This is an optimization exercise on Yosys and OpenROAD, whose aim is small area, not a production implementation.
Only simulation tests tie the RTL to the original design; equivalence was not proved.
Some runs may be left out. An edit can pass the tests and still lose a function that they never use.

**Run 1: met1 routing**

Scale bar: 50 µm. Supply wires on this layer in gray.
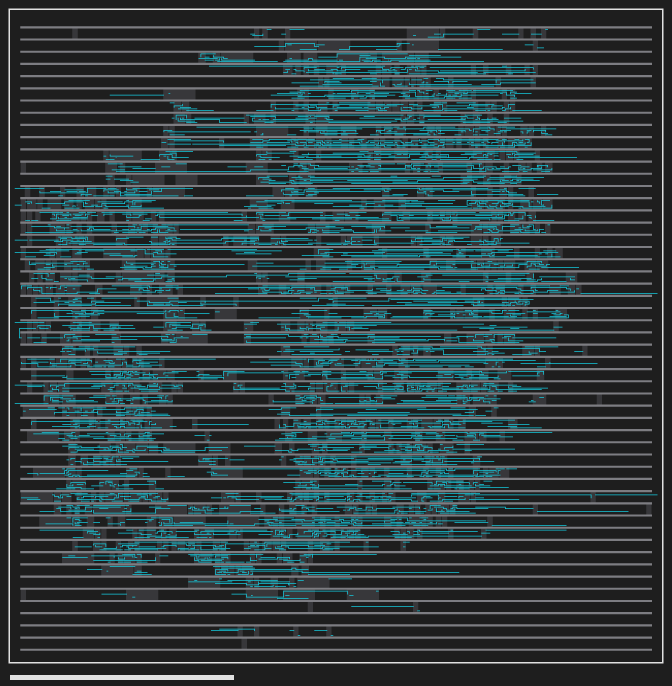
**Run 1: metal 2**

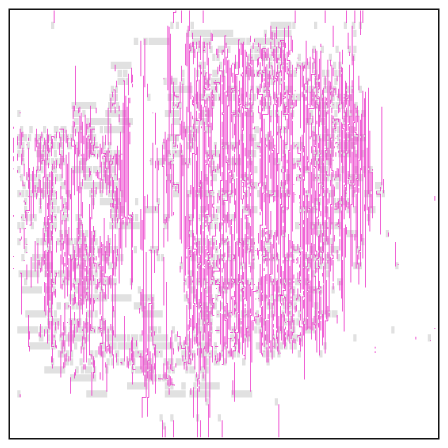
**Run 1: signal wires on met3**

Scale bar: 50 µm.
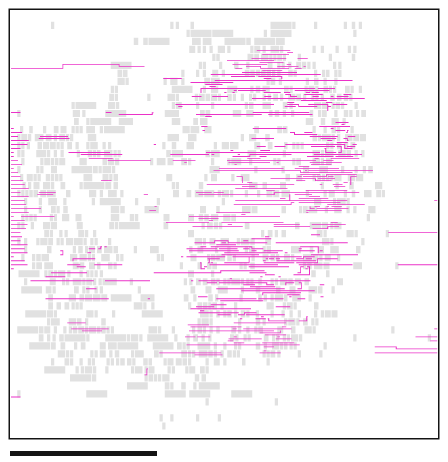
**Run 1: met4 routing**

Supply wires on this layer in gray.
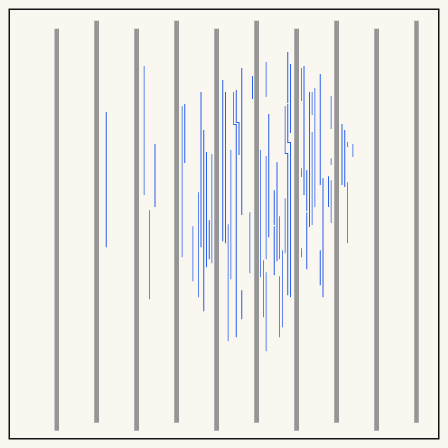
--- flow/run.sh ---
#!/bin/bash
# Own layout flow: the standard synthesis, then the combinational logic
# re-mapped for area by yosys/ABC (every flip-flop instance kept exactly as the
# standard synthesis made it), then the standard layout steps with the
# smallest port buffers and a clock tree without dummy loads.
set -euo pipefail
W=$(pwd)
R=$W/orfs/results/${FLOW_PLATFORM}/game_core/base
LIB=$FLOW_HOME/platforms/${FLOW_PLATFORM}/lib/sky130_fd_sc_hd__tt_025C_1v80.lib
YOSYS=$(command -v yosys || true)
[[ -n "$YOSYS" ]] || YOSYS=$FLOW_HOME/../tools/install/yosys/bin/yosys

# 1. standard synthesis
bash standard.sh synth > "$W/flow_synth.log" 2>&1
cp "$R/1_2_yosys.v" "$W/std_1_2_yosys.v"

# 2. re-map the combinational logic for area: five rounds of four ABC runs
#    (different seeds and mappers) in parallel; each round starts from the
#    smallest netlist so far
remap() {  # remap IN TAG
  IN="$1" OUT="$W/remap_$2.v" LIB="$LIB" TOP="$FLOW_TOP" \
    ABC_SCRIPT="$W/remap_$2.abc" "$YOSYS" -c "$W/flow/remap.tcl" > "$W/flow_remap_$2.log" 2>&1
}
area() { awk '/Chip area/ {print $NF}' "$W/remap_$1.v.stat"; }
best_in="$W/std_1_2_yosys.v"
best_area=""
seed=0
for round in 1 2 3 4 5; do
  tags=""
  for k in 1 2 3 4; do
    seed=$((seed + 1))
    tag="${round}_${k}"
    if (( round == 1 && k % 2 )); then pre='dc2\n'; else pre=''; fi
    if (( round > 1 && k > 2 )); then map='map -a'; else map='amap'; fi
    printf "strash\n${pre}&get -n\n&deepsyn -T 60 -S %s\n&put\ndch -f\n${map}\ntopo\n" "$seed" > "$W/remap_$tag.abc"
    remap "$best_in" "$tag" &
    tags="$tags $tag"
  done
  wait
  for tag in $tags; do
    a=$(area "$tag")
    echo "remap $tag: $a" >> "$W/flow_remap.log"
    if [[ -z "$best_area" ]] || awk -v a="$a" -v b="$best_area" 'BEGIN {exit !(a < b)}'; then
      best_in="$W/remap_$tag.v"
      best_area=$a
    fi
  done
done
echo "kept $best_in ($best_area)" >> "$W/flow_remap.log"

# 3. the rest of the standard layout, from the re-mapped netlist
cp "$best_in" "$R/1_2_yosys.v"
rm -f "$R/1_synth.odb" "$R/1_synth.sdc"
bash standard.sh BUFFER_PORTS_ARGS="-buffer_cell sky130_fd_sc_hd__buf_1" \
  CTS_ARGS="-sink_clustering_enable -sink_clustering_size 40 -sink_clustering_max_diameter 300 -repair_clock_nets -buf_list sky130_fd_sc_hd__clkbuf_8 -dont_use_dummy_load" \
  finish > "$W/flow_layout.log" 2>&1
--- flow/remap.tcl ---
# remap.tcl: re-map the combinational logic of a mapped netlist for area,
# keeping every flip-flop instance (name, cell type, connections) as it is.
# env: LIB, IN, OUT, ABC_SCRIPT
yosys read_liberty -ignore_miss_func $::env(LIB)
yosys blackbox {sky130_fd_sc_hd__*df*} {sky130_fd_sc_hd__*dl*} {sky130_fd_sc_hd__*sdf*}
yosys read_verilog $::env(IN)
yosys hierarchy -top $::env(TOP)
yosys flatten
yosys rename -hide {w:_*}
yosys hierarchy -top $::env(TOP)
yosys opt_clean -purge
yosys abc -liberty $::env(LIB) -dont_use {*probe*} -dont_use {*lpflow*} -script $::env(ABC_SCRIPT)
yosys opt_clean -purge
yosys hilomap -hicell sky130_fd_sc_hd__conb_1 HI -locell sky130_fd_sc_hd__conb_1 LO
yosys opt_clean -purge
yosys insbuf -buf sky130_fd_sc_hd__buf_1 A X
yosys splitnets
yosys opt_clean -purge
yosys tee -o $::env(OUT).stat stat -liberty $::env(LIB)
yosys write_verilog -noattr -nohex -nodec $::env(OUT)
--- standard.sh ---
#!/bin/bash
# synth_recipe.tcl (not shown) runs the flow's synth.tcl, then flattens the netlist and writes it again
# the make line also repeats each setting of config.mk as NAME=value (left out here)
make -C /OpenROAD-flow-scripts/flow DESIGN_CONFIG=/design/flow/config.mk WORK_HOME=/design/flow/orfs CLKGATE_MAP_FILE= SYNTH_SCRIPT=/design/flow/synth_recipe.tcl "${@:-finish}"
--- config.mk ---
export PLATFORM = sky130hd
export DESIGN_NAME = game_core
export DESIGN_NICKNAME = game_core
export VERILOG_FILES = /design/flow/design.v
export SDC_FILE = /design/flow/constraint.sdc
export NUM_CORES = 4
export LEC_CHECK = 0
export CAP_MARGIN = 20
export CORE_MARGIN = 2
export CORE_UTILIZATION = 25
export GPL_TIMING_DRIVEN = 0
export SLEW_MARGIN = 20
--- constraint.sdc ---
create_clock -name core_clock -period 12.0 [get_ports {clk}]
set_input_delay 2.4000 -clock core_clock [delete_from_list [all_inputs] [get_ports {clk}]]
set_output_delay 2.4000 -clock core_clock [all_outputs]
set_load 0.01 [all_outputs]
--- design.v ---
module char_controller (
    input  logic       clk,
    input  logic       reset,
    input  logic [7:0] keycode0,
    input  logic [7:0] keycode1,
    input  logic       lc,
    input  logic       rc,
    input  logic       bc,
    input  logic       ts,
    input  logic       bs,
    output logic [3:0] state,
    output logic [9:0] xpos,
    output logic [9:0] ypos
);
    localparam logic [3:0] A = 4'd0,   
                           B = 4'd1,   
                           C = 4'd2,   
                           D = 4'd3,   
                           E = 4'd4,   
                           F = 4'd5,   
                           G = 4'd6,   
                           H = 4'd7,   
                           I = 4'd8,   
                           J = 4'd9,   
                           K = 4'd10,  
                           M = 4'd11,  
                           N = 4'd12;  
    logic [3:0] next_state;
    logic [6:0] cnt, cnt_inc, cnt_jmp;
    logic       k0_sp, k0_d, k0_a, k0_0, k1_sp, k1_d, k1_a, k1_0;
    logic       jump_done, to_jump, to_arc;
    assign k0_sp = (keycode0 == 8'h2C);
    assign k0_d  = (keycode0 == 8'h07);
    assign k0_a  = (keycode0 == 8'h04);
    assign k0_0  = (keycode0 == 8'h00);
    assign k1_sp = (keycode1 == 8'h2C);
    assign k1_d  = (keycode1 == 8'h07);
    assign k1_a  = (keycode1 == 8'h04);
    assign k1_0  = (keycode1 == 8'h00);
    assign jump_done = (cnt[6:1] == 6'd0);
    always_comb begin
        next_state = state;
        case (state)
            A: next_state = B;
            B: if (k0_sp || ((k0_d || k0_a) && k1_sp))  next_state = E;
               else if (k0_d && !lc && !bc)              next_state = M;
               else if (k0_a && !lc && !bc)              next_state = N;
               else if (k0_a && !lc && bc)               next_state = D;
               else if (k0_d && !rc && bc)               next_state = C;
            C: if (k0_d && !rc && bc)                    next_state = C;
               else if ((k0_d && k1_sp) || (k0_sp && k1_d)) next_state = E;
               else if (k0_0 || rc)                      next_state = B;
               else if (k0_d && !lc && !bc)              next_state = M;
            D: if (k0_a && !lc && bc)                    next_state = D;
               else if ((k0_a && k1_sp) || (k0_sp && k1_a)) next_state = E;
               else if (k0_0 || lc)                      next_state = B;
               else if (k0_a && !lc && !bc)              next_state = N;
            E: if (k0_sp)                                next_state = E;
               else if (k0_0 && k1_0)                    next_state = F;
               else if (k0_a)                            next_state = H;
               else if (k0_d)                            next_state = J;
            F: if (jump_done)                            next_state = G;
            G: if (bc)                                   next_state = B;
            H: if (lc)                                   next_state = J;
               else if (jump_done)                       next_state = I;
            I: if (lc)                                   next_state = K;
               else if (bc)                              next_state = B;
            J: if (rc)                                   next_state = H;
               else if (jump_done)                       next_state = K;
            K: if (rc)                                   next_state = I;
               else if (bc)                              next_state = B;
            M: if (bc)                                   next_state = B;
            N: if (bc)                                   next_state = B;
            default: next_state = A;
        endcase
    end
    always_ff @(posedge clk) begin
        if (reset)
            state <= A;
        else
            state <= next_state;
    end
    logic cls_clr, cls_e, cls_jump, cls_arc, cls_fall;
    assign cls_clr  = (state[3:2] == 2'b00);
    assign cls_e    = (state == E);
    assign cls_jump = (state == F) || (state == H) || (state == J);
    assign cls_arc  = (state == G) || (state == I) || (state == K);
    assign cls_fall = state[3] & (state[2] | (state[1] & state[0]));
    assign to_jump = (next_state == F) || (next_state == H) || (next_state == J);
    assign to_arc  = (next_state == G) || (next_state == I) || (next_state == K);
    logic       inc_en, dec_en, p;
    logic [6:0] cnt_next;
    always_comb begin
        logic c;
        inc_en = (cls_e    & ~(cnt[6] & cnt[1] & cnt[0]))
               | (cls_arc  & ~(&cnt))
               | (cls_fall & ~(cnt[6] & (&cnt[3:0])));
        c = inc_en;
        for (int i = 0; i < 7; i++) begin
            cnt_inc[i] = cnt[i] ^ c;
            c = c & cnt[i];
        end
        dec_en = ~cnt[0] & ~jump_done;
        c = dec_en;
        cnt_jmp[0] = cnt[0] ^ cnt[0];
        cnt_jmp[1] = cnt[1] ^ (cnt[0] | c);
        c = c & ~cnt[1];
        for (int i = 2; i < 7; i++) begin
            cnt_jmp[i] = cnt[i] ^ c;
            c = c & ~cnt[i];
        end
        p = cnt_inc[1] & cnt_inc[0] & ~cnt_inc[6];
        if (cls_clr || (cls_jump && to_arc))
            cnt_next = 7'd0;
        else if (cls_jump)
            cnt_next = cnt_jmp;
        else if (cls_e && to_jump)
            cnt_next = {cnt_inc[6:2], 1'b0, p};
        else
            cnt_next = cnt_inc;
    end
    always_ff @(posedge clk)
        cnt <= cnt_next;
    logic xodd, xup, xdn;        
    logic [3:0] dy;              
    logic [9:0] xs;
    logic [8:0] ys;
    always_comb begin
        logic p1, n1, p2, n2;
        p1 = (state == J) || (state == K) || (state == M);
        n1 = (state == H) || (state == I) || (state == N);
        p2 = (state == C);
        n2 = (state == D);
        xodd = (p1 | n1) & ~ts & ~bs;
        xup  = (p2 | (p1 & xpos[0])) & ~ts & ~bs;
        xdn  = (n2 | (n1 & ~xpos[0])) & ~ts & ~bs;
        case (state)
            F, H, J: dy = 4'b1101;
            G, I, K: dy = {~cnt[6] & ~(cnt[5] & cnt[4]), ~(cnt[6] ^ (cnt[5] & cnt[4])),
                           cnt[5] ^ cnt[4], ~cnt[4]};
            M, N:    dy = {1'b0, cnt[6] ^ (cnt[5] & cnt[4]), cnt[5] ^ cnt[4], ~cnt[4]};
            default: dy = 4'd0;
        endcase
    end
    always_comb begin
        logic a, b, c, up, dn;
        xs[0] = xpos[0] ^ xodd;
        a = 1'b1;
        b = 1'b1;
        for (int i = 1; i < 10; i++) begin
            xs[i] = xpos[i] ^ ((xup & a) | (xdn & b));
            a = a & xpos[i];
            b = b & ~xpos[i];
        end
        c = 1'b0;
        for (int i = 0; i < 4; i++) begin
            ys[i] = ypos[i] ^ dy[i] ^ c;
            c = (ypos[i] & dy[i]) | (c & (ypos[i] ^ dy[i]));
        end
        up = c & ~dy[3];
        dn = ~c & dy[3];
        a = 1'b1;
        b = 1'b1;
        for (int i = 4; i < 9; i++) begin
            ys[i] = ypos[i] ^ ((up & a) | (dn & b));
            a = a & ypos[i];
            b = b & ~ypos[i];
        end
    end
    logic [8:0] yreg;
    assign ypos = {1'b0, yreg};
    always_ff @(posedge clk) begin
        if (state == A) begin
            xpos <= 10'd320;
            yreg <= 9'd410;
        end else begin
            xpos <= xs;
            if (ts)
                yreg <= 9'd436;
            else if (bs)
                yreg <= 9'd40;
            else
                yreg <= ys;
        end
    end
endmodule
module collide (
    input  logic [9:0] x,
    input  logic [9:0] y,
    input  logic [2:0] scr,
    output logic       l,
    output logic       r,
    output logic       b,
    output logic       ts,
    output logic       bs
);
wire new_n29, new_n30, new_n31, new_n32, new_n33, new_n34, new_n35,
    new_n36, new_n37, new_n38, new_n39, new_n40, new_n41, new_n42, new_n43,
    new_n44, new_n45, new_n46, new_n47, new_n48, new_n49, new_n50, new_n51,
    new_n52, new_n53, new_n54, new_n55, new_n56, new_n57, new_n58, new_n59,
    new_n60, new_n61, new_n62, new_n63, new_n64, new_n65, new_n66, new_n67,
    new_n68, new_n69, new_n70, new_n71, new_n72, new_n73, new_n74, new_n75,
    new_n76, new_n77, new_n78, new_n79, new_n80, new_n81, new_n82, new_n83,
    new_n84, new_n85, new_n86, new_n87, new_n88, new_n89, new_n90, new_n91,
    new_n92, new_n93, new_n94, new_n95, new_n96, new_n97, new_n98, new_n99,
    new_n100, new_n101, new_n102, new_n103, new_n104, new_n105, new_n106,
    new_n107, new_n108, new_n109, new_n110, new_n111, new_n112, new_n113,
    new_n114, new_n115, new_n116, new_n117, new_n118, new_n119, new_n120,
    new_n121, new_n122, new_n123, new_n124, new_n125, new_n126, new_n127,
    new_n128, new_n129, new_n130, new_n131, new_n132, new_n133, new_n134,
    new_n135, new_n136, new_n137, new_n138, new_n139, new_n140, new_n141,
    new_n142, new_n143, new_n144, new_n145, new_n146, new_n147, new_n148,
    new_n149, new_n150, new_n151, new_n152, new_n153, new_n154, new_n155,
    new_n156, new_n157, new_n158, new_n159, new_n160, new_n161, new_n162,
    new_n163, new_n164, new_n165, new_n166, new_n167, new_n168, new_n169,
    new_n170, new_n171, new_n172, new_n173, new_n174, new_n175, new_n176,
    new_n177, new_n178, new_n179, new_n180, new_n181, new_n182, new_n183,
    new_n184, new_n185, new_n186, new_n187, new_n188, new_n189, new_n190,
    new_n191, new_n192, new_n193, new_n194, new_n195, new_n196, new_n197,
    new_n198, new_n199, new_n200, new_n201, new_n202, new_n203, new_n204,
    new_n205, new_n206, new_n207, new_n208, new_n209, new_n210, new_n211,
    new_n212, new_n213, new_n214, new_n215, new_n216, new_n217, new_n218,
    new_n219, new_n220, new_n221, new_n222, new_n223, new_n224, new_n225,
    new_n226, new_n227, new_n228, new_n229, new_n230, new_n231, new_n232,
    new_n233, new_n234, new_n235, new_n236, new_n237, new_n238, new_n239,
    new_n240, new_n241, new_n242, new_n243, new_n244, new_n245, new_n246,
    new_n247, new_n248, new_n249, new_n250, new_n251, new_n252, new_n253,
    new_n254, new_n255, new_n256, new_n257, new_n258, new_n259, new_n260,
    new_n261, new_n262, new_n263, new_n264, new_n265, new_n266, new_n267,
    new_n268, new_n269, new_n270, new_n271, new_n272, new_n273, new_n274,
    new_n275, new_n276, new_n277, new_n278, new_n279, new_n280, new_n281,
    new_n282, new_n283, new_n284, new_n285, new_n286, new_n287, new_n288,
    new_n289, new_n290, new_n291, new_n292, new_n293, new_n294, new_n295,
    new_n296, new_n297, new_n298, new_n299, new_n300, new_n301, new_n302,
    new_n303, new_n304, new_n305, new_n306, new_n307, new_n308, new_n309,
    new_n310, new_n311, new_n312, new_n313, new_n314, new_n315, new_n316,
    new_n317, new_n318, new_n319, new_n320, new_n321, new_n322, new_n323,
    new_n324, new_n325, new_n326, new_n327, new_n328, new_n329, new_n330,
    new_n331, new_n332, new_n333, new_n334, new_n335, new_n336, new_n337,
    new_n338, new_n339, new_n340, new_n341, new_n342, new_n343, new_n344,
    new_n345, new_n346, new_n347, new_n348, new_n349, new_n350, new_n351,
    new_n352, new_n353, new_n354, new_n355, new_n356, new_n357, new_n358,
    new_n359, new_n360, new_n361, new_n362, new_n363, new_n364, new_n365,
    new_n366, new_n367, new_n368, new_n369, new_n370, new_n371, new_n372,
    new_n373, new_n374, new_n375, new_n376, new_n377, new_n378, new_n379,
    new_n380, new_n381, new_n382, new_n383, new_n384, new_n385, new_n386,
    new_n387, new_n388, new_n389, new_n390, new_n391, new_n392, new_n393,
    new_n394, new_n395, new_n396, new_n397, new_n398, new_n399, new_n400,
    new_n401, new_n402, new_n403, new_n404, new_n405, new_n406, new_n407,
    new_n409, new_n410, new_n411, new_n412, new_n413, new_n414, new_n415,
    new_n416, new_n417, new_n418, new_n419, new_n420, new_n421, new_n422,
    new_n423, new_n424, new_n425, new_n426, new_n427, new_n428, new_n429,
    new_n430, new_n431, new_n432, new_n433, new_n434, new_n435, new_n436,
    new_n437, new_n438, new_n439, new_n440, new_n441, new_n442, new_n443,
    new_n444, new_n445, new_n446, new_n447, new_n448, new_n449, new_n450,
    new_n451, new_n452, new_n453, new_n454, new_n455, new_n456, new_n457,
    new_n458, new_n459, new_n460, new_n461, new_n462, new_n463, new_n464,
    new_n465, new_n466, new_n467, new_n468, new_n469, new_n470, new_n471,
    new_n472, new_n473, new_n474, new_n475, new_n476, new_n477, new_n478,
    new_n479, new_n480, new_n481, new_n482, new_n483, new_n484, new_n485,
    new_n486, new_n487, new_n488, new_n489, new_n490, new_n491, new_n492,
    new_n493, new_n494, new_n495, new_n496, new_n497, new_n498, new_n499,
    new_n500, new_n501, new_n502, new_n503, new_n504, new_n505, new_n506,
    new_n507, new_n508, new_n509, new_n510, new_n511, new_n512, new_n513,
    new_n514, new_n515, new_n516, new_n517, new_n518, new_n519, new_n520,
    new_n521, new_n522, new_n523, new_n524, new_n525, new_n526, new_n527,
    new_n528, new_n529, new_n530, new_n531, new_n532, new_n533, new_n534,
    new_n535, new_n536, new_n537, new_n538, new_n539, new_n540, new_n541,
    new_n542, new_n543, new_n544, new_n545, new_n546, new_n547, new_n548,
    new_n549, new_n550, new_n551, new_n552, new_n553, new_n554, new_n555,
    new_n556, new_n557, new_n558, new_n559, new_n560, new_n561, new_n562,
    new_n563, new_n564, new_n565, new_n566, new_n567, new_n568, new_n569,
    new_n570, new_n571, new_n572, new_n573, new_n574, new_n575, new_n576,
    new_n577, new_n578, new_n579, new_n580, new_n581, new_n582, new_n583,
    new_n584, new_n585, new_n586, new_n587, new_n588, new_n589, new_n590,
    new_n591, new_n592, new_n593, new_n594, new_n595, new_n596, new_n597,
    new_n598, new_n599, new_n600, new_n601, new_n602, new_n603, new_n604,
    new_n605, new_n606, new_n607, new_n608, new_n609, new_n610, new_n612,
    new_n613, new_n614, new_n615, new_n616, new_n617, new_n618, new_n619,
    new_n620, new_n621, new_n622, new_n623, new_n624, new_n625, new_n626,
    new_n627, new_n628, new_n629, new_n630, new_n631, new_n632, new_n633,
    new_n634, new_n635, new_n636, new_n637, new_n638, new_n639, new_n640,
    new_n641, new_n642, new_n643, new_n644, new_n645, new_n646, new_n647,
    new_n648, new_n649, new_n650, new_n651, new_n652, new_n653, new_n654,
    new_n655, new_n656, new_n657, new_n658, new_n659, new_n660, new_n661,
    new_n662, new_n663, new_n664, new_n665, new_n666, new_n667, new_n668,
    new_n669, new_n670, new_n671, new_n672, new_n673, new_n674, new_n675,
    new_n676, new_n677, new_n678, new_n679, new_n680, new_n681, new_n682,
    new_n683, new_n684, new_n685, new_n686, new_n687, new_n688, new_n689,
    new_n690, new_n691, new_n692, new_n693, new_n694, new_n695, new_n696,
    new_n697, new_n698, new_n699, new_n700, new_n701, new_n702, new_n703,
    new_n704, new_n705, new_n706, new_n707, new_n708, new_n709, new_n710,
    new_n711, new_n712, new_n713, new_n714, new_n715, new_n716, new_n717,
    new_n718, new_n719, new_n720, new_n721, new_n722, new_n723, new_n724,
    new_n725, new_n726, new_n727, new_n728, new_n729, new_n730, new_n731,
    new_n732, new_n733, new_n734, new_n735, new_n736, new_n737, new_n738,
    new_n739, new_n740, new_n741, new_n742, new_n743, new_n744, new_n745,
    new_n746, new_n747, new_n748, new_n749, new_n750, new_n751, new_n752,
    new_n753, new_n754, new_n755, new_n756, new_n757, new_n758, new_n759,
    new_n760, new_n761, new_n762, new_n763, new_n764, new_n765, new_n766,
    new_n767, new_n768, new_n769, new_n770, new_n771, new_n772, new_n773,
    new_n774, new_n775, new_n776, new_n777, new_n778, new_n779, new_n780,
    new_n781, new_n782, new_n783, new_n784, new_n785, new_n786, new_n787,
    new_n788, new_n789, new_n790, new_n791, new_n792, new_n793, new_n794,
    new_n795, new_n796, new_n797, new_n798, new_n799, new_n800, new_n801,
    new_n802, new_n803, new_n804, new_n805, new_n806, new_n807, new_n808,
    new_n809, new_n810, new_n811, new_n812;
  assign new_n29 = ~scr[0] & scr[2];
  assign new_n30 = ~scr[0] & ~scr[1];
  assign new_n31 = scr[1] & scr[2];
  assign new_n32 = ~new_n30 & ~new_n31;
  assign new_n33 = ~new_n29 & ~new_n32;
  assign new_n34 = y[1] & y[2];
  assign new_n35 = y[3] & new_n34;
  assign new_n36 = y[4] & new_n35;
  assign new_n37 = ~y[5] & ~new_n36;
  assign new_n38 = ~y[7] & ~y[8];
  assign new_n39 = y[6] & new_n38;
  assign new_n40 = ~new_n37 & new_n39;
  assign new_n41 = ~y[1] & ~y[2];
  assign new_n42 = y[3] & ~new_n41;
  assign new_n43 = ~y[4] & ~new_n42;
  assign new_n44 = y[0] & y[3];
  assign new_n45 = new_n43 & ~new_n44;
  assign new_n46 = y[7] & ~y[8];
  assign new_n47 = y[3] & y[4];
  assign new_n48 = ~y[5] & ~new_n47;
  assign new_n49 = y[4] & ~new_n41;
  assign new_n50 = new_n48 & ~new_n49;
  assign new_n51 = ~y[6] & ~new_n50;
  assign new_n52 = y[5] & ~new_n43;
  assign new_n53 = y[6] & ~new_n52;
  assign new_n54 = ~new_n51 & ~new_n53;
  assign new_n55 = new_n46 & ~new_n54;
  assign new_n56 = y[6] & ~y[7];
  assign new_n57 = y[4] & y[5];
  assign new_n58 = ~y[2] & ~y[3];
  assign new_n59 = new_n57 & ~new_n58;
  assign new_n60 = new_n56 & new_n59;
  assign new_n61 = ~y[6] & y[7];
  assign new_n62 = y[2] & y[3];
  assign new_n63 = new_n57 & new_n62;
  assign new_n64 = new_n61 & ~new_n63;
  assign new_n65 = ~new_n60 & ~new_n64;
  assign new_n66 = ~y[8] & ~new_n65;
  assign new_n67 = y[5] & ~new_n62;
  assign new_n68 = new_n66 & ~new_n67;
  assign new_n69 = ~new_n55 & ~new_n68;
  assign new_n70 = ~y[5] & ~y[6];
  assign new_n71 = ~new_n42 & new_n70;
  assign new_n72 = new_n38 & ~new_n71;
  assign new_n73 = ~y[4] & ~y[5];
  assign new_n74 = ~y[6] & new_n73;
  assign new_n75 = new_n72 & ~new_n74;
  assign new_n76 = new_n69 & ~new_n75;
  assign new_n77 = ~y[0] & ~y[1];
  assign new_n78 = y[2] & ~new_n77;
  assign new_n79 = new_n48 & ~new_n78;
  assign new_n80 = new_n51 & ~new_n79;
  assign new_n81 = ~new_n53 & ~new_n80;
  assign new_n82 = ~new_n76 & new_n81;
  assign new_n83 = new_n45 & new_n82;
  assign new_n84 = ~new_n40 & ~new_n83;
  assign new_n85 = new_n39 & ~new_n43;
  assign new_n86 = new_n84 & ~new_n85;
  assign new_n87 = x[8] & ~x[9];
  assign new_n88 = ~x[5] & ~x[6];
  assign new_n89 = x[7] & new_n88;
  assign new_n90 = x[2] & x[3];
  assign new_n91 = ~x[4] & ~new_n90;
  assign new_n92 = x[5] & x[6];
  assign new_n93 = ~x[7] & new_n92;
  assign new_n94 = ~new_n91 & new_n93;
  assign new_n95 = ~new_n89 & ~new_n94;
  assign new_n96 = new_n87 & ~new_n95;
  assign new_n97 = ~x[3] & ~x[4];
  assign new_n98 = ~x[2] & new_n97;
  assign new_n99 = new_n96 & new_n98;
  assign new_n100 = ~x[7] & new_n87;
  assign new_n101 = x[6] & new_n100;
  assign new_n102 = x[5] & new_n100;
  assign new_n103 = x[3] & x[4];
  assign new_n104 = x[2] & new_n103;
  assign new_n105 = new_n102 & new_n104;
  assign new_n106 = ~new_n101 & ~new_n105;
  assign new_n107 = ~new_n99 & new_n106;
  assign new_n108 = ~new_n86 & ~new_n107;
  assign new_n109 = ~x[8] & ~x[9];
  assign new_n110 = ~x[6] & x[7];
  assign new_n111 = new_n93 & ~new_n97;
  assign new_n112 = ~new_n110 & ~new_n111;
  assign new_n113 = new_n109 & ~new_n112;
  assign new_n114 = ~x[5] & x[6];
  assign new_n115 = new_n109 & new_n114;
  assign new_n116 = ~new_n104 & new_n115;
  assign new_n117 = ~new_n113 & ~new_n116;
  assign new_n118 = y[7] & y[8];
  assign new_n119 = ~y[6] & new_n37;
  assign new_n120 = new_n118 & ~new_n119;
  assign new_n121 = ~new_n38 & ~new_n120;
  assign new_n122 = new_n69 & new_n121;
  assign new_n123 = ~new_n117 & new_n122;
  assign new_n124 = ~scr[1] & ~scr[2];
  assign new_n125 = ~new_n123 & new_n124;
  assign new_n126 = ~new_n108 & new_n125;
  assign new_n127 = ~x[0] & ~x[1];
  assign new_n128 = x[3] & ~new_n127;
  assign new_n129 = ~new_n90 & ~new_n128;
  assign new_n130 = ~x[7] & new_n129;
  assign new_n131 = ~x[2] & ~x[3];
  assign new_n132 = x[4] & ~new_n131;
  assign new_n133 = x[0] & x[1];
  assign new_n134 = x[4] & new_n133;
  assign new_n135 = ~new_n132 & ~new_n134;
  assign new_n136 = ~new_n130 & ~new_n135;
  assign new_n137 = new_n114 & ~new_n136;
  assign new_n138 = new_n91 & new_n114;
  assign new_n139 = x[5] & ~x[6];
  assign new_n140 = x[5] & new_n91;
  assign new_n141 = ~new_n128 & new_n140;
  assign new_n142 = new_n139 & ~new_n141;
  assign new_n143 = ~new_n138 & ~new_n142;
  assign new_n144 = ~x[7] & new_n135;
  assign new_n145 = ~new_n143 & ~new_n144;
  assign new_n146 = ~new_n137 & ~new_n145;
  assign new_n147 = y[3] & new_n57;
  assign new_n148 = y[0] & new_n34;
  assign new_n149 = new_n147 & new_n148;
  assign new_n150 = new_n80 & ~new_n149;
  assign new_n151 = y[7] & new_n70;
  assign new_n152 = new_n47 & new_n78;
  assign new_n153 = new_n151 & ~new_n152;
  assign new_n154 = ~y[4] & new_n58;
  assign new_n155 = y[5] & ~new_n154;
  assign new_n156 = new_n56 & new_n155;
  assign new_n157 = ~y[4] & ~new_n62;
  assign new_n158 = new_n156 & ~new_n157;
  assign new_n159 = ~new_n153 & ~new_n158;
  assign new_n160 = ~new_n150 & new_n159;
  assign new_n161 = y[5] & ~new_n34;
  assign new_n162 = ~new_n47 & new_n161;
  assign new_n163 = new_n57 & ~new_n162;
  assign new_n164 = ~y[7] & ~new_n163;
  assign new_n165 = ~new_n160 & ~new_n164;
  assign new_n166 = y[8] & ~new_n80;
  assign new_n167 = new_n165 & new_n166;
  assign new_n168 = ~new_n146 & new_n167;
  assign new_n169 = new_n98 & new_n127;
  assign new_n170 = ~x[5] & ~new_n169;
  assign new_n171 = ~new_n141 & ~new_n170;
  assign new_n172 = ~y[7] & y[8];
  assign new_n173 = ~y[5] & new_n154;
  assign new_n174 = ~y[6] & new_n173;
  assign new_n175 = new_n172 & ~new_n174;
  assign new_n176 = ~new_n171 & new_n175;
  assign new_n177 = x[5] & new_n132;
  assign new_n178 = ~x[7] & new_n177;
  assign new_n179 = new_n110 & ~new_n177;
  assign new_n180 = ~new_n178 & ~new_n179;
  assign new_n181 = y[0] & y[1];
  assign new_n182 = ~y[2] & ~new_n181;
  assign new_n183 = y[3] & ~new_n182;
  assign new_n184 = new_n73 & ~new_n183;
  assign new_n185 = y[6] & ~new_n184;
  assign new_n186 = ~new_n180 & ~new_n185;
  assign new_n187 = new_n176 & new_n186;
  assign new_n188 = ~new_n168 & ~new_n187;
  assign new_n189 = new_n87 & ~new_n188;
  assign new_n190 = new_n72 & new_n150;
  assign new_n191 = x[7] & new_n92;
  assign new_n192 = new_n109 & new_n191;
  assign new_n193 = new_n103 & new_n192;
  assign new_n194 = ~x[1] & ~x[2];
  assign new_n195 = x[3] & ~new_n194;
  assign new_n196 = ~x[4] & ~new_n195;
  assign new_n197 = x[5] & ~new_n196;
  assign new_n198 = ~x[6] & ~new_n197;
  assign new_n199 = new_n100 & new_n198;
  assign new_n200 = ~new_n193 & ~new_n199;
  assign new_n201 = new_n190 & ~new_n200;
  assign new_n202 = y[3] & new_n148;
  assign new_n203 = ~y[4] & ~new_n202;
  assign new_n204 = y[5] & ~new_n203;
  assign new_n205 = new_n113 & ~new_n204;
  assign new_n206 = x[5] & x[7];
  assign new_n207 = ~new_n169 & new_n206;
  assign new_n208 = ~y[6] & new_n46;
  assign new_n209 = ~new_n35 & new_n73;
  assign new_n210 = new_n208 & ~new_n209;
  assign new_n211 = ~new_n207 & new_n210;
  assign new_n212 = new_n205 & new_n211;
  assign new_n213 = ~x[6] & ~x[7];
  assign new_n214 = x[8] & ~new_n213;
  assign new_n215 = new_n46 & ~new_n214;
  assign new_n216 = ~y[3] & ~y[4];
  assign new_n217 = y[5] & ~new_n216;
  assign new_n218 = y[6] & ~new_n217;
  assign new_n219 = y[5] & ~y[6];
  assign new_n220 = ~new_n154 & new_n219;
  assign new_n221 = ~new_n218 & ~new_n220;
  assign new_n222 = new_n215 & ~new_n221;
  assign new_n223 = new_n88 & new_n97;
  assign new_n224 = new_n100 & ~new_n223;
  assign new_n225 = ~new_n177 & new_n224;
  assign new_n226 = new_n222 & new_n225;
  assign new_n227 = scr[1] & ~new_n226;
  assign new_n228 = ~new_n212 & new_n227;
  assign new_n229 = ~new_n201 & new_n228;
  assign new_n230 = ~new_n189 & new_n229;
  assign new_n231 = new_n88 & new_n100;
  assign new_n232 = x[2] & ~new_n127;
  assign new_n233 = new_n103 & new_n232;
  assign new_n234 = new_n231 & ~new_n233;
  assign new_n235 = x[1] & x[2];
  assign new_n236 = new_n193 & new_n235;
  assign new_n237 = ~new_n234 & ~new_n236;
  assign new_n238 = ~new_n84 & ~new_n237;
  assign new_n239 = ~x[3] & ~new_n235;
  assign new_n240 = x[4] & ~new_n239;
  assign new_n241 = new_n102 & new_n240;
  assign new_n242 = ~new_n101 & ~new_n241;
  assign new_n243 = x[6] & x[7];
  assign new_n244 = new_n97 & new_n194;
  assign new_n245 = ~x[5] & new_n244;
  assign new_n246 = new_n243 & ~new_n245;
  assign new_n247 = new_n103 & ~new_n194;
  assign new_n248 = ~x[5] & x[8];
  assign new_n249 = ~new_n247 & new_n248;
  assign new_n250 = ~new_n246 & ~new_n249;
  assign new_n251 = ~x[2] & ~new_n133;
  assign new_n252 = new_n103 & ~new_n251;
  assign new_n253 = ~x[6] & new_n252;
  assign new_n254 = new_n250 & ~new_n253;
  assign new_n255 = ~new_n242 & ~new_n254;
  assign new_n256 = new_n82 & new_n255;
  assign new_n257 = ~x[5] & new_n196;
  assign new_n258 = ~x[7] & new_n257;
  assign new_n259 = ~new_n246 & ~new_n258;
  assign new_n260 = new_n190 & new_n259;
  assign new_n261 = new_n52 & ~new_n149;
  assign new_n262 = new_n66 & ~new_n261;
  assign new_n263 = new_n88 & ~new_n169;
  assign new_n264 = new_n262 & new_n263;
  assign new_n265 = ~new_n260 & ~new_n264;
  assign new_n266 = new_n87 & ~new_n213;
  assign new_n267 = ~new_n265 & new_n266;
  assign new_n268 = x[7] & new_n87;
  assign new_n269 = ~new_n143 & new_n268;
  assign new_n270 = new_n192 & ~new_n247;
  assign new_n271 = x[2] & new_n133;
  assign new_n272 = ~x[3] & ~new_n271;
  assign new_n273 = x[4] & ~new_n272;
  assign new_n274 = new_n115 & new_n273;
  assign new_n275 = ~new_n270 & ~new_n274;
  assign new_n276 = ~new_n269 & new_n275;
  assign new_n277 = new_n118 & ~new_n276;
  assign new_n278 = ~new_n148 & new_n216;
  assign new_n279 = y[5] & ~new_n278;
  assign new_n280 = ~new_n63 & new_n279;
  assign new_n281 = new_n66 & ~new_n280;
  assign new_n282 = new_n97 & ~new_n271;
  assign new_n283 = new_n88 & new_n282;
  assign new_n284 = new_n109 & ~new_n283;
  assign new_n285 = new_n198 & new_n284;
  assign new_n286 = new_n281 & new_n285;
  assign new_n287 = ~x[7] & new_n103;
  assign new_n288 = ~x[5] & ~new_n240;
  assign new_n289 = ~new_n287 & ~new_n288;
  assign new_n290 = y[6] & new_n172;
  assign new_n291 = ~new_n173 & new_n290;
  assign new_n292 = ~new_n289 & new_n291;
  assign new_n293 = new_n205 & new_n292;
  assign new_n294 = scr[2] & ~new_n293;
  assign new_n295 = ~new_n286 & new_n294;
  assign new_n296 = ~new_n277 & new_n295;
  assign new_n297 = ~new_n267 & new_n296;
  assign new_n298 = ~new_n256 & new_n297;
  assign new_n299 = ~new_n238 & new_n298;
  assign new_n300 = ~new_n230 & ~new_n299;
  assign new_n301 = ~new_n126 & new_n300;
  assign new_n302 = scr[0] & ~new_n301;
  assign new_n303 = new_n48 & ~new_n148;
  assign new_n304 = y[6] & ~new_n50;
  assign new_n305 = ~new_n303 & new_n304;
  assign new_n306 = ~new_n76 & ~new_n305;
  assign new_n307 = ~new_n46 & ~new_n306;
  assign new_n308 = ~new_n74 & ~new_n307;
  assign new_n309 = ~y[6] & new_n172;
  assign new_n310 = new_n58 & new_n77;
  assign new_n311 = new_n57 & ~new_n310;
  assign new_n312 = new_n309 & ~new_n311;
  assign new_n313 = ~new_n308 & ~new_n312;
  assign new_n314 = ~new_n103 & new_n139;
  assign new_n315 = new_n103 & new_n271;
  assign new_n316 = new_n88 & new_n315;
  assign new_n317 = ~new_n314 & ~new_n316;
  assign new_n318 = new_n268 & ~new_n317;
  assign new_n319 = ~new_n313 & new_n318;
  assign new_n320 = ~new_n169 & new_n270;
  assign new_n321 = ~new_n76 & new_n320;
  assign new_n322 = new_n96 & ~new_n247;
  assign new_n323 = new_n242 & ~new_n322;
  assign new_n324 = ~x[8] & new_n180;
  assign new_n325 = new_n323 & ~new_n324;
  assign new_n326 = ~new_n200 & new_n271;
  assign new_n327 = ~new_n325 & ~new_n326;
  assign new_n328 = new_n63 & ~new_n77;
  assign new_n329 = ~x[9] & ~new_n268;
  assign new_n330 = new_n172 & new_n329;
  assign new_n331 = ~new_n328 & new_n330;
  assign new_n332 = new_n51 & new_n331;
  assign new_n333 = ~new_n327 & new_n332;
  assign new_n334 = ~new_n91 & new_n192;
  assign new_n335 = ~new_n231 & ~new_n334;
  assign new_n336 = ~new_n287 & ~new_n335;
  assign new_n337 = ~new_n69 & new_n336;
  assign new_n338 = new_n192 & new_n240;
  assign new_n339 = ~new_n199 & ~new_n338;
  assign new_n340 = ~new_n42 & new_n74;
  assign new_n341 = new_n118 & ~new_n340;
  assign new_n342 = ~new_n339 & new_n341;
  assign new_n343 = new_n30 & ~new_n342;
  assign new_n344 = ~new_n337 & new_n343;
  assign new_n345 = ~new_n333 & new_n344;
  assign new_n346 = ~new_n321 & new_n345;
  assign new_n347 = ~new_n319 & new_n346;
  assign new_n348 = new_n120 & ~new_n323;
  assign new_n349 = new_n31 & ~new_n348;
  assign new_n350 = y[6] & y[7];
  assign new_n351 = ~new_n73 & new_n350;
  assign new_n352 = ~y[8] & new_n351;
  assign new_n353 = new_n147 & new_n352;
  assign new_n354 = new_n34 & new_n353;
  assign new_n355 = ~new_n163 & new_n309;
  assign new_n356 = ~new_n354 & ~new_n355;
  assign new_n357 = ~x[5] & ~x[8];
  assign new_n358 = new_n213 & new_n357;
  assign new_n359 = x[9] & new_n358;
  assign new_n360 = ~new_n315 & new_n359;
  assign new_n361 = ~new_n98 & new_n139;
  assign new_n362 = ~new_n104 & new_n359;
  assign new_n363 = new_n87 & new_n191;
  assign new_n364 = ~new_n362 & ~new_n363;
  assign new_n365 = new_n273 & ~new_n364;
  assign new_n366 = y[4] & ~new_n182;
  assign new_n367 = new_n161 & new_n366;
  assign new_n368 = new_n87 & ~new_n367;
  assign new_n369 = ~new_n180 & new_n368;
  assign new_n370 = ~new_n365 & ~new_n369;
  assign new_n371 = ~new_n361 & ~new_n370;
  assign new_n372 = ~new_n360 & ~new_n371;
  assign new_n373 = ~new_n356 & ~new_n372;
  assign new_n374 = y[8] & new_n96;
  assign new_n375 = new_n279 & new_n350;
  assign new_n376 = ~y[8] & new_n109;
  assign new_n377 = ~new_n375 & new_n376;
  assign new_n378 = ~new_n374 & ~new_n377;
  assign new_n379 = new_n42 & ~new_n65;
  assign new_n380 = ~y[7] & ~new_n379;
  assign new_n381 = new_n57 & new_n290;
  assign new_n382 = ~new_n310 & new_n381;
  assign new_n383 = new_n380 & ~new_n382;
  assign new_n384 = ~new_n128 & new_n257;
  assign new_n385 = x[3] & new_n235;
  assign new_n386 = ~x[7] & ~new_n385;
  assign new_n387 = new_n177 & ~new_n386;
  assign new_n388 = ~x[6] & ~new_n387;
  assign new_n389 = ~new_n384 & new_n388;
  assign new_n390 = ~new_n383 & new_n389;
  assign new_n391 = ~new_n378 & new_n390;
  assign new_n392 = x[3] & ~new_n251;
  assign new_n393 = ~x[4] & ~new_n392;
  assign new_n394 = new_n192 & ~new_n393;
  assign new_n395 = ~new_n234 & ~new_n394;
  assign new_n396 = new_n55 & ~new_n395;
  assign new_n397 = ~scr[0] & ~scr[2];
  assign new_n398 = ~new_n396 & new_n397;
  assign new_n399 = ~new_n391 & new_n398;
  assign new_n400 = ~new_n373 & new_n399;
  assign new_n401 = ~new_n349 & ~new_n400;
  assign new_n402 = ~new_n347 & new_n401;
  assign new_n403 = ~new_n302 & new_n402;
  assign new_n404 = new_n92 & new_n240;
  assign new_n405 = ~x[7] & ~new_n404;
  assign new_n406 = new_n284 & new_n405;
  assign new_n407 = ~new_n403 & ~new_n406;
  assign l = ~new_n33 & ~new_n407;
  assign new_n409 = ~x[4] & ~new_n385;
  assign new_n410 = new_n358 & new_n409;
  assign new_n411 = x[9] & ~new_n410;
  assign new_n412 = y[5] & ~new_n45;
  assign new_n413 = new_n309 & ~new_n412;
  assign new_n414 = ~new_n308 & ~new_n413;
  assign new_n415 = x[7] & ~x[8];
  assign new_n416 = x[5] & new_n315;
  assign new_n417 = ~x[6] & ~new_n416;
  assign new_n418 = new_n415 & ~new_n417;
  assign new_n419 = new_n92 & ~new_n244;
  assign new_n420 = y[7] & ~new_n419;
  assign new_n421 = new_n418 & new_n420;
  assign new_n422 = new_n127 & new_n131;
  assign new_n423 = x[4] & ~new_n422;
  assign new_n424 = ~x[5] & ~new_n423;
  assign new_n425 = x[8] & new_n179;
  assign new_n426 = ~new_n424 & new_n425;
  assign new_n427 = ~new_n421 & ~new_n426;
  assign new_n428 = ~y[3] & new_n73;
  assign new_n429 = new_n41 & new_n428;
  assign new_n430 = new_n350 & ~new_n429;
  assign new_n431 = ~new_n309 & ~new_n430;
  assign new_n432 = new_n427 & new_n431;
  assign new_n433 = ~new_n252 & new_n358;
  assign new_n434 = ~new_n198 & new_n268;
  assign new_n435 = ~new_n433 & ~new_n434;
  assign new_n436 = x[4] & new_n243;
  assign new_n437 = new_n128 & new_n436;
  assign new_n438 = ~new_n117 & ~new_n437;
  assign new_n439 = new_n435 & ~new_n438;
  assign new_n440 = ~new_n112 & ~new_n144;
  assign new_n441 = new_n439 & new_n440;
  assign new_n442 = ~new_n432 & new_n441;
  assign new_n443 = ~new_n414 & new_n442;
  assign new_n444 = ~x[8] & ~new_n243;
  assign new_n445 = ~new_n259 & new_n332;
  assign new_n446 = ~x[8] & ~new_n334;
  assign new_n447 = ~new_n76 & new_n446;
  assign new_n448 = ~new_n445 & ~new_n447;
  assign new_n449 = new_n146 & ~new_n448;
  assign new_n450 = x[8] & ~new_n393;
  assign new_n451 = new_n191 & new_n450;
  assign new_n452 = ~x[9] & ~new_n451;
  assign new_n453 = new_n233 & ~new_n452;
  assign new_n454 = new_n357 & new_n409;
  assign new_n455 = new_n341 & ~new_n454;
  assign new_n456 = ~new_n453 & new_n455;
  assign new_n457 = ~new_n449 & ~new_n456;
  assign new_n458 = ~new_n444 & ~new_n457;
  assign new_n459 = ~y[4] & ~new_n35;
  assign new_n460 = new_n219 & ~new_n459;
  assign new_n461 = ~y[5] & y[6];
  assign new_n462 = new_n203 & new_n461;
  assign new_n463 = ~new_n460 & ~new_n462;
  assign new_n464 = new_n46 & ~new_n463;
  assign new_n465 = ~new_n452 & new_n464;
  assign new_n466 = ~new_n458 & ~new_n465;
  assign new_n467 = ~new_n443 & new_n466;
  assign new_n468 = new_n30 & ~new_n467;
  assign new_n469 = ~x[7] & new_n248;
  assign new_n470 = ~x[3] & ~new_n232;
  assign new_n471 = x[4] & ~new_n470;
  assign new_n472 = new_n469 & ~new_n471;
  assign new_n473 = x[8] & new_n213;
  assign new_n474 = ~x[8] & new_n243;
  assign new_n475 = ~x[5] & ~new_n233;
  assign new_n476 = new_n474 & ~new_n475;
  assign new_n477 = ~new_n473 & ~new_n476;
  assign new_n478 = ~new_n472 & new_n477;
  assign new_n479 = new_n97 & ~new_n235;
  assign new_n480 = ~new_n139 & ~new_n479;
  assign new_n481 = new_n114 & ~new_n232;
  assign new_n482 = new_n479 & ~new_n481;
  assign new_n483 = ~new_n480 & ~new_n482;
  assign new_n484 = new_n82 & new_n483;
  assign new_n485 = ~new_n190 & ~new_n484;
  assign new_n486 = ~new_n478 & ~new_n485;
  assign new_n487 = new_n223 & new_n473;
  assign new_n488 = new_n171 & new_n476;
  assign new_n489 = ~new_n487 & ~new_n488;
  assign new_n490 = ~new_n84 & ~new_n489;
  assign new_n491 = y[4] & ~new_n310;
  assign new_n492 = new_n461 & ~new_n491;
  assign new_n493 = ~y[6] & new_n57;
  assign new_n494 = ~y[7] & ~new_n493;
  assign new_n495 = ~new_n492 & new_n494;
  assign new_n496 = y[8] & ~new_n495;
  assign new_n497 = ~new_n427 & new_n496;
  assign new_n498 = ~x[1] & new_n131;
  assign new_n499 = x[4] & ~new_n498;
  assign new_n500 = new_n89 & ~new_n499;
  assign new_n501 = ~new_n450 & new_n500;
  assign new_n502 = ~new_n94 & ~new_n501;
  assign new_n503 = x[8] & new_n262;
  assign new_n504 = ~x[4] & ~x[7];
  assign new_n505 = ~new_n133 & new_n504;
  assign new_n506 = ~x[8] & ~new_n505;
  assign new_n507 = new_n281 & new_n506;
  assign new_n508 = ~new_n503 & ~new_n507;
  assign new_n509 = ~new_n502 & ~new_n508;
  assign new_n510 = ~new_n34 & new_n48;
  assign new_n511 = new_n352 & ~new_n510;
  assign new_n512 = new_n309 & new_n429;
  assign new_n513 = ~y[0] & new_n512;
  assign new_n514 = ~new_n511 & ~new_n513;
  assign new_n515 = new_n103 & new_n363;
  assign new_n516 = ~x[9] & ~new_n515;
  assign new_n517 = ~new_n514 & ~new_n516;
  assign new_n518 = scr[2] & ~new_n517;
  assign new_n519 = ~new_n509 & new_n518;
  assign new_n520 = ~new_n497 & new_n519;
  assign new_n521 = ~new_n490 & new_n520;
  assign new_n522 = ~new_n486 & new_n521;
  assign new_n523 = x[3] & new_n232;
  assign new_n524 = ~x[4] & ~new_n523;
  assign new_n525 = x[7] & ~new_n524;
  assign new_n526 = new_n88 & ~new_n104;
  assign new_n527 = ~new_n525 & new_n526;
  assign new_n528 = x[7] & ~new_n194;
  assign new_n529 = x[4] & ~new_n129;
  assign new_n530 = ~new_n528 & ~new_n529;
  assign new_n531 = new_n527 & new_n530;
  assign new_n532 = new_n389 & ~new_n531;
  assign new_n533 = new_n167 & new_n532;
  assign new_n534 = new_n93 & ~new_n98;
  assign new_n535 = new_n89 & new_n91;
  assign new_n536 = ~new_n534 & ~new_n535;
  assign new_n537 = ~new_n217 & new_n309;
  assign new_n538 = ~new_n173 & new_n537;
  assign new_n539 = ~new_n536 & new_n538;
  assign new_n540 = ~new_n533 & ~new_n539;
  assign new_n541 = x[8] & ~new_n540;
  assign new_n542 = new_n150 & new_n183;
  assign new_n543 = ~new_n70 & ~new_n185;
  assign new_n544 = ~new_n542 & ~new_n543;
  assign new_n545 = new_n223 & ~new_n232;
  assign new_n546 = new_n469 & new_n479;
  assign new_n547 = ~new_n473 & ~new_n546;
  assign new_n548 = ~new_n545 & ~new_n547;
  assign new_n549 = ~new_n544 & new_n548;
  assign new_n550 = ~x[4] & ~x[9];
  assign new_n551 = ~new_n271 & new_n550;
  assign new_n552 = ~new_n154 & new_n461;
  assign new_n553 = ~new_n152 & new_n552;
  assign new_n554 = ~new_n551 & new_n553;
  assign new_n555 = ~new_n452 & new_n554;
  assign new_n556 = ~new_n549 & ~new_n555;
  assign new_n557 = new_n172 & ~new_n556;
  assign new_n558 = ~new_n424 & new_n474;
  assign new_n559 = new_n251 & new_n487;
  assign new_n560 = ~new_n558 & ~new_n559;
  assign new_n561 = new_n190 & ~new_n560;
  assign new_n562 = new_n135 & new_n248;
  assign new_n563 = new_n191 & ~new_n282;
  assign new_n564 = ~new_n562 & ~new_n563;
  assign new_n565 = new_n222 & ~new_n564;
  assign new_n566 = scr[1] & ~new_n565;
  assign new_n567 = ~new_n561 & new_n566;
  assign new_n568 = ~new_n557 & new_n567;
  assign new_n569 = ~new_n541 & new_n568;
  assign new_n570 = scr[0] & ~new_n569;
  assign new_n571 = ~new_n522 & new_n570;
  assign new_n572 = x[9] & new_n498;
  assign new_n573 = x[6] & x[8];
  assign new_n574 = ~x[7] & ~new_n367;
  assign new_n575 = ~new_n416 & new_n574;
  assign new_n576 = ~new_n384 & new_n575;
  assign new_n577 = ~new_n207 & ~new_n576;
  assign new_n578 = new_n573 & ~new_n577;
  assign new_n579 = ~new_n572 & ~new_n578;
  assign new_n580 = ~new_n356 & ~new_n579;
  assign new_n581 = x[5] & ~new_n524;
  assign new_n582 = new_n110 & ~new_n581;
  assign new_n583 = new_n93 & ~new_n409;
  assign new_n584 = ~new_n582 & ~new_n583;
  assign new_n585 = x[8] & y[8];
  assign new_n586 = ~new_n159 & new_n585;
  assign new_n587 = ~new_n584 & new_n586;
  assign new_n588 = ~new_n404 & new_n418;
  assign new_n589 = new_n55 & new_n588;
  assign new_n590 = ~new_n587 & ~new_n589;
  assign new_n591 = ~new_n580 & new_n590;
  assign new_n592 = new_n397 & ~new_n591;
  assign new_n593 = ~new_n169 & new_n573;
  assign new_n594 = new_n29 & ~new_n593;
  assign new_n595 = new_n120 & new_n594;
  assign new_n596 = ~new_n478 & new_n595;
  assign new_n597 = ~new_n592 & ~new_n596;
  assign new_n598 = ~new_n571 & new_n597;
  assign new_n599 = ~new_n468 & new_n598;
  assign new_n600 = x[5] & ~new_n499;
  assign new_n601 = ~new_n282 & new_n600;
  assign new_n602 = new_n435 & ~new_n601;
  assign new_n603 = new_n122 & ~new_n602;
  assign new_n604 = new_n124 & new_n547;
  assign new_n605 = ~new_n603 & new_n604;
  assign new_n606 = ~new_n599 & ~new_n605;
  assign new_n607 = ~new_n411 & ~new_n606;
  assign new_n608 = new_n124 & new_n329;
  assign new_n609 = new_n86 & new_n608;
  assign new_n610 = ~new_n33 & ~new_n609;
  assign r = ~new_n607 & new_n610;
  assign new_n612 = ~x[5] & ~new_n132;
  assign new_n613 = new_n87 & new_n110;
  assign new_n614 = ~new_n612 & new_n613;
  assign new_n615 = ~new_n128 & new_n269;
  assign new_n616 = ~new_n614 & ~new_n615;
  assign new_n617 = new_n62 & ~new_n77;
  assign new_n618 = ~new_n463 & ~new_n617;
  assign new_n619 = new_n42 & new_n219;
  assign new_n620 = new_n380 & ~new_n619;
  assign new_n621 = ~new_n618 & new_n620;
  assign new_n622 = ~new_n616 & ~new_n621;
  assign new_n623 = y[5] & new_n34;
  assign new_n624 = new_n218 & ~new_n623;
  assign new_n625 = new_n36 & new_n219;
  assign new_n626 = ~new_n624 & ~new_n625;
  assign new_n627 = new_n89 & new_n135;
  assign new_n628 = ~new_n111 & ~new_n627;
  assign new_n629 = ~new_n626 & ~new_n628;
  assign new_n630 = new_n380 & new_n629;
  assign new_n631 = new_n273 & ~new_n335;
  assign new_n632 = ~new_n250 & ~new_n380;
  assign new_n633 = ~new_n631 & new_n632;
  assign new_n634 = ~new_n630 & ~new_n633;
  assign new_n635 = new_n109 & ~new_n634;
  assign new_n636 = y[8] & ~new_n635;
  assign new_n637 = ~new_n622 & new_n636;
  assign new_n638 = x[7] & new_n233;
  assign new_n639 = ~new_n44 & new_n57;
  assign new_n640 = ~new_n42 & new_n639;
  assign new_n641 = ~new_n505 & ~new_n640;
  assign new_n642 = ~new_n638 & new_n641;
  assign new_n643 = new_n96 & new_n642;
  assign new_n644 = ~new_n146 & new_n423;
  assign new_n645 = new_n113 & ~new_n644;
  assign new_n646 = new_n36 & ~new_n59;
  assign new_n647 = ~new_n162 & ~new_n646;
  assign new_n648 = ~new_n601 & new_n647;
  assign new_n649 = new_n645 & new_n648;
  assign new_n650 = ~new_n643 & ~new_n649;
  assign new_n651 = y[5] & y[7];
  assign new_n652 = ~new_n310 & new_n651;
  assign new_n653 = ~new_n65 & ~new_n652;
  assign new_n654 = ~new_n650 & new_n653;
  assign new_n655 = new_n114 & ~new_n273;
  assign new_n656 = new_n143 & ~new_n655;
  assign new_n657 = new_n151 & new_n157;
  assign new_n658 = ~new_n156 & ~new_n657;
  assign new_n659 = new_n100 & ~new_n658;
  assign new_n660 = ~new_n656 & new_n659;
  assign new_n661 = ~x[9] & ~new_n252;
  assign new_n662 = ~new_n147 & new_n351;
  assign new_n663 = ~new_n661 & new_n662;
  assign new_n664 = ~new_n364 & new_n663;
  assign new_n665 = ~y[8] & ~new_n664;
  assign new_n666 = ~new_n660 & new_n665;
  assign new_n667 = ~new_n654 & new_n666;
  assign new_n668 = ~new_n637 & ~new_n667;
  assign new_n669 = new_n39 & ~new_n48;
  assign new_n670 = ~new_n250 & new_n669;
  assign new_n671 = ~new_n335 & new_n670;
  assign new_n672 = ~scr[1] & ~new_n671;
  assign new_n673 = ~new_n668 & new_n672;
  assign new_n674 = new_n192 & ~new_n196;
  assign new_n675 = ~new_n87 & ~new_n674;
  assign new_n676 = new_n167 & ~new_n366;
  assign new_n677 = ~new_n381 & ~new_n676;
  assign new_n678 = x[6] & ~new_n288;
  assign new_n679 = ~new_n436 & ~new_n678;
  assign new_n680 = ~new_n527 & new_n679;
  assign new_n681 = ~new_n677 & new_n680;
  assign new_n682 = new_n110 & new_n479;
  assign new_n683 = new_n95 & ~new_n682;
  assign new_n684 = ~new_n59 & new_n309;
  assign new_n685 = ~new_n354 & ~new_n684;
  assign new_n686 = ~new_n683 & ~new_n685;
  assign new_n687 = x[5] & x[8];
  assign new_n688 = new_n423 & new_n687;
  assign new_n689 = new_n215 & ~new_n304;
  assign new_n690 = ~new_n688 & new_n689;
  assign new_n691 = ~new_n119 & new_n690;
  assign new_n692 = ~new_n686 & ~new_n691;
  assign new_n693 = ~new_n681 & new_n692;
  assign new_n694 = ~new_n675 & ~new_n693;
  assign new_n695 = ~new_n129 & new_n404;
  assign new_n696 = new_n224 & ~new_n695;
  assign new_n697 = new_n150 & new_n696;
  assign new_n698 = y[4] & y[6];
  assign new_n699 = new_n62 & new_n698;
  assign new_n700 = ~new_n600 & ~new_n699;
  assign new_n701 = ~new_n364 & new_n700;
  assign new_n702 = ~new_n626 & new_n701;
  assign new_n703 = ~new_n697 & ~new_n702;
  assign new_n704 = y[5] & y[6];
  assign new_n705 = new_n172 & ~new_n704;
  assign new_n706 = ~new_n703 & new_n705;
  assign new_n707 = ~y[3] & ~new_n78;
  assign new_n708 = new_n57 & ~new_n707;
  assign new_n709 = ~new_n139 & new_n208;
  assign new_n710 = ~new_n428 & new_n709;
  assign new_n711 = ~new_n253 & new_n710;
  assign new_n712 = ~new_n708 & new_n711;
  assign new_n713 = new_n113 & new_n712;
  assign new_n714 = ~scr[2] & ~new_n713;
  assign new_n715 = ~new_n706 & new_n714;
  assign new_n716 = ~new_n694 & new_n715;
  assign new_n717 = scr[0] & ~new_n124;
  assign new_n718 = ~new_n716 & new_n717;
  assign new_n719 = ~new_n673 & new_n718;
  assign new_n720 = ~x[6] & new_n472;
  assign new_n721 = x[8] & ~new_n720;
  assign new_n722 = new_n165 & ~new_n721;
  assign new_n723 = ~new_n110 & ~new_n404;
  assign new_n724 = new_n65 & ~new_n207;
  assign new_n725 = ~new_n723 & new_n724;
  assign new_n726 = ~new_n722 & ~new_n725;
  assign new_n727 = ~new_n675 & ~new_n726;
  assign new_n728 = x[5] & new_n409;
  assign new_n729 = ~y[6] & ~new_n217;
  assign new_n730 = ~new_n728 & ~new_n729;
  assign new_n731 = ~new_n185 & new_n730;
  assign new_n732 = ~new_n364 & new_n731;
  assign new_n733 = x[5] & new_n471;
  assign new_n734 = ~new_n45 & new_n704;
  assign new_n735 = ~new_n340 & new_n614;
  assign new_n736 = ~new_n734 & new_n735;
  assign new_n737 = ~new_n733 & new_n736;
  assign new_n738 = ~new_n732 & ~new_n737;
  assign new_n739 = ~new_n727 & new_n738;
  assign new_n740 = ~new_n46 & ~new_n512;
  assign new_n741 = ~new_n66 & new_n740;
  assign new_n742 = ~new_n739 & ~new_n741;
  assign new_n743 = ~new_n288 & new_n415;
  assign new_n744 = new_n547 & ~new_n743;
  assign new_n745 = ~x[9] & ~new_n744;
  assign new_n746 = new_n146 & new_n745;
  assign new_n747 = ~new_n645 & ~new_n746;
  assign new_n748 = ~new_n62 & new_n73;
  assign new_n749 = new_n684 & ~new_n748;
  assign new_n750 = ~new_n747 & new_n749;
  assign new_n751 = ~new_n200 & ~new_n601;
  assign new_n752 = ~new_n558 & ~new_n751;
  assign new_n753 = ~x[9] & new_n118;
  assign new_n754 = ~new_n174 & new_n753;
  assign new_n755 = ~new_n752 & new_n754;
  assign new_n756 = ~new_n750 & ~new_n755;
  assign new_n757 = ~new_n742 & new_n756;
  assign new_n758 = new_n30 & ~new_n757;
  assign new_n759 = y[5] & new_n78;
  assign new_n760 = new_n537 & ~new_n759;
  assign new_n761 = ~new_n353 & ~new_n760;
  assign new_n762 = x[7] & new_n98;
  assign new_n763 = ~new_n364 & ~new_n762;
  assign new_n764 = new_n101 & ~new_n138;
  assign new_n765 = ~new_n763 & ~new_n764;
  assign new_n766 = ~new_n727 & new_n765;
  assign new_n767 = ~new_n761 & ~new_n766;
  assign new_n768 = new_n66 & new_n645;
  assign new_n769 = new_n92 & new_n423;
  assign new_n770 = ~x[7] & ~new_n769;
  assign new_n771 = ~new_n56 & ~new_n61;
  assign new_n772 = ~new_n191 & new_n585;
  assign new_n773 = ~new_n771 & new_n772;
  assign new_n774 = ~new_n770 & new_n773;
  assign new_n775 = new_n626 & new_n774;
  assign new_n776 = new_n544 & new_n775;
  assign new_n777 = ~new_n185 & new_n215;
  assign new_n778 = ~new_n250 & new_n658;
  assign new_n779 = new_n777 & new_n778;
  assign new_n780 = ~new_n776 & ~new_n779;
  assign new_n781 = ~x[9] & ~new_n780;
  assign new_n782 = ~new_n768 & ~new_n781;
  assign new_n783 = ~new_n767 & new_n782;
  assign new_n784 = new_n397 & ~new_n783;
  assign new_n785 = ~x[7] & ~x[9];
  assign new_n786 = ~new_n113 & new_n785;
  assign new_n787 = new_n155 & new_n350;
  assign new_n788 = ~y[8] & ~new_n787;
  assign new_n789 = ~new_n786 & ~new_n788;
  assign new_n790 = ~new_n439 & new_n789;
  assign new_n791 = new_n96 & new_n171;
  assign new_n792 = ~new_n100 & ~new_n791;
  assign new_n793 = new_n39 & ~new_n173;
  assign new_n794 = ~new_n163 & new_n793;
  assign new_n795 = ~new_n559 & new_n794;
  assign new_n796 = ~new_n792 & new_n795;
  assign new_n797 = new_n74 & ~new_n183;
  assign new_n798 = new_n118 & ~new_n797;
  assign new_n799 = scr[0] & ~new_n798;
  assign new_n800 = ~new_n796 & new_n799;
  assign new_n801 = ~new_n790 & new_n800;
  assign new_n802 = new_n124 & ~new_n801;
  assign new_n803 = new_n96 & ~new_n273;
  assign new_n804 = ~new_n100 & ~new_n192;
  assign new_n805 = ~new_n803 & new_n804;
  assign new_n806 = ~new_n47 & new_n70;
  assign new_n807 = new_n31 & new_n118;
  assign new_n808 = ~new_n806 & new_n807;
  assign new_n809 = ~new_n805 & new_n808;
  assign new_n810 = ~new_n802 & ~new_n809;
  assign new_n811 = ~new_n784 & new_n810;
  assign new_n812 = ~new_n758 & new_n811;
  assign b = new_n719 | ~new_n812;
  assign ts = new_n38 & new_n74;
  assign bs = new_n118 & new_n698;
endmodule
module character (
    input  logic       clk,
    input  logic       reset,
    input  logic [7:0] keycode0,
    input  logic [7:0] keycode1,
    input  logic [2:0] scr,
    output logic [9:0] char_x,
    output logic [9:0] char_y,
    output logic       ts_collide,
    output logic       bs_collide,
    output logic       left_collide,
    output logic       right_collide,
    output logic       bottom_collide,
    output logic [3:0] char_state
);
    collide coll (
        .x   (char_x),
        .y   (char_y),
        .scr (scr),
        .l   (left_collide),
        .r   (right_collide),
        .b   (bottom_collide),
        .ts  (ts_collide),
        .bs  (bs_collide)
    );
    char_controller ctl (
        .clk      (clk),
        .reset    (reset),
        .keycode0 (keycode0),
        .keycode1 (keycode1),
        .lc       (left_collide),
        .rc       (right_collide),
        .bc       (bottom_collide),
        .ts       (ts_collide),
        .bs       (bs_collide),
        .state    (char_state),
        .xpos     (char_x),
        .ypos     (char_y)
    );
endmodule
module back_controller (
    input  logic        clk,
    input  logic        reset,
    input  logic [7:0]  keycode0,
    input  logic        ts_collide,
    input  logic        bs_collide,
    output logic [2:0]  scr,
    output logic [3:0]  screen,
    output logic [10:0] background_number,
    output logic [3:0]  screen_state
);
    logic [2:0] st, st_next;
    logic [3:0] tracker, tr_next, tr_inc;
    logic [7:0] k3;
    logic       lvl, kmatch, adv, ret;
    always_comb begin
        logic a, b;
        a = 1'b1;
        b = 1'b1;
        for (int i = 0; i < 4; i++) begin
            tr_next[i] = tracker[i] ^ ((ts_collide & a) | (~ts_collide & bs_collide & b));
            tr_inc[i]  = tracker[i] ^ a;
            a = a & tracker[i];
            b = b & ~tracker[i];
        end
    end
    always_comb begin
        logic c;
        k3[0] = ~keycode0[0];
        k3[1] = ~(keycode0[1] ^ keycode0[0]);
        c = keycode0[1] | keycode0[0];
        for (int i = 2; i < 8; i++) begin
            k3[i] = keycode0[i] ^ c;
            c = keycode0[i] & c;
        end
    end
    assign lvl    = (st != 3'd0) && (st != 3'd7);
    assign kmatch = (k3[7:3] == 5'b00100) && (k3[2:0] == st);
    assign adv = (lvl && ((tracker == {1'b0, st}) || kmatch))
               || (st == 3'd0 && keycode0 == 8'h2C)
               || (st == 3'd7 && keycode0 == 8'h15);
    assign ret = lvl && (st != 3'd1) && (tr_inc == {1'b0, st});
    always_comb begin
        logic a, b;
        a = 1'b1;
        b = 1'b1;
        for (int i = 0; i < 3; i++) begin
            st_next[i] = st[i] ^ ((adv & a) | (~adv & ret & b));
            a = a & st[i];
            b = b & ~st[i];
        end
    end
    always_ff @(posedge clk) begin
        if (reset) begin
            st      <= 3'd0;
            tracker <= 4'd0;
        end else begin
            st      <= st_next;
            tracker <= tr_next;
        end
    end
    assign scr               = st;
    assign screen            = {1'b0, st};
    assign background_number = {3'b000, 8'b0000_0001 << st};
    assign screen_state      = {1'b0, st[2] & (st[1] | st[0]), st[1] | (st[2] & ~st[0]), st[0]};
endmodule
module game_core (
    input  logic        clk,
    input  logic        reset,
    input  logic [7:0]  keycode0,
    input  logic [7:0]  keycode1,
    output logic [9:0]  char_x,
    output logic [9:0]  char_y,
    output logic        ts_collide,
    output logic        bs_collide,
    output logic        left_collide,
    output logic        right_collide,
    output logic        bottom_collide,
    output logic [3:0]  char_state,
    output logic [3:0]  screen,
    output logic [10:0] background_number,
    output logic [3:0]  screen_state
);
    logic [2:0] scr;
    character char (
        .clk        (clk),
        .reset      (reset),
        .keycode0   (keycode0),
        .keycode1   (keycode1),
        .scr        (scr),
        .char_x     (char_x),
        .char_y     (char_y),
        .ts_collide (ts_collide),
        .bs_collide (bs_collide),
        .left_collide  (left_collide),
        .right_collide (right_collide),
        .bottom_collide(bottom_collide),
        .char_state (char_state)
    );
    back_controller bak (
        .clk               (clk),
        .reset             (reset),
        .keycode0          (keycode0),
        .ts_collide        (ts_collide),
        .bs_collide        (bs_collide),
        .scr               (scr),
        .screen            (screen),
        .background_number (background_number),
        .screen_state      (screen_state)
    );
endmodule
==> flow_summary.html, run 1 <==
<table>
<tr><th>Metric</th><th>Value</th></tr>
<tr><th colspan="2">Final layout</th></tr>
<tr><td>Layout Nets</td><td>between 900 and 1000</td></tr>
<tr><td>Post-route cell area</td><td>5620 µm²</td></tr>
<tr><td>Number of standard cells in the final layout excluding fillers</td><td>1213</td></tr>
<tr><td>Commonest non-fill, non-tap cell in the layout</td><td>nor2_1</td></tr>
<tr><td>Share of post-route cells with drive strength above 1</td><td>less than 1%</td></tr>
<tr><th colspan="2">Setup path</th></tr>
<tr><td>Reg-to-reg setup timing slack</td><td>approximately 5300 ps</td></tr>
<tr><td>Delay of the slowest cell on the worst path</td><td>between 800 and 900 ps</td></tr>
<tr><td>CP Cell Sequence</td><td>clkinv_1, nor2_1, a22oi_1, o21ai_0, nor4_1, a311oi_1, nor4_1, a31oi_1, clkinv_1, buf_1</td></tr>
<tr><td>Slowest library cell on the worst path</td><td>dfxtp_1</td></tr>
<tr><td>Worst path bufs/invs</td><td>3</td></tr>
<tr><td>Category of cells accounting for the largest share of critical-path delay</td><td>compound AO/OA/AOI/OAI gates</td></tr>
<tr><td>Start of the worst register-to-register path</td><td>char.ctl.xpos[5]</td></tr>
<tr><th colspan="2">Flow run</th></tr>
<tr><td>Max-cap violations</td><td>0</td></tr>
<tr><th colspan="2">Global routing</th></tr>
<tr><td>Total routing resource utilization after global routing</td><td>between 20 and 30%</td></tr>
<tr><td>Total global routing overflow</td><td>0</td></tr>
<tr><td>Pin count of the biggest net entering global routing</td><td>21</td></tr>
<tr><th colspan="2">Min path</th></tr>
<tr><td>Hold path endpoint</td><td>char.ctl.cnt[3]</td></tr>
<tr><td>Class of the most critical hold timing path</td><td>reg2reg</td></tr>
<tr><th colspan="2">Timing</th></tr>
<tr><td>Share of the clock period used by the worst path</td><td>about two thirds</td></tr>
<tr><td>Measured slew at the worst slew-check pin</td><td>approximately 1000 ps</td></tr>
<tr><td>Highest clock rate</td><td>approximately 0.12 GHz</td></tr>
<tr><td>Final-report setup violation count</td><td>0</td></tr>
<tr><td>Final-report max-slew violation count</td><td>0</td></tr>
<tr><th colspan="2">Clock tree</th></tr>
<tr><td>Post-cts repair resize count</td><td>0</td></tr>
<tr><td>Clock root buffer master</td><td>clkbuf_8</td></tr>
<tr><td>Max Root-Sink Buffers</td><td>2</td></tr>
<tr><td>Setup bufs post-CTS</td><td>0</td></tr>
<tr><td>Cts hold-fix bufs</td><td>0</td></tr>
<tr><td>TritonCTS clock tree</td><td>yes</td></tr>
<tr><td>H-tree Lvls</td><td>2</td></tr>
<tr><th colspan="2">Drt</th></tr>
<tr><td>Average wire per standard cell</td><td>approximately 23 µm</td></tr>
<tr><td>DRT iter0 DRCs</td><td>1048</td></tr>
<tr><td>Total DRC errors in the routed layout</td><td>0</td></tr>
<tr><th colspan="2">Outcome</th></tr>
<tr><td>Status</td><td>no timing/DRC/antenna violations</td></tr>
<tr><th colspan="2">Die</th></tr>
<tr><td>Initial core utilization</td><td>between 20% and 30%</td></tr>
<tr><th colspan="2">Placement</th></tr>
<tr><td>Buffers added on ports</td><td>59</td></tr>
<tr><td>Number of cells after detailed placement</td><td>roughly 1200</td></tr>
<tr><td>Total half-perimeter wirelength after legalization and detailed placement</td><td>roughly 23000 µm</td></tr>
<tr><th colspan="2">Logic synthesis</th></tr>
<tr><td>Summed instance area of the synthesized netlist</td><td>4990 µm²</td></tr>
<tr><td>Ys Warns</td><td>2</td></tr>
</table>
Notes on 'met1 routing' above:
nets with wire on the layer: 909
wire length on this layer: 11200 µm
main direction: horizontal

Notes on 'metal 2' above:
share of all routed wire: 44%
nets with wire on the layer: 854

Notes on 'signal wires on met3' above:
nets with wire on the layer: 239
share of all routed wire: 10%

Notes on 'met4 routing' above:
main direction: vertical
nets with wire on the layer: 56
wire length on this layer: 1740 µm

[run 1: metal layers]
layer	routed length (µm)	GRT usage, %	share of wire (%)
met2	12400	40.7	44
met1	11200	33.4	40
met4	1740	13.2	6.2
met3	2880	4.91	10
met5	0	0	0
[run 1: registers in the layout, summed over array words and instances, names as in the netlist]
register	flops
char.ctl.cnt	7
char.ctl.xpos	10
bak.st	3
char.ctl.yreg	9
bak.tracker	4
char.ctl.state	4
[run 1: worst max path at each step]
stage | startpoint | cells after the start | to
3_3_place_gp | char.ctl.xpos[5] | 10 | left_collide
6_report | char.ctl.xpos[5] | 10 | left_collide
4_1_cts | char.ctl.xpos[5] | 10 | left_collide
5_1_grt | char.ctl.xpos[5] | 10 | left_collide
3_5_place_dp | char.ctl.xpos[5] | 10 | left_collide
2_1_floorplan | char.ctl.yreg[6] | 13 | right_collide
[run 1: layout make-up]
cell class | instances | area (µm²) | share of cell area, %
Tap cell | 265 | 332 | 5.90
Buffer | 1 | 3.75 | 0.0668
Inverter | 123 | 462 | 8.21
Multi-Input combinational cell | 723 | 3790 | 67.5
Sequential cell | 37 | 741 | 13.2
Clock buffer | 5 | 68.8 | 1.22
Timing Repair Buffer | 59 | 221 | 3.94
[run 1: per-stage QoR]
stage | worst slack (ps) | hold WS, ps
after CTS | 4130 | 479
after detailed placement | 4460 | 464
after global placement | 4170 | 460
final | 3810 | 476
after global routing | 3760 | 518
after floorplan | 6510 | 439
**Run 1: path with the least slack**

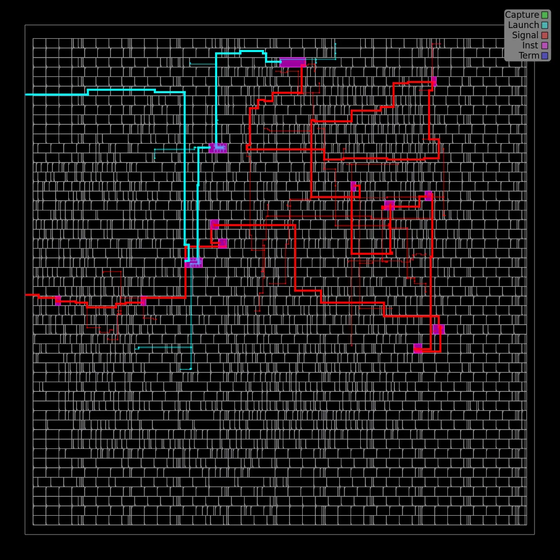

==> run 2, diff against run 1 <==
--- a/flow/run.sh
+++ b/flow/run.sh
@@ -14,9 +14,11 @@
 bash standard.sh synth > "$W/flow_synth.log" 2>&1
 cp "$R/1_2_yosys.v" "$W/std_1_2_yosys.v"
 
-# 2. re-map the combinational logic for area: five rounds of four ABC runs
-#    (different seeds and mappers) in parallel; each round starts from the
-#    smallest netlist so far
+# 2. re-map the combinational logic for area: nine rounds of four ABC runs
+#    (different seeds) in parallel; each round starts from the smallest
+#    netlist so far. deepsyn stops after 30 (from round 6 on, 100) steps
+#    without improvement (no time limit), so the result does not depend on
+#    the machine's load.
 remap() {  # remap IN TAG
   IN="$1" OUT="$W/remap_$2.v" LIB="$LIB" TOP="$FLOW_TOP" \
     ABC_SCRIPT="$W/remap_$2.abc" "$YOSYS" -c "$W/flow/remap.tcl" > "$W/flow_remap_$2.log" 2>&1
@@ -25,14 +27,14 @@
 best_in="$W/std_1_2_yosys.v"
 best_area=""
 seed=0
-for round in 1 2 3 4 5; do
+for round in 1 2 3 4 5 6 7 8 9; do
   tags=""
   for k in 1 2 3 4; do
     seed=$((seed + 1))
     tag="${round}_${k}"
-    if (( round == 1 && k % 2 )); then pre='dc2\n'; else pre=''; fi
-    if (( round > 1 && k > 2 )); then map='map -a'; else map='amap'; fi
-    printf "strash\n${pre}&get -n\n&deepsyn -T 60 -S %s\n&put\ndch -f\n${map}\ntopo\n" "$seed" > "$W/remap_$tag.abc"
+    if (( (round == 1 || round > 5) && k % 2 )); then pre='dc2\n'; else pre=''; fi
+    if (( round > 5 )); then steps=100; else steps=30; fi
+    printf "strash\n${pre}&get -n\n&deepsyn -J ${steps} -S %s\n&put\ndch -f\namap\ntopo\n" "$seed" > "$W/remap_$tag.abc"
     remap "$best_in" "$tag" &
     tags="$tags $tag"
   done
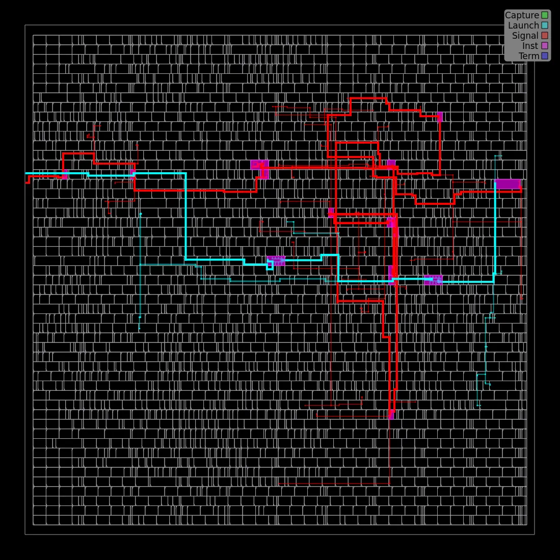
**Above:** run 2 (path with the least slack).
setup tns final: 0 ps
Layout Utilization: 28.6%

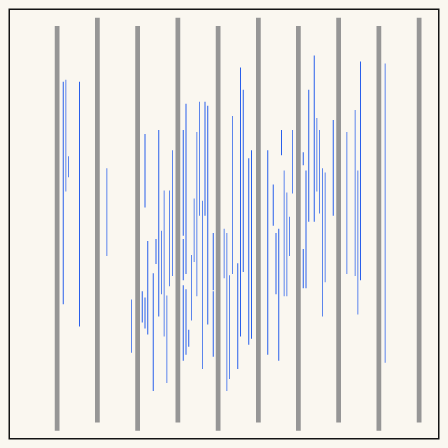
**Above:** run 2 (met4 routing).
Supply wires on this layer in gray.
share of all routed wire: 8.2%
nets with wire on the layer: 62

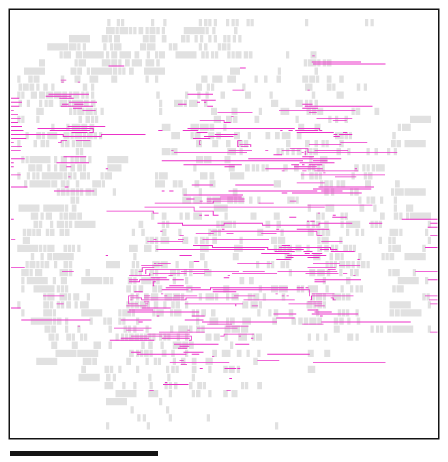
**Above:** run 2 (signal wires on met3).
Scale bar: 50 µm.
wire length on this layer: 2550 µm
nets with wire on the layer: 217
main direction: horizontal
longest straight run: 47.4 µm
share of all routed wire: 8.3%

==> flow_summary.html, run 2 <==
<table>
<tr><th>Metric</th><th>Value</th></tr>
<tr><th colspan="2">Final layout</th></tr>
<tr><td>Flip-flop count of the largest register, all copies and words added</td><td>10 (unchanged)</td></tr>
<tr><td>Register Area</td><td>741 µm² (unchanged)</td></tr>
<tr><td>Footprint of the multi-input gates</td><td>3740 µm² (was 3790 µm²)</td></tr>
<tr><td>Layout Nets</td><td>964 (was 968)</td></tr>
<tr><td>Commonest non-fill, non-tap cell in the layout</td><td>nor2_1 (unchanged)</td></tr>
<tr><td>Share of post-route cells with drive strength above 1</td><td>0.636% (was 0.738%)</td></tr>
<tr><td>Area growth from synthesis to layout</td><td>12.7% (was 12.6%)</td></tr>
<tr><td>Number of standard cells in the final layout excluding fillers</td><td>1209 (was 1213)</td></tr>
<tr><th colspan="2">Logic synthesis</th></tr>
<tr><td>Ys Warns</td><td>2 (unchanged)</td></tr>
<tr><td>Summed instance area of the synthesized netlist</td><td>4920 µm² (was 4990 µm²)</td></tr>
<tr><th colspan="2">Global routing</th></tr>
<tr><td>Met2 usage</td><td>45.6% (was 40.7%)</td></tr>
<tr><td>Layer with the highest usage after global routing</td><td>met2 (unchanged)</td></tr>
<tr><td>Pin count of the biggest net entering global routing</td><td>24 (was 21)</td></tr>
<tr><td>Met3 routing resource usage after global routing</td><td>5.17% (was 4.91%)</td></tr>
<tr><td>Total routing resource utilization after global routing</td><td>29.2% (was 25.8%)</td></tr>
<tr><td>Total global routing overflow</td><td>0 (unchanged)</td></tr>
<tr><td>Grt met1 use</td><td>37.0% (was 33.4%)</td></tr>
<tr><th colspan="2">Setup path</th></tr>
<tr><td>CP Cell Sequence</td><td>clkinv_1, nor2_1, clkinv_1, nor2_1, clkinv_1, nor2_1, o21ai_0, o21ai_0, o22ai_1, a2111oi_0, a21oi_1, a31oi_1, clkinv_1, buf_1 (was clkinv_1, nor2_1, a22oi_1, o21ai_0, nor4_1, a311oi_1, nor4_1, a31oi_1, clkinv_1, buf_1)</td></tr>
<tr><td>Capturing element type of the critical path</td><td>output port (unchanged)</td></tr>
<tr><td>Slowest library cell on the worst path</td><td>dfxtp_1 (unchanged)</td></tr>
<tr><td>Arrival time worst endpoint</td><td>6100 ps (was 5790 ps)</td></tr>
<tr><td>Critical path type</td><td>reg2out (unchanged)</td></tr>
<tr><td>Required @ worst endpoint</td><td>9600 ps (about the same)</td></tr>
<tr><td>Reg-to-reg setup timing slack</td><td>5070 ps (was 5300 ps)</td></tr>
<tr><td>Delay of the slowest cell on the worst path</td><td>800 ps (was 890 ps)</td></tr>
<tr><td>Reg2Reg Depth</td><td>19 (was 15)</td></tr>
<tr><th colspan="2">Placement</th></tr>
<tr><td>Number of cells after detailed placement</td><td>1204 (was 1208)</td></tr>
<tr><td>DP Worst Slack</td><td>4140 ps (was 4460 ps)</td></tr>
<tr><td>Final Wtd Congestion</td><td>1.07 (about the same)</td></tr>
<tr><td>Total half-perimeter wirelength after legalization and detailed placement</td><td>24600 µm (was 22600 µm)</td></tr>
<tr><th colspan="2">Drt</th></tr>
<tr><td>Number of vias per cell after detailed routing</td><td>6.06 (was 6.24)</td></tr>
<tr><td>Average wire per standard cell</td><td>25.3 µm (was 23.3 µm)</td></tr>
<tr><td>Total DRC errors in the routed layout</td><td>0 (unchanged)</td></tr>
<tr><td>DRT iter0 DRCs</td><td>985 (was 1048)</td></tr>
<tr><th colspan="2">Clock tree</th></tr>
<tr><td>H-tree Lvls</td><td>2 (unchanged)</td></tr>
<tr><td>Post-cts repair resize count</td><td>0 (unchanged)</td></tr>
<tr><td>Clock root buffer master</td><td>clkbuf_8 (unchanged)</td></tr>
<tr><td>Setup bufs post-CTS</td><td>0 (unchanged)</td></tr>
<tr><td>TritonCTS clock tree</td><td>yes (unchanged)</td></tr>
<tr><td>Cts hold-fix bufs</td><td>0 (unchanged)</td></tr>
<tr><th colspan="2">Timing</th></tr>
<tr><td>Final-report setup violation count</td><td>0 (unchanged)</td></tr>
<tr><td>Fin Hold WS</td><td>470 ps (was 476 ps)</td></tr>
<tr><td>Share of the clock period used by the worst path</td><td>70.8% (was 68.3%)</td></tr>
<tr><td>Measured slew at the worst slew-check pin</td><td>1080 ps (was 1040 ps)</td></tr>
<tr><td>Final-report max-slew violation count</td><td>0 (unchanged)</td></tr>
<tr><td>Final setup margin</td><td>3500 ps (was 3810 ps)</td></tr>
<tr><th colspan="2">Outcome</th></tr>
<tr><td>Status</td><td>no timing/DRC/antenna violations (unchanged)</td></tr>
<tr><th colspan="2">Min path</th></tr>
<tr><td>Hold path start</td><td>char.ctl.cnt[2] (was char.ctl.cnt[3])</td></tr>
<tr><td>Class of the most critical hold timing path</td><td>reg2reg (unchanged)</td></tr>
<tr><td>Hold path endpoint</td><td>char.ctl.cnt[6] (was char.ctl.cnt[3])</td></tr>
<tr><th colspan="2">Flow run</th></tr>
<tr><td>Max-cap violations</td><td>0 (unchanged)</td></tr>
<tr><th colspan="2">Die</th></tr>
<tr><td>Initial core utilization</td><td>25.4% (was 25.6%)</td></tr>
</table>
==> run 2: layout make-up <==
| type | instances | share of cell area (%) |
|---|---|---|
| sequential | 37 | 13.3 |
| buffer | 1 | 0.0676 |
| clock buffer | 5 | 1.24 |
| tap | 265 | 5.98 |
| inverter | 119 | 8.05 |
| timing repair buffer | 59 | 3.99 |
| multi-input combinational | 723 | 67.3 |
==> run 2: critical path: cells and delay by family, from the launching register on <==
| kind | cells | cell delay, ps |
|---|---|---|
| buffers and inverters | 5 | 2050 |
| AND/OR/NAND/NOR | 3 | 1230 |
| AO/OA/AOI/OAI | 6 | 1680 |
| flip-flops | 1 | 800 |
==> run 2: how the worst max path moves through the flow <==
stage,from,endpoint,slack (ps),cells after the start
finish,char.ctl.xpos[8],left_collide,3500,14
global route,char.ctl.xpos[8],left_collide,3330,14
CTS,char.ctl.xpos[8],left_collide,3760,14
detailed placement,char.ctl.xpos[8],left_collide,4140,14
global placement,char.ctl.xpos[8],left_collide,3850,14
floorplan,char.ctl.xpos[5],left_collide,6420,10
==> run 2: metal layers <==
layer | vias to the layer above | wire (µm)
met5 | - | 0
met4 | 0 | 2500
met3 | 146 | 2550
met2 | 508 | 13200
met1 | 3362 | 12400
li1 | 3315 | -
==> run 2: stage by stage <==
step / cell area (µm²) / utilization (%)
after floorplan: 4920 / -
after global placement: 5480 / 28.2
after detailed placement: 5480 / 28.3
after CTS: 5550 / 28.6
after global routing: 5550 / 28.6
final: 5550 / 28.6
**Run 2: metal 2**

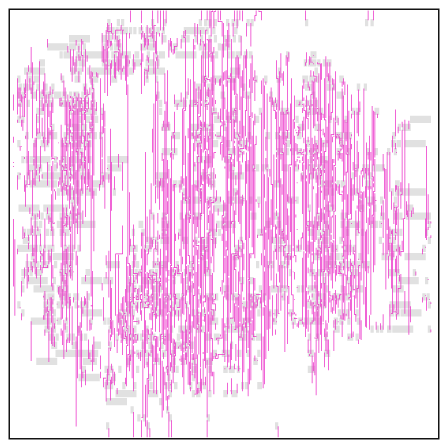

==> run 3, diff against run 2 <==
--- a/flow/run.sh
+++ b/flow/run.sh
@@ -14,11 +14,10 @@
 bash standard.sh synth > "$W/flow_synth.log" 2>&1
 cp "$R/1_2_yosys.v" "$W/std_1_2_yosys.v"
 
-# 2. re-map the combinational logic for area: nine rounds of four ABC runs
-#    (different seeds) in parallel; each round starts from the smallest
-#    netlist so far. deepsyn stops after 30 (from round 6 on, 100) steps
-#    without improvement (no time limit), so the result does not depend on
-#    the machine's load.
+# 2. re-map the combinational logic for area: six rounds of eight ABC runs
+#    (different seeds, with and without dc2 first), four at a time; each round starts from the smallest
+#    netlist so far. deepsyn stops after 30 steps without improvement (no
+#    time limit), so the result does not depend on the machine's load.
 remap() {  # remap IN TAG
   IN="$1" OUT="$W/remap_$2.v" LIB="$LIB" TOP="$FLOW_TOP" \
     ABC_SCRIPT="$W/remap_$2.abc" "$YOSYS" -c "$W/flow/remap.tcl" > "$W/flow_remap_$2.log" 2>&1
@@ -27,17 +26,19 @@
 best_in="$W/std_1_2_yosys.v"
 best_area=""
 seed=0
-for round in 1 2 3 4 5 6 7 8 9; do
+for round in 1 2 3 4 5 6; do
   tags=""
-  for k in 1 2 3 4; do
-    seed=$((seed + 1))
+  for k in 1 2 3 4 5 6 7 8; do
+    seed=$(( (seed % 100) + 1 ))
     tag="${round}_${k}"
-    if (( (round == 1 || round > 5) && k % 2 )); then pre='dc2\n'; else pre=''; fi
-    if (( round > 5 )); then steps=100; else steps=30; fi
-    printf "strash\n${pre}&get -n\n&deepsyn -J ${steps} -S %s\n&put\ndch -f\namap\ntopo\n" "$seed" > "$W/remap_$tag.abc"
-    remap "$best_in" "$tag" &
+    if (( k % 2 )); then pre='dc2\n'; else pre=''; fi
+    printf "strash\n${pre}&get -n\n&deepsyn -J 30 -S %s\n&put\ndch -f\namap\ntopo\n" "$seed" > "$W/remap_$tag.abc"
     tags="$tags $tag"
   done
+  set -- $tags
+  for tag in $1 $2 $3 $4; do remap "$best_in" "$tag" & done
+  wait
+  for tag in $5 $6 $7 $8; do remap "$best_in" "$tag" & done
   wait
   for tag in $tags; do
     a=$(area "$tag")
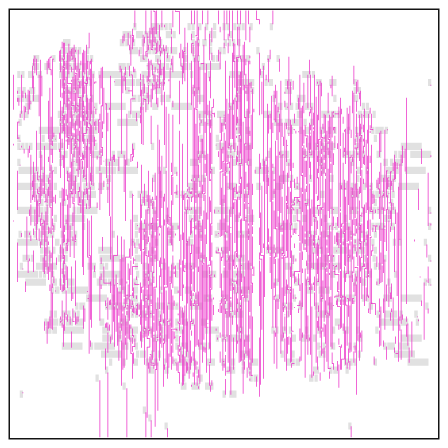
**Above:** run 3 (metal 2).
longest straight run: 70.5 µm
nets with wire on the layer: 841

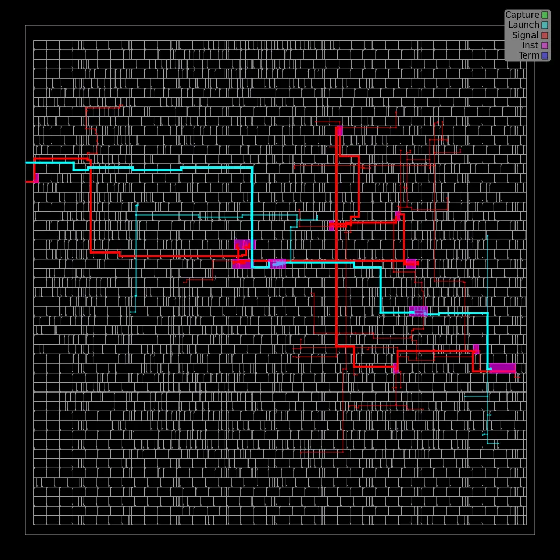
**Above:** run 3 (path with the least slack).
Layout Utilization: 28.9%
post-route minimum period: 8210 ps
number of standard cells in the final layout excluding fillers: 1217
final setup margin: 3790 ps

==> flow_summary.html, run 3 <==
<table>
<tr><th>Metric</th><th>Value</th></tr>
<tr><th colspan="2">Die</th></tr>
<tr><td>Initial core utilization</td><td>25.6% (was 25.4%)</td></tr>
<tr><th colspan="2">Setup path</th></tr>
<tr><td>Delay of the slowest cell on the worst path</td><td>770 ps (was 800 ps)</td></tr>
<tr><td>Reg-to-reg setup timing slack</td><td>5180 ps (was 5070 ps)</td></tr>
<tr><td>Logic depth of the worst setup path including buffers</td><td>11 (was 14)</td></tr>
<tr><td>Critical path type</td><td>reg2out (unchanged)</td></tr>
<tr><td>Capturing element type of the critical path</td><td>output port (unchanged)</td></tr>
<tr><td>CP Cell Sequence</td><td>clkinv_1, nor2_1, clkinv_1, nor2_1, nand2_1, a211oi_1, o21ai_0, o2111a_1, or4_1, o221ai_1, buf_1 (was clkinv_1, nor2_1, clkinv_1, nor2_1, clkinv_1, nor2_1, o21ai_0, o21ai_0, o22ai_1, a2111oi_0, a21oi_1, a31oi_1, clkinv_1, buf_1)</td></tr>
<tr><td>Worst path bufs/invs</td><td>3 (was 5)</td></tr>
<tr><td>Start of the worst register-to-register path</td><td>char.ctl.xpos[8] (unchanged)</td></tr>
<tr><td>Required @ worst endpoint</td><td>9600 ps (about the same)</td></tr>
<tr><td>Reg2Reg Depth</td><td>17 (was 19)</td></tr>
<tr><th colspan="2">Clock tree</th></tr>
<tr><td>Clock root buffer master</td><td>clkbuf_8 (unchanged)</td></tr>
<tr><td>H-tree Lvls</td><td>2 (unchanged)</td></tr>
<tr><td>Max Root-Sink Buffers</td><td>2 (unchanged)</td></tr>
<tr><td>TritonCTS clock tree</td><td>yes (unchanged)</td></tr>
<tr><td>Cts hold-fix bufs</td><td>0 (unchanged)</td></tr>
<tr><td>Setup bufs post-CTS</td><td>0 (unchanged)</td></tr>
<tr><th colspan="2">Timing</th></tr>
<tr><td>Final-report max-slew violation count</td><td>0 (unchanged)</td></tr>
<tr><td>Measured slew at the worst slew-check pin</td><td>1040 ps (was 1080 ps)</td></tr>
<tr><td>Highest clock rate</td><td>0.122 GHz (was 0.118 GHz)</td></tr>
<tr><td>Final setup skew</td><td>26.6 ps (was 22.7 ps)</td></tr>
<tr><td>Setup tns final</td><td>0 ps (unchanged)</td></tr>
<tr><td>Final-report setup violation count</td><td>0 (unchanged)</td></tr>
<tr><th colspan="2">Logic synthesis</th></tr>
<tr><td>Ys Warns</td><td>2 (unchanged)</td></tr>
<tr><th colspan="2">Final layout</th></tr>
<tr><td>Footprint of the multi-input gates</td><td>3850 µm² (was 3740 µm²)</td></tr>
<tr><td>Register Area</td><td>741 µm² (unchanged)</td></tr>
<tr><td>Flip-flop count of the largest register, all copies and words added</td><td>10 (unchanged)</td></tr>
<tr><td>Largest Register</td><td>char.ctl.xpos (unchanged)</td></tr>
<tr><td>Area growth from synthesis to layout</td><td>12.6% (was 12.7%)</td></tr>
<tr><td>Registers with the highest flip-flop counts</td><td>char.ctl.xpos (10), char.ctl.yreg (9), char.ctl.cnt (7) (unchanged)</td></tr>
<tr><td>Share of post-route cells with drive strength above 1</td><td>0.735% (was 0.636%)</td></tr>
<tr><th colspan="2">Drt</th></tr>
<tr><td>DRT iter0 DRCs</td><td>975 (was 985)</td></tr>
<tr><td>Number of vias per cell after detailed routing</td><td>6.06 (about the same)</td></tr>
<tr><td>Average wire per standard cell</td><td>25.1 µm (was 25.3 µm)</td></tr>
<tr><td>Total DRC errors in the routed layout</td><td>0 (unchanged)</td></tr>
<tr><th colspan="2">Placement</th></tr>
<tr><td>Total half-perimeter wirelength after legalization and detailed placement</td><td>24800 µm (was 24600 µm)</td></tr>
<tr><td>Final Wtd Congestion</td><td>1.03 (was 1.07)</td></tr>
<tr><td>DP Worst Slack</td><td>4320 ps (was 4140 ps)</td></tr>
<tr><td>Buffers added on ports</td><td>59 (unchanged)</td></tr>
<tr><th colspan="2">Min path</th></tr>
<tr><td>Hold path endpoint</td><td>bak.tracker[3] (was char.ctl.cnt[6])</td></tr>
<tr><td>Class of the most critical hold timing path</td><td>reg2reg (unchanged)</td></tr>
<tr><th colspan="2">Global routing</th></tr>
<tr><td>Pin count of the biggest net entering global routing</td><td>24 (unchanged)</td></tr>
<tr><td>Total routing resource utilization after global routing</td><td>28.0% (was 29.2%)</td></tr>
<tr><th colspan="2">Outcome</th></tr>
<tr><td>Status</td><td>no timing/DRC/antenna violations (unchanged)</td></tr>
</table>
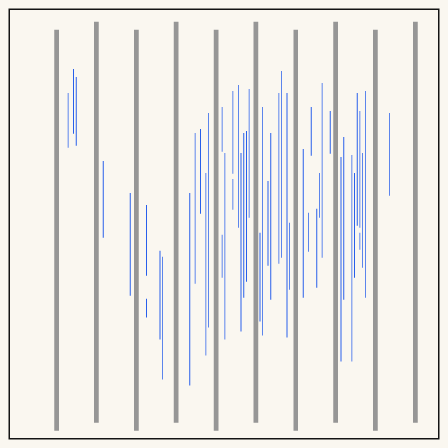
**Above:** run 3 (met4 routing).
Supply wires on this layer in gray.
longest straight run: 83.0 µm
nets with wire on the layer: 45
share of all routed wire: 6.4%

[run 3: cell type report]
cell class	instances	share of cell area (%)
sequential	37	13.1
timing repair buffer	59	3.92
clock buffer	5	1.22
multi-input combinational	735	68.2
inverter	115	7.64
tap	265	5.87
buffer	1	0.0664
[run 3: worst max path at each step]
stage | endpoint | slack [ps] | start
after floorplan | bottom_collide | 6150 | char.ctl.yreg[6]
after global placement | bottom_collide | 4120 | char.ctl.xpos[8]
after detailed placement | bottom_collide | 4320 | char.ctl.xpos[8]
after CTS | bottom_collide | 3990 | char.ctl.xpos[8]
after global routing | right_collide | 3540 | char.ctl.xpos[5]
final | bottom_collide | 3790 | char.ctl.xpos[8]
[run 3: metrics by stage]
stage | utilization [%] | instance area (µm²) | hold WS [ps] | instances
2_1_floorplan | - | 5020 | 442 | 888
3_3_place_gp | 28.5 | 5570 | 459 | 1212
3_5_place_dp | 28.5 | 5580 | 467 | 1212
4_1_cts | 28.8 | 5650 | 482 | 1217
5_1_grt | 28.9 | 5650 | 511 | 1217
6_report | 28.9 | 5650 | 476 | 1217
[run 3: worst reg2reg max path: cells and delay by family, from the launching register on]
kind | cells | cell delay [ps]
compound gates | 7 | 2020
buf+inv | 3 | 1350
flops | 1 | 770
simple gates | 7 | 2570
[run 3: routing by layer]
metal | part of all wire (%) | up-vias | track usage, %
met3 | 7.7 | 104 | 4.67
met1 | 40 | 3471 | 35.6
met5 | 0 | - | 0
met4 | 6.4 | 0 | 15.3
li1 | - | 3375 | -
met2 | 46 | 430 | 45.3

[afterwards: timing with drivers on the ports]
No port has a modelled driver above. Below, the same layouts with a new extraction and two added sets of constraints. Step 1 sets driving cells, clkbuf_16 on the clock port and buf_2 on the other inputs (assumed; they add their load-dependent delay and slew). Step 2 also shifts input and output timing later by t, the mid clock arrival at the registers, as if the neighbouring blocks saw the same clock. Slacks: ideal / step 1 / step 2; pairs: ideal / step 1.
| run | t, ns | setup WS [ns] | hold WS [ns] | worst setup path after step 2 |
|---|---|---|---|---|
| run 1 | 0.324 | 3.806 / 3.773 / 4.097 | 0.476 / 0.476 / 0.476 | register to output |
| run 2 | 0.359 | 3.501 / 3.465 / 3.824 | 0.470 / 0.470 / 0.470 | register to output |
| run 3 | 0.352 | 3.793 / 3.757 / 4.109 | 0.476 / 0.476 / 0.476 | register to output |
After both steps every run listed still meets setup and hold.
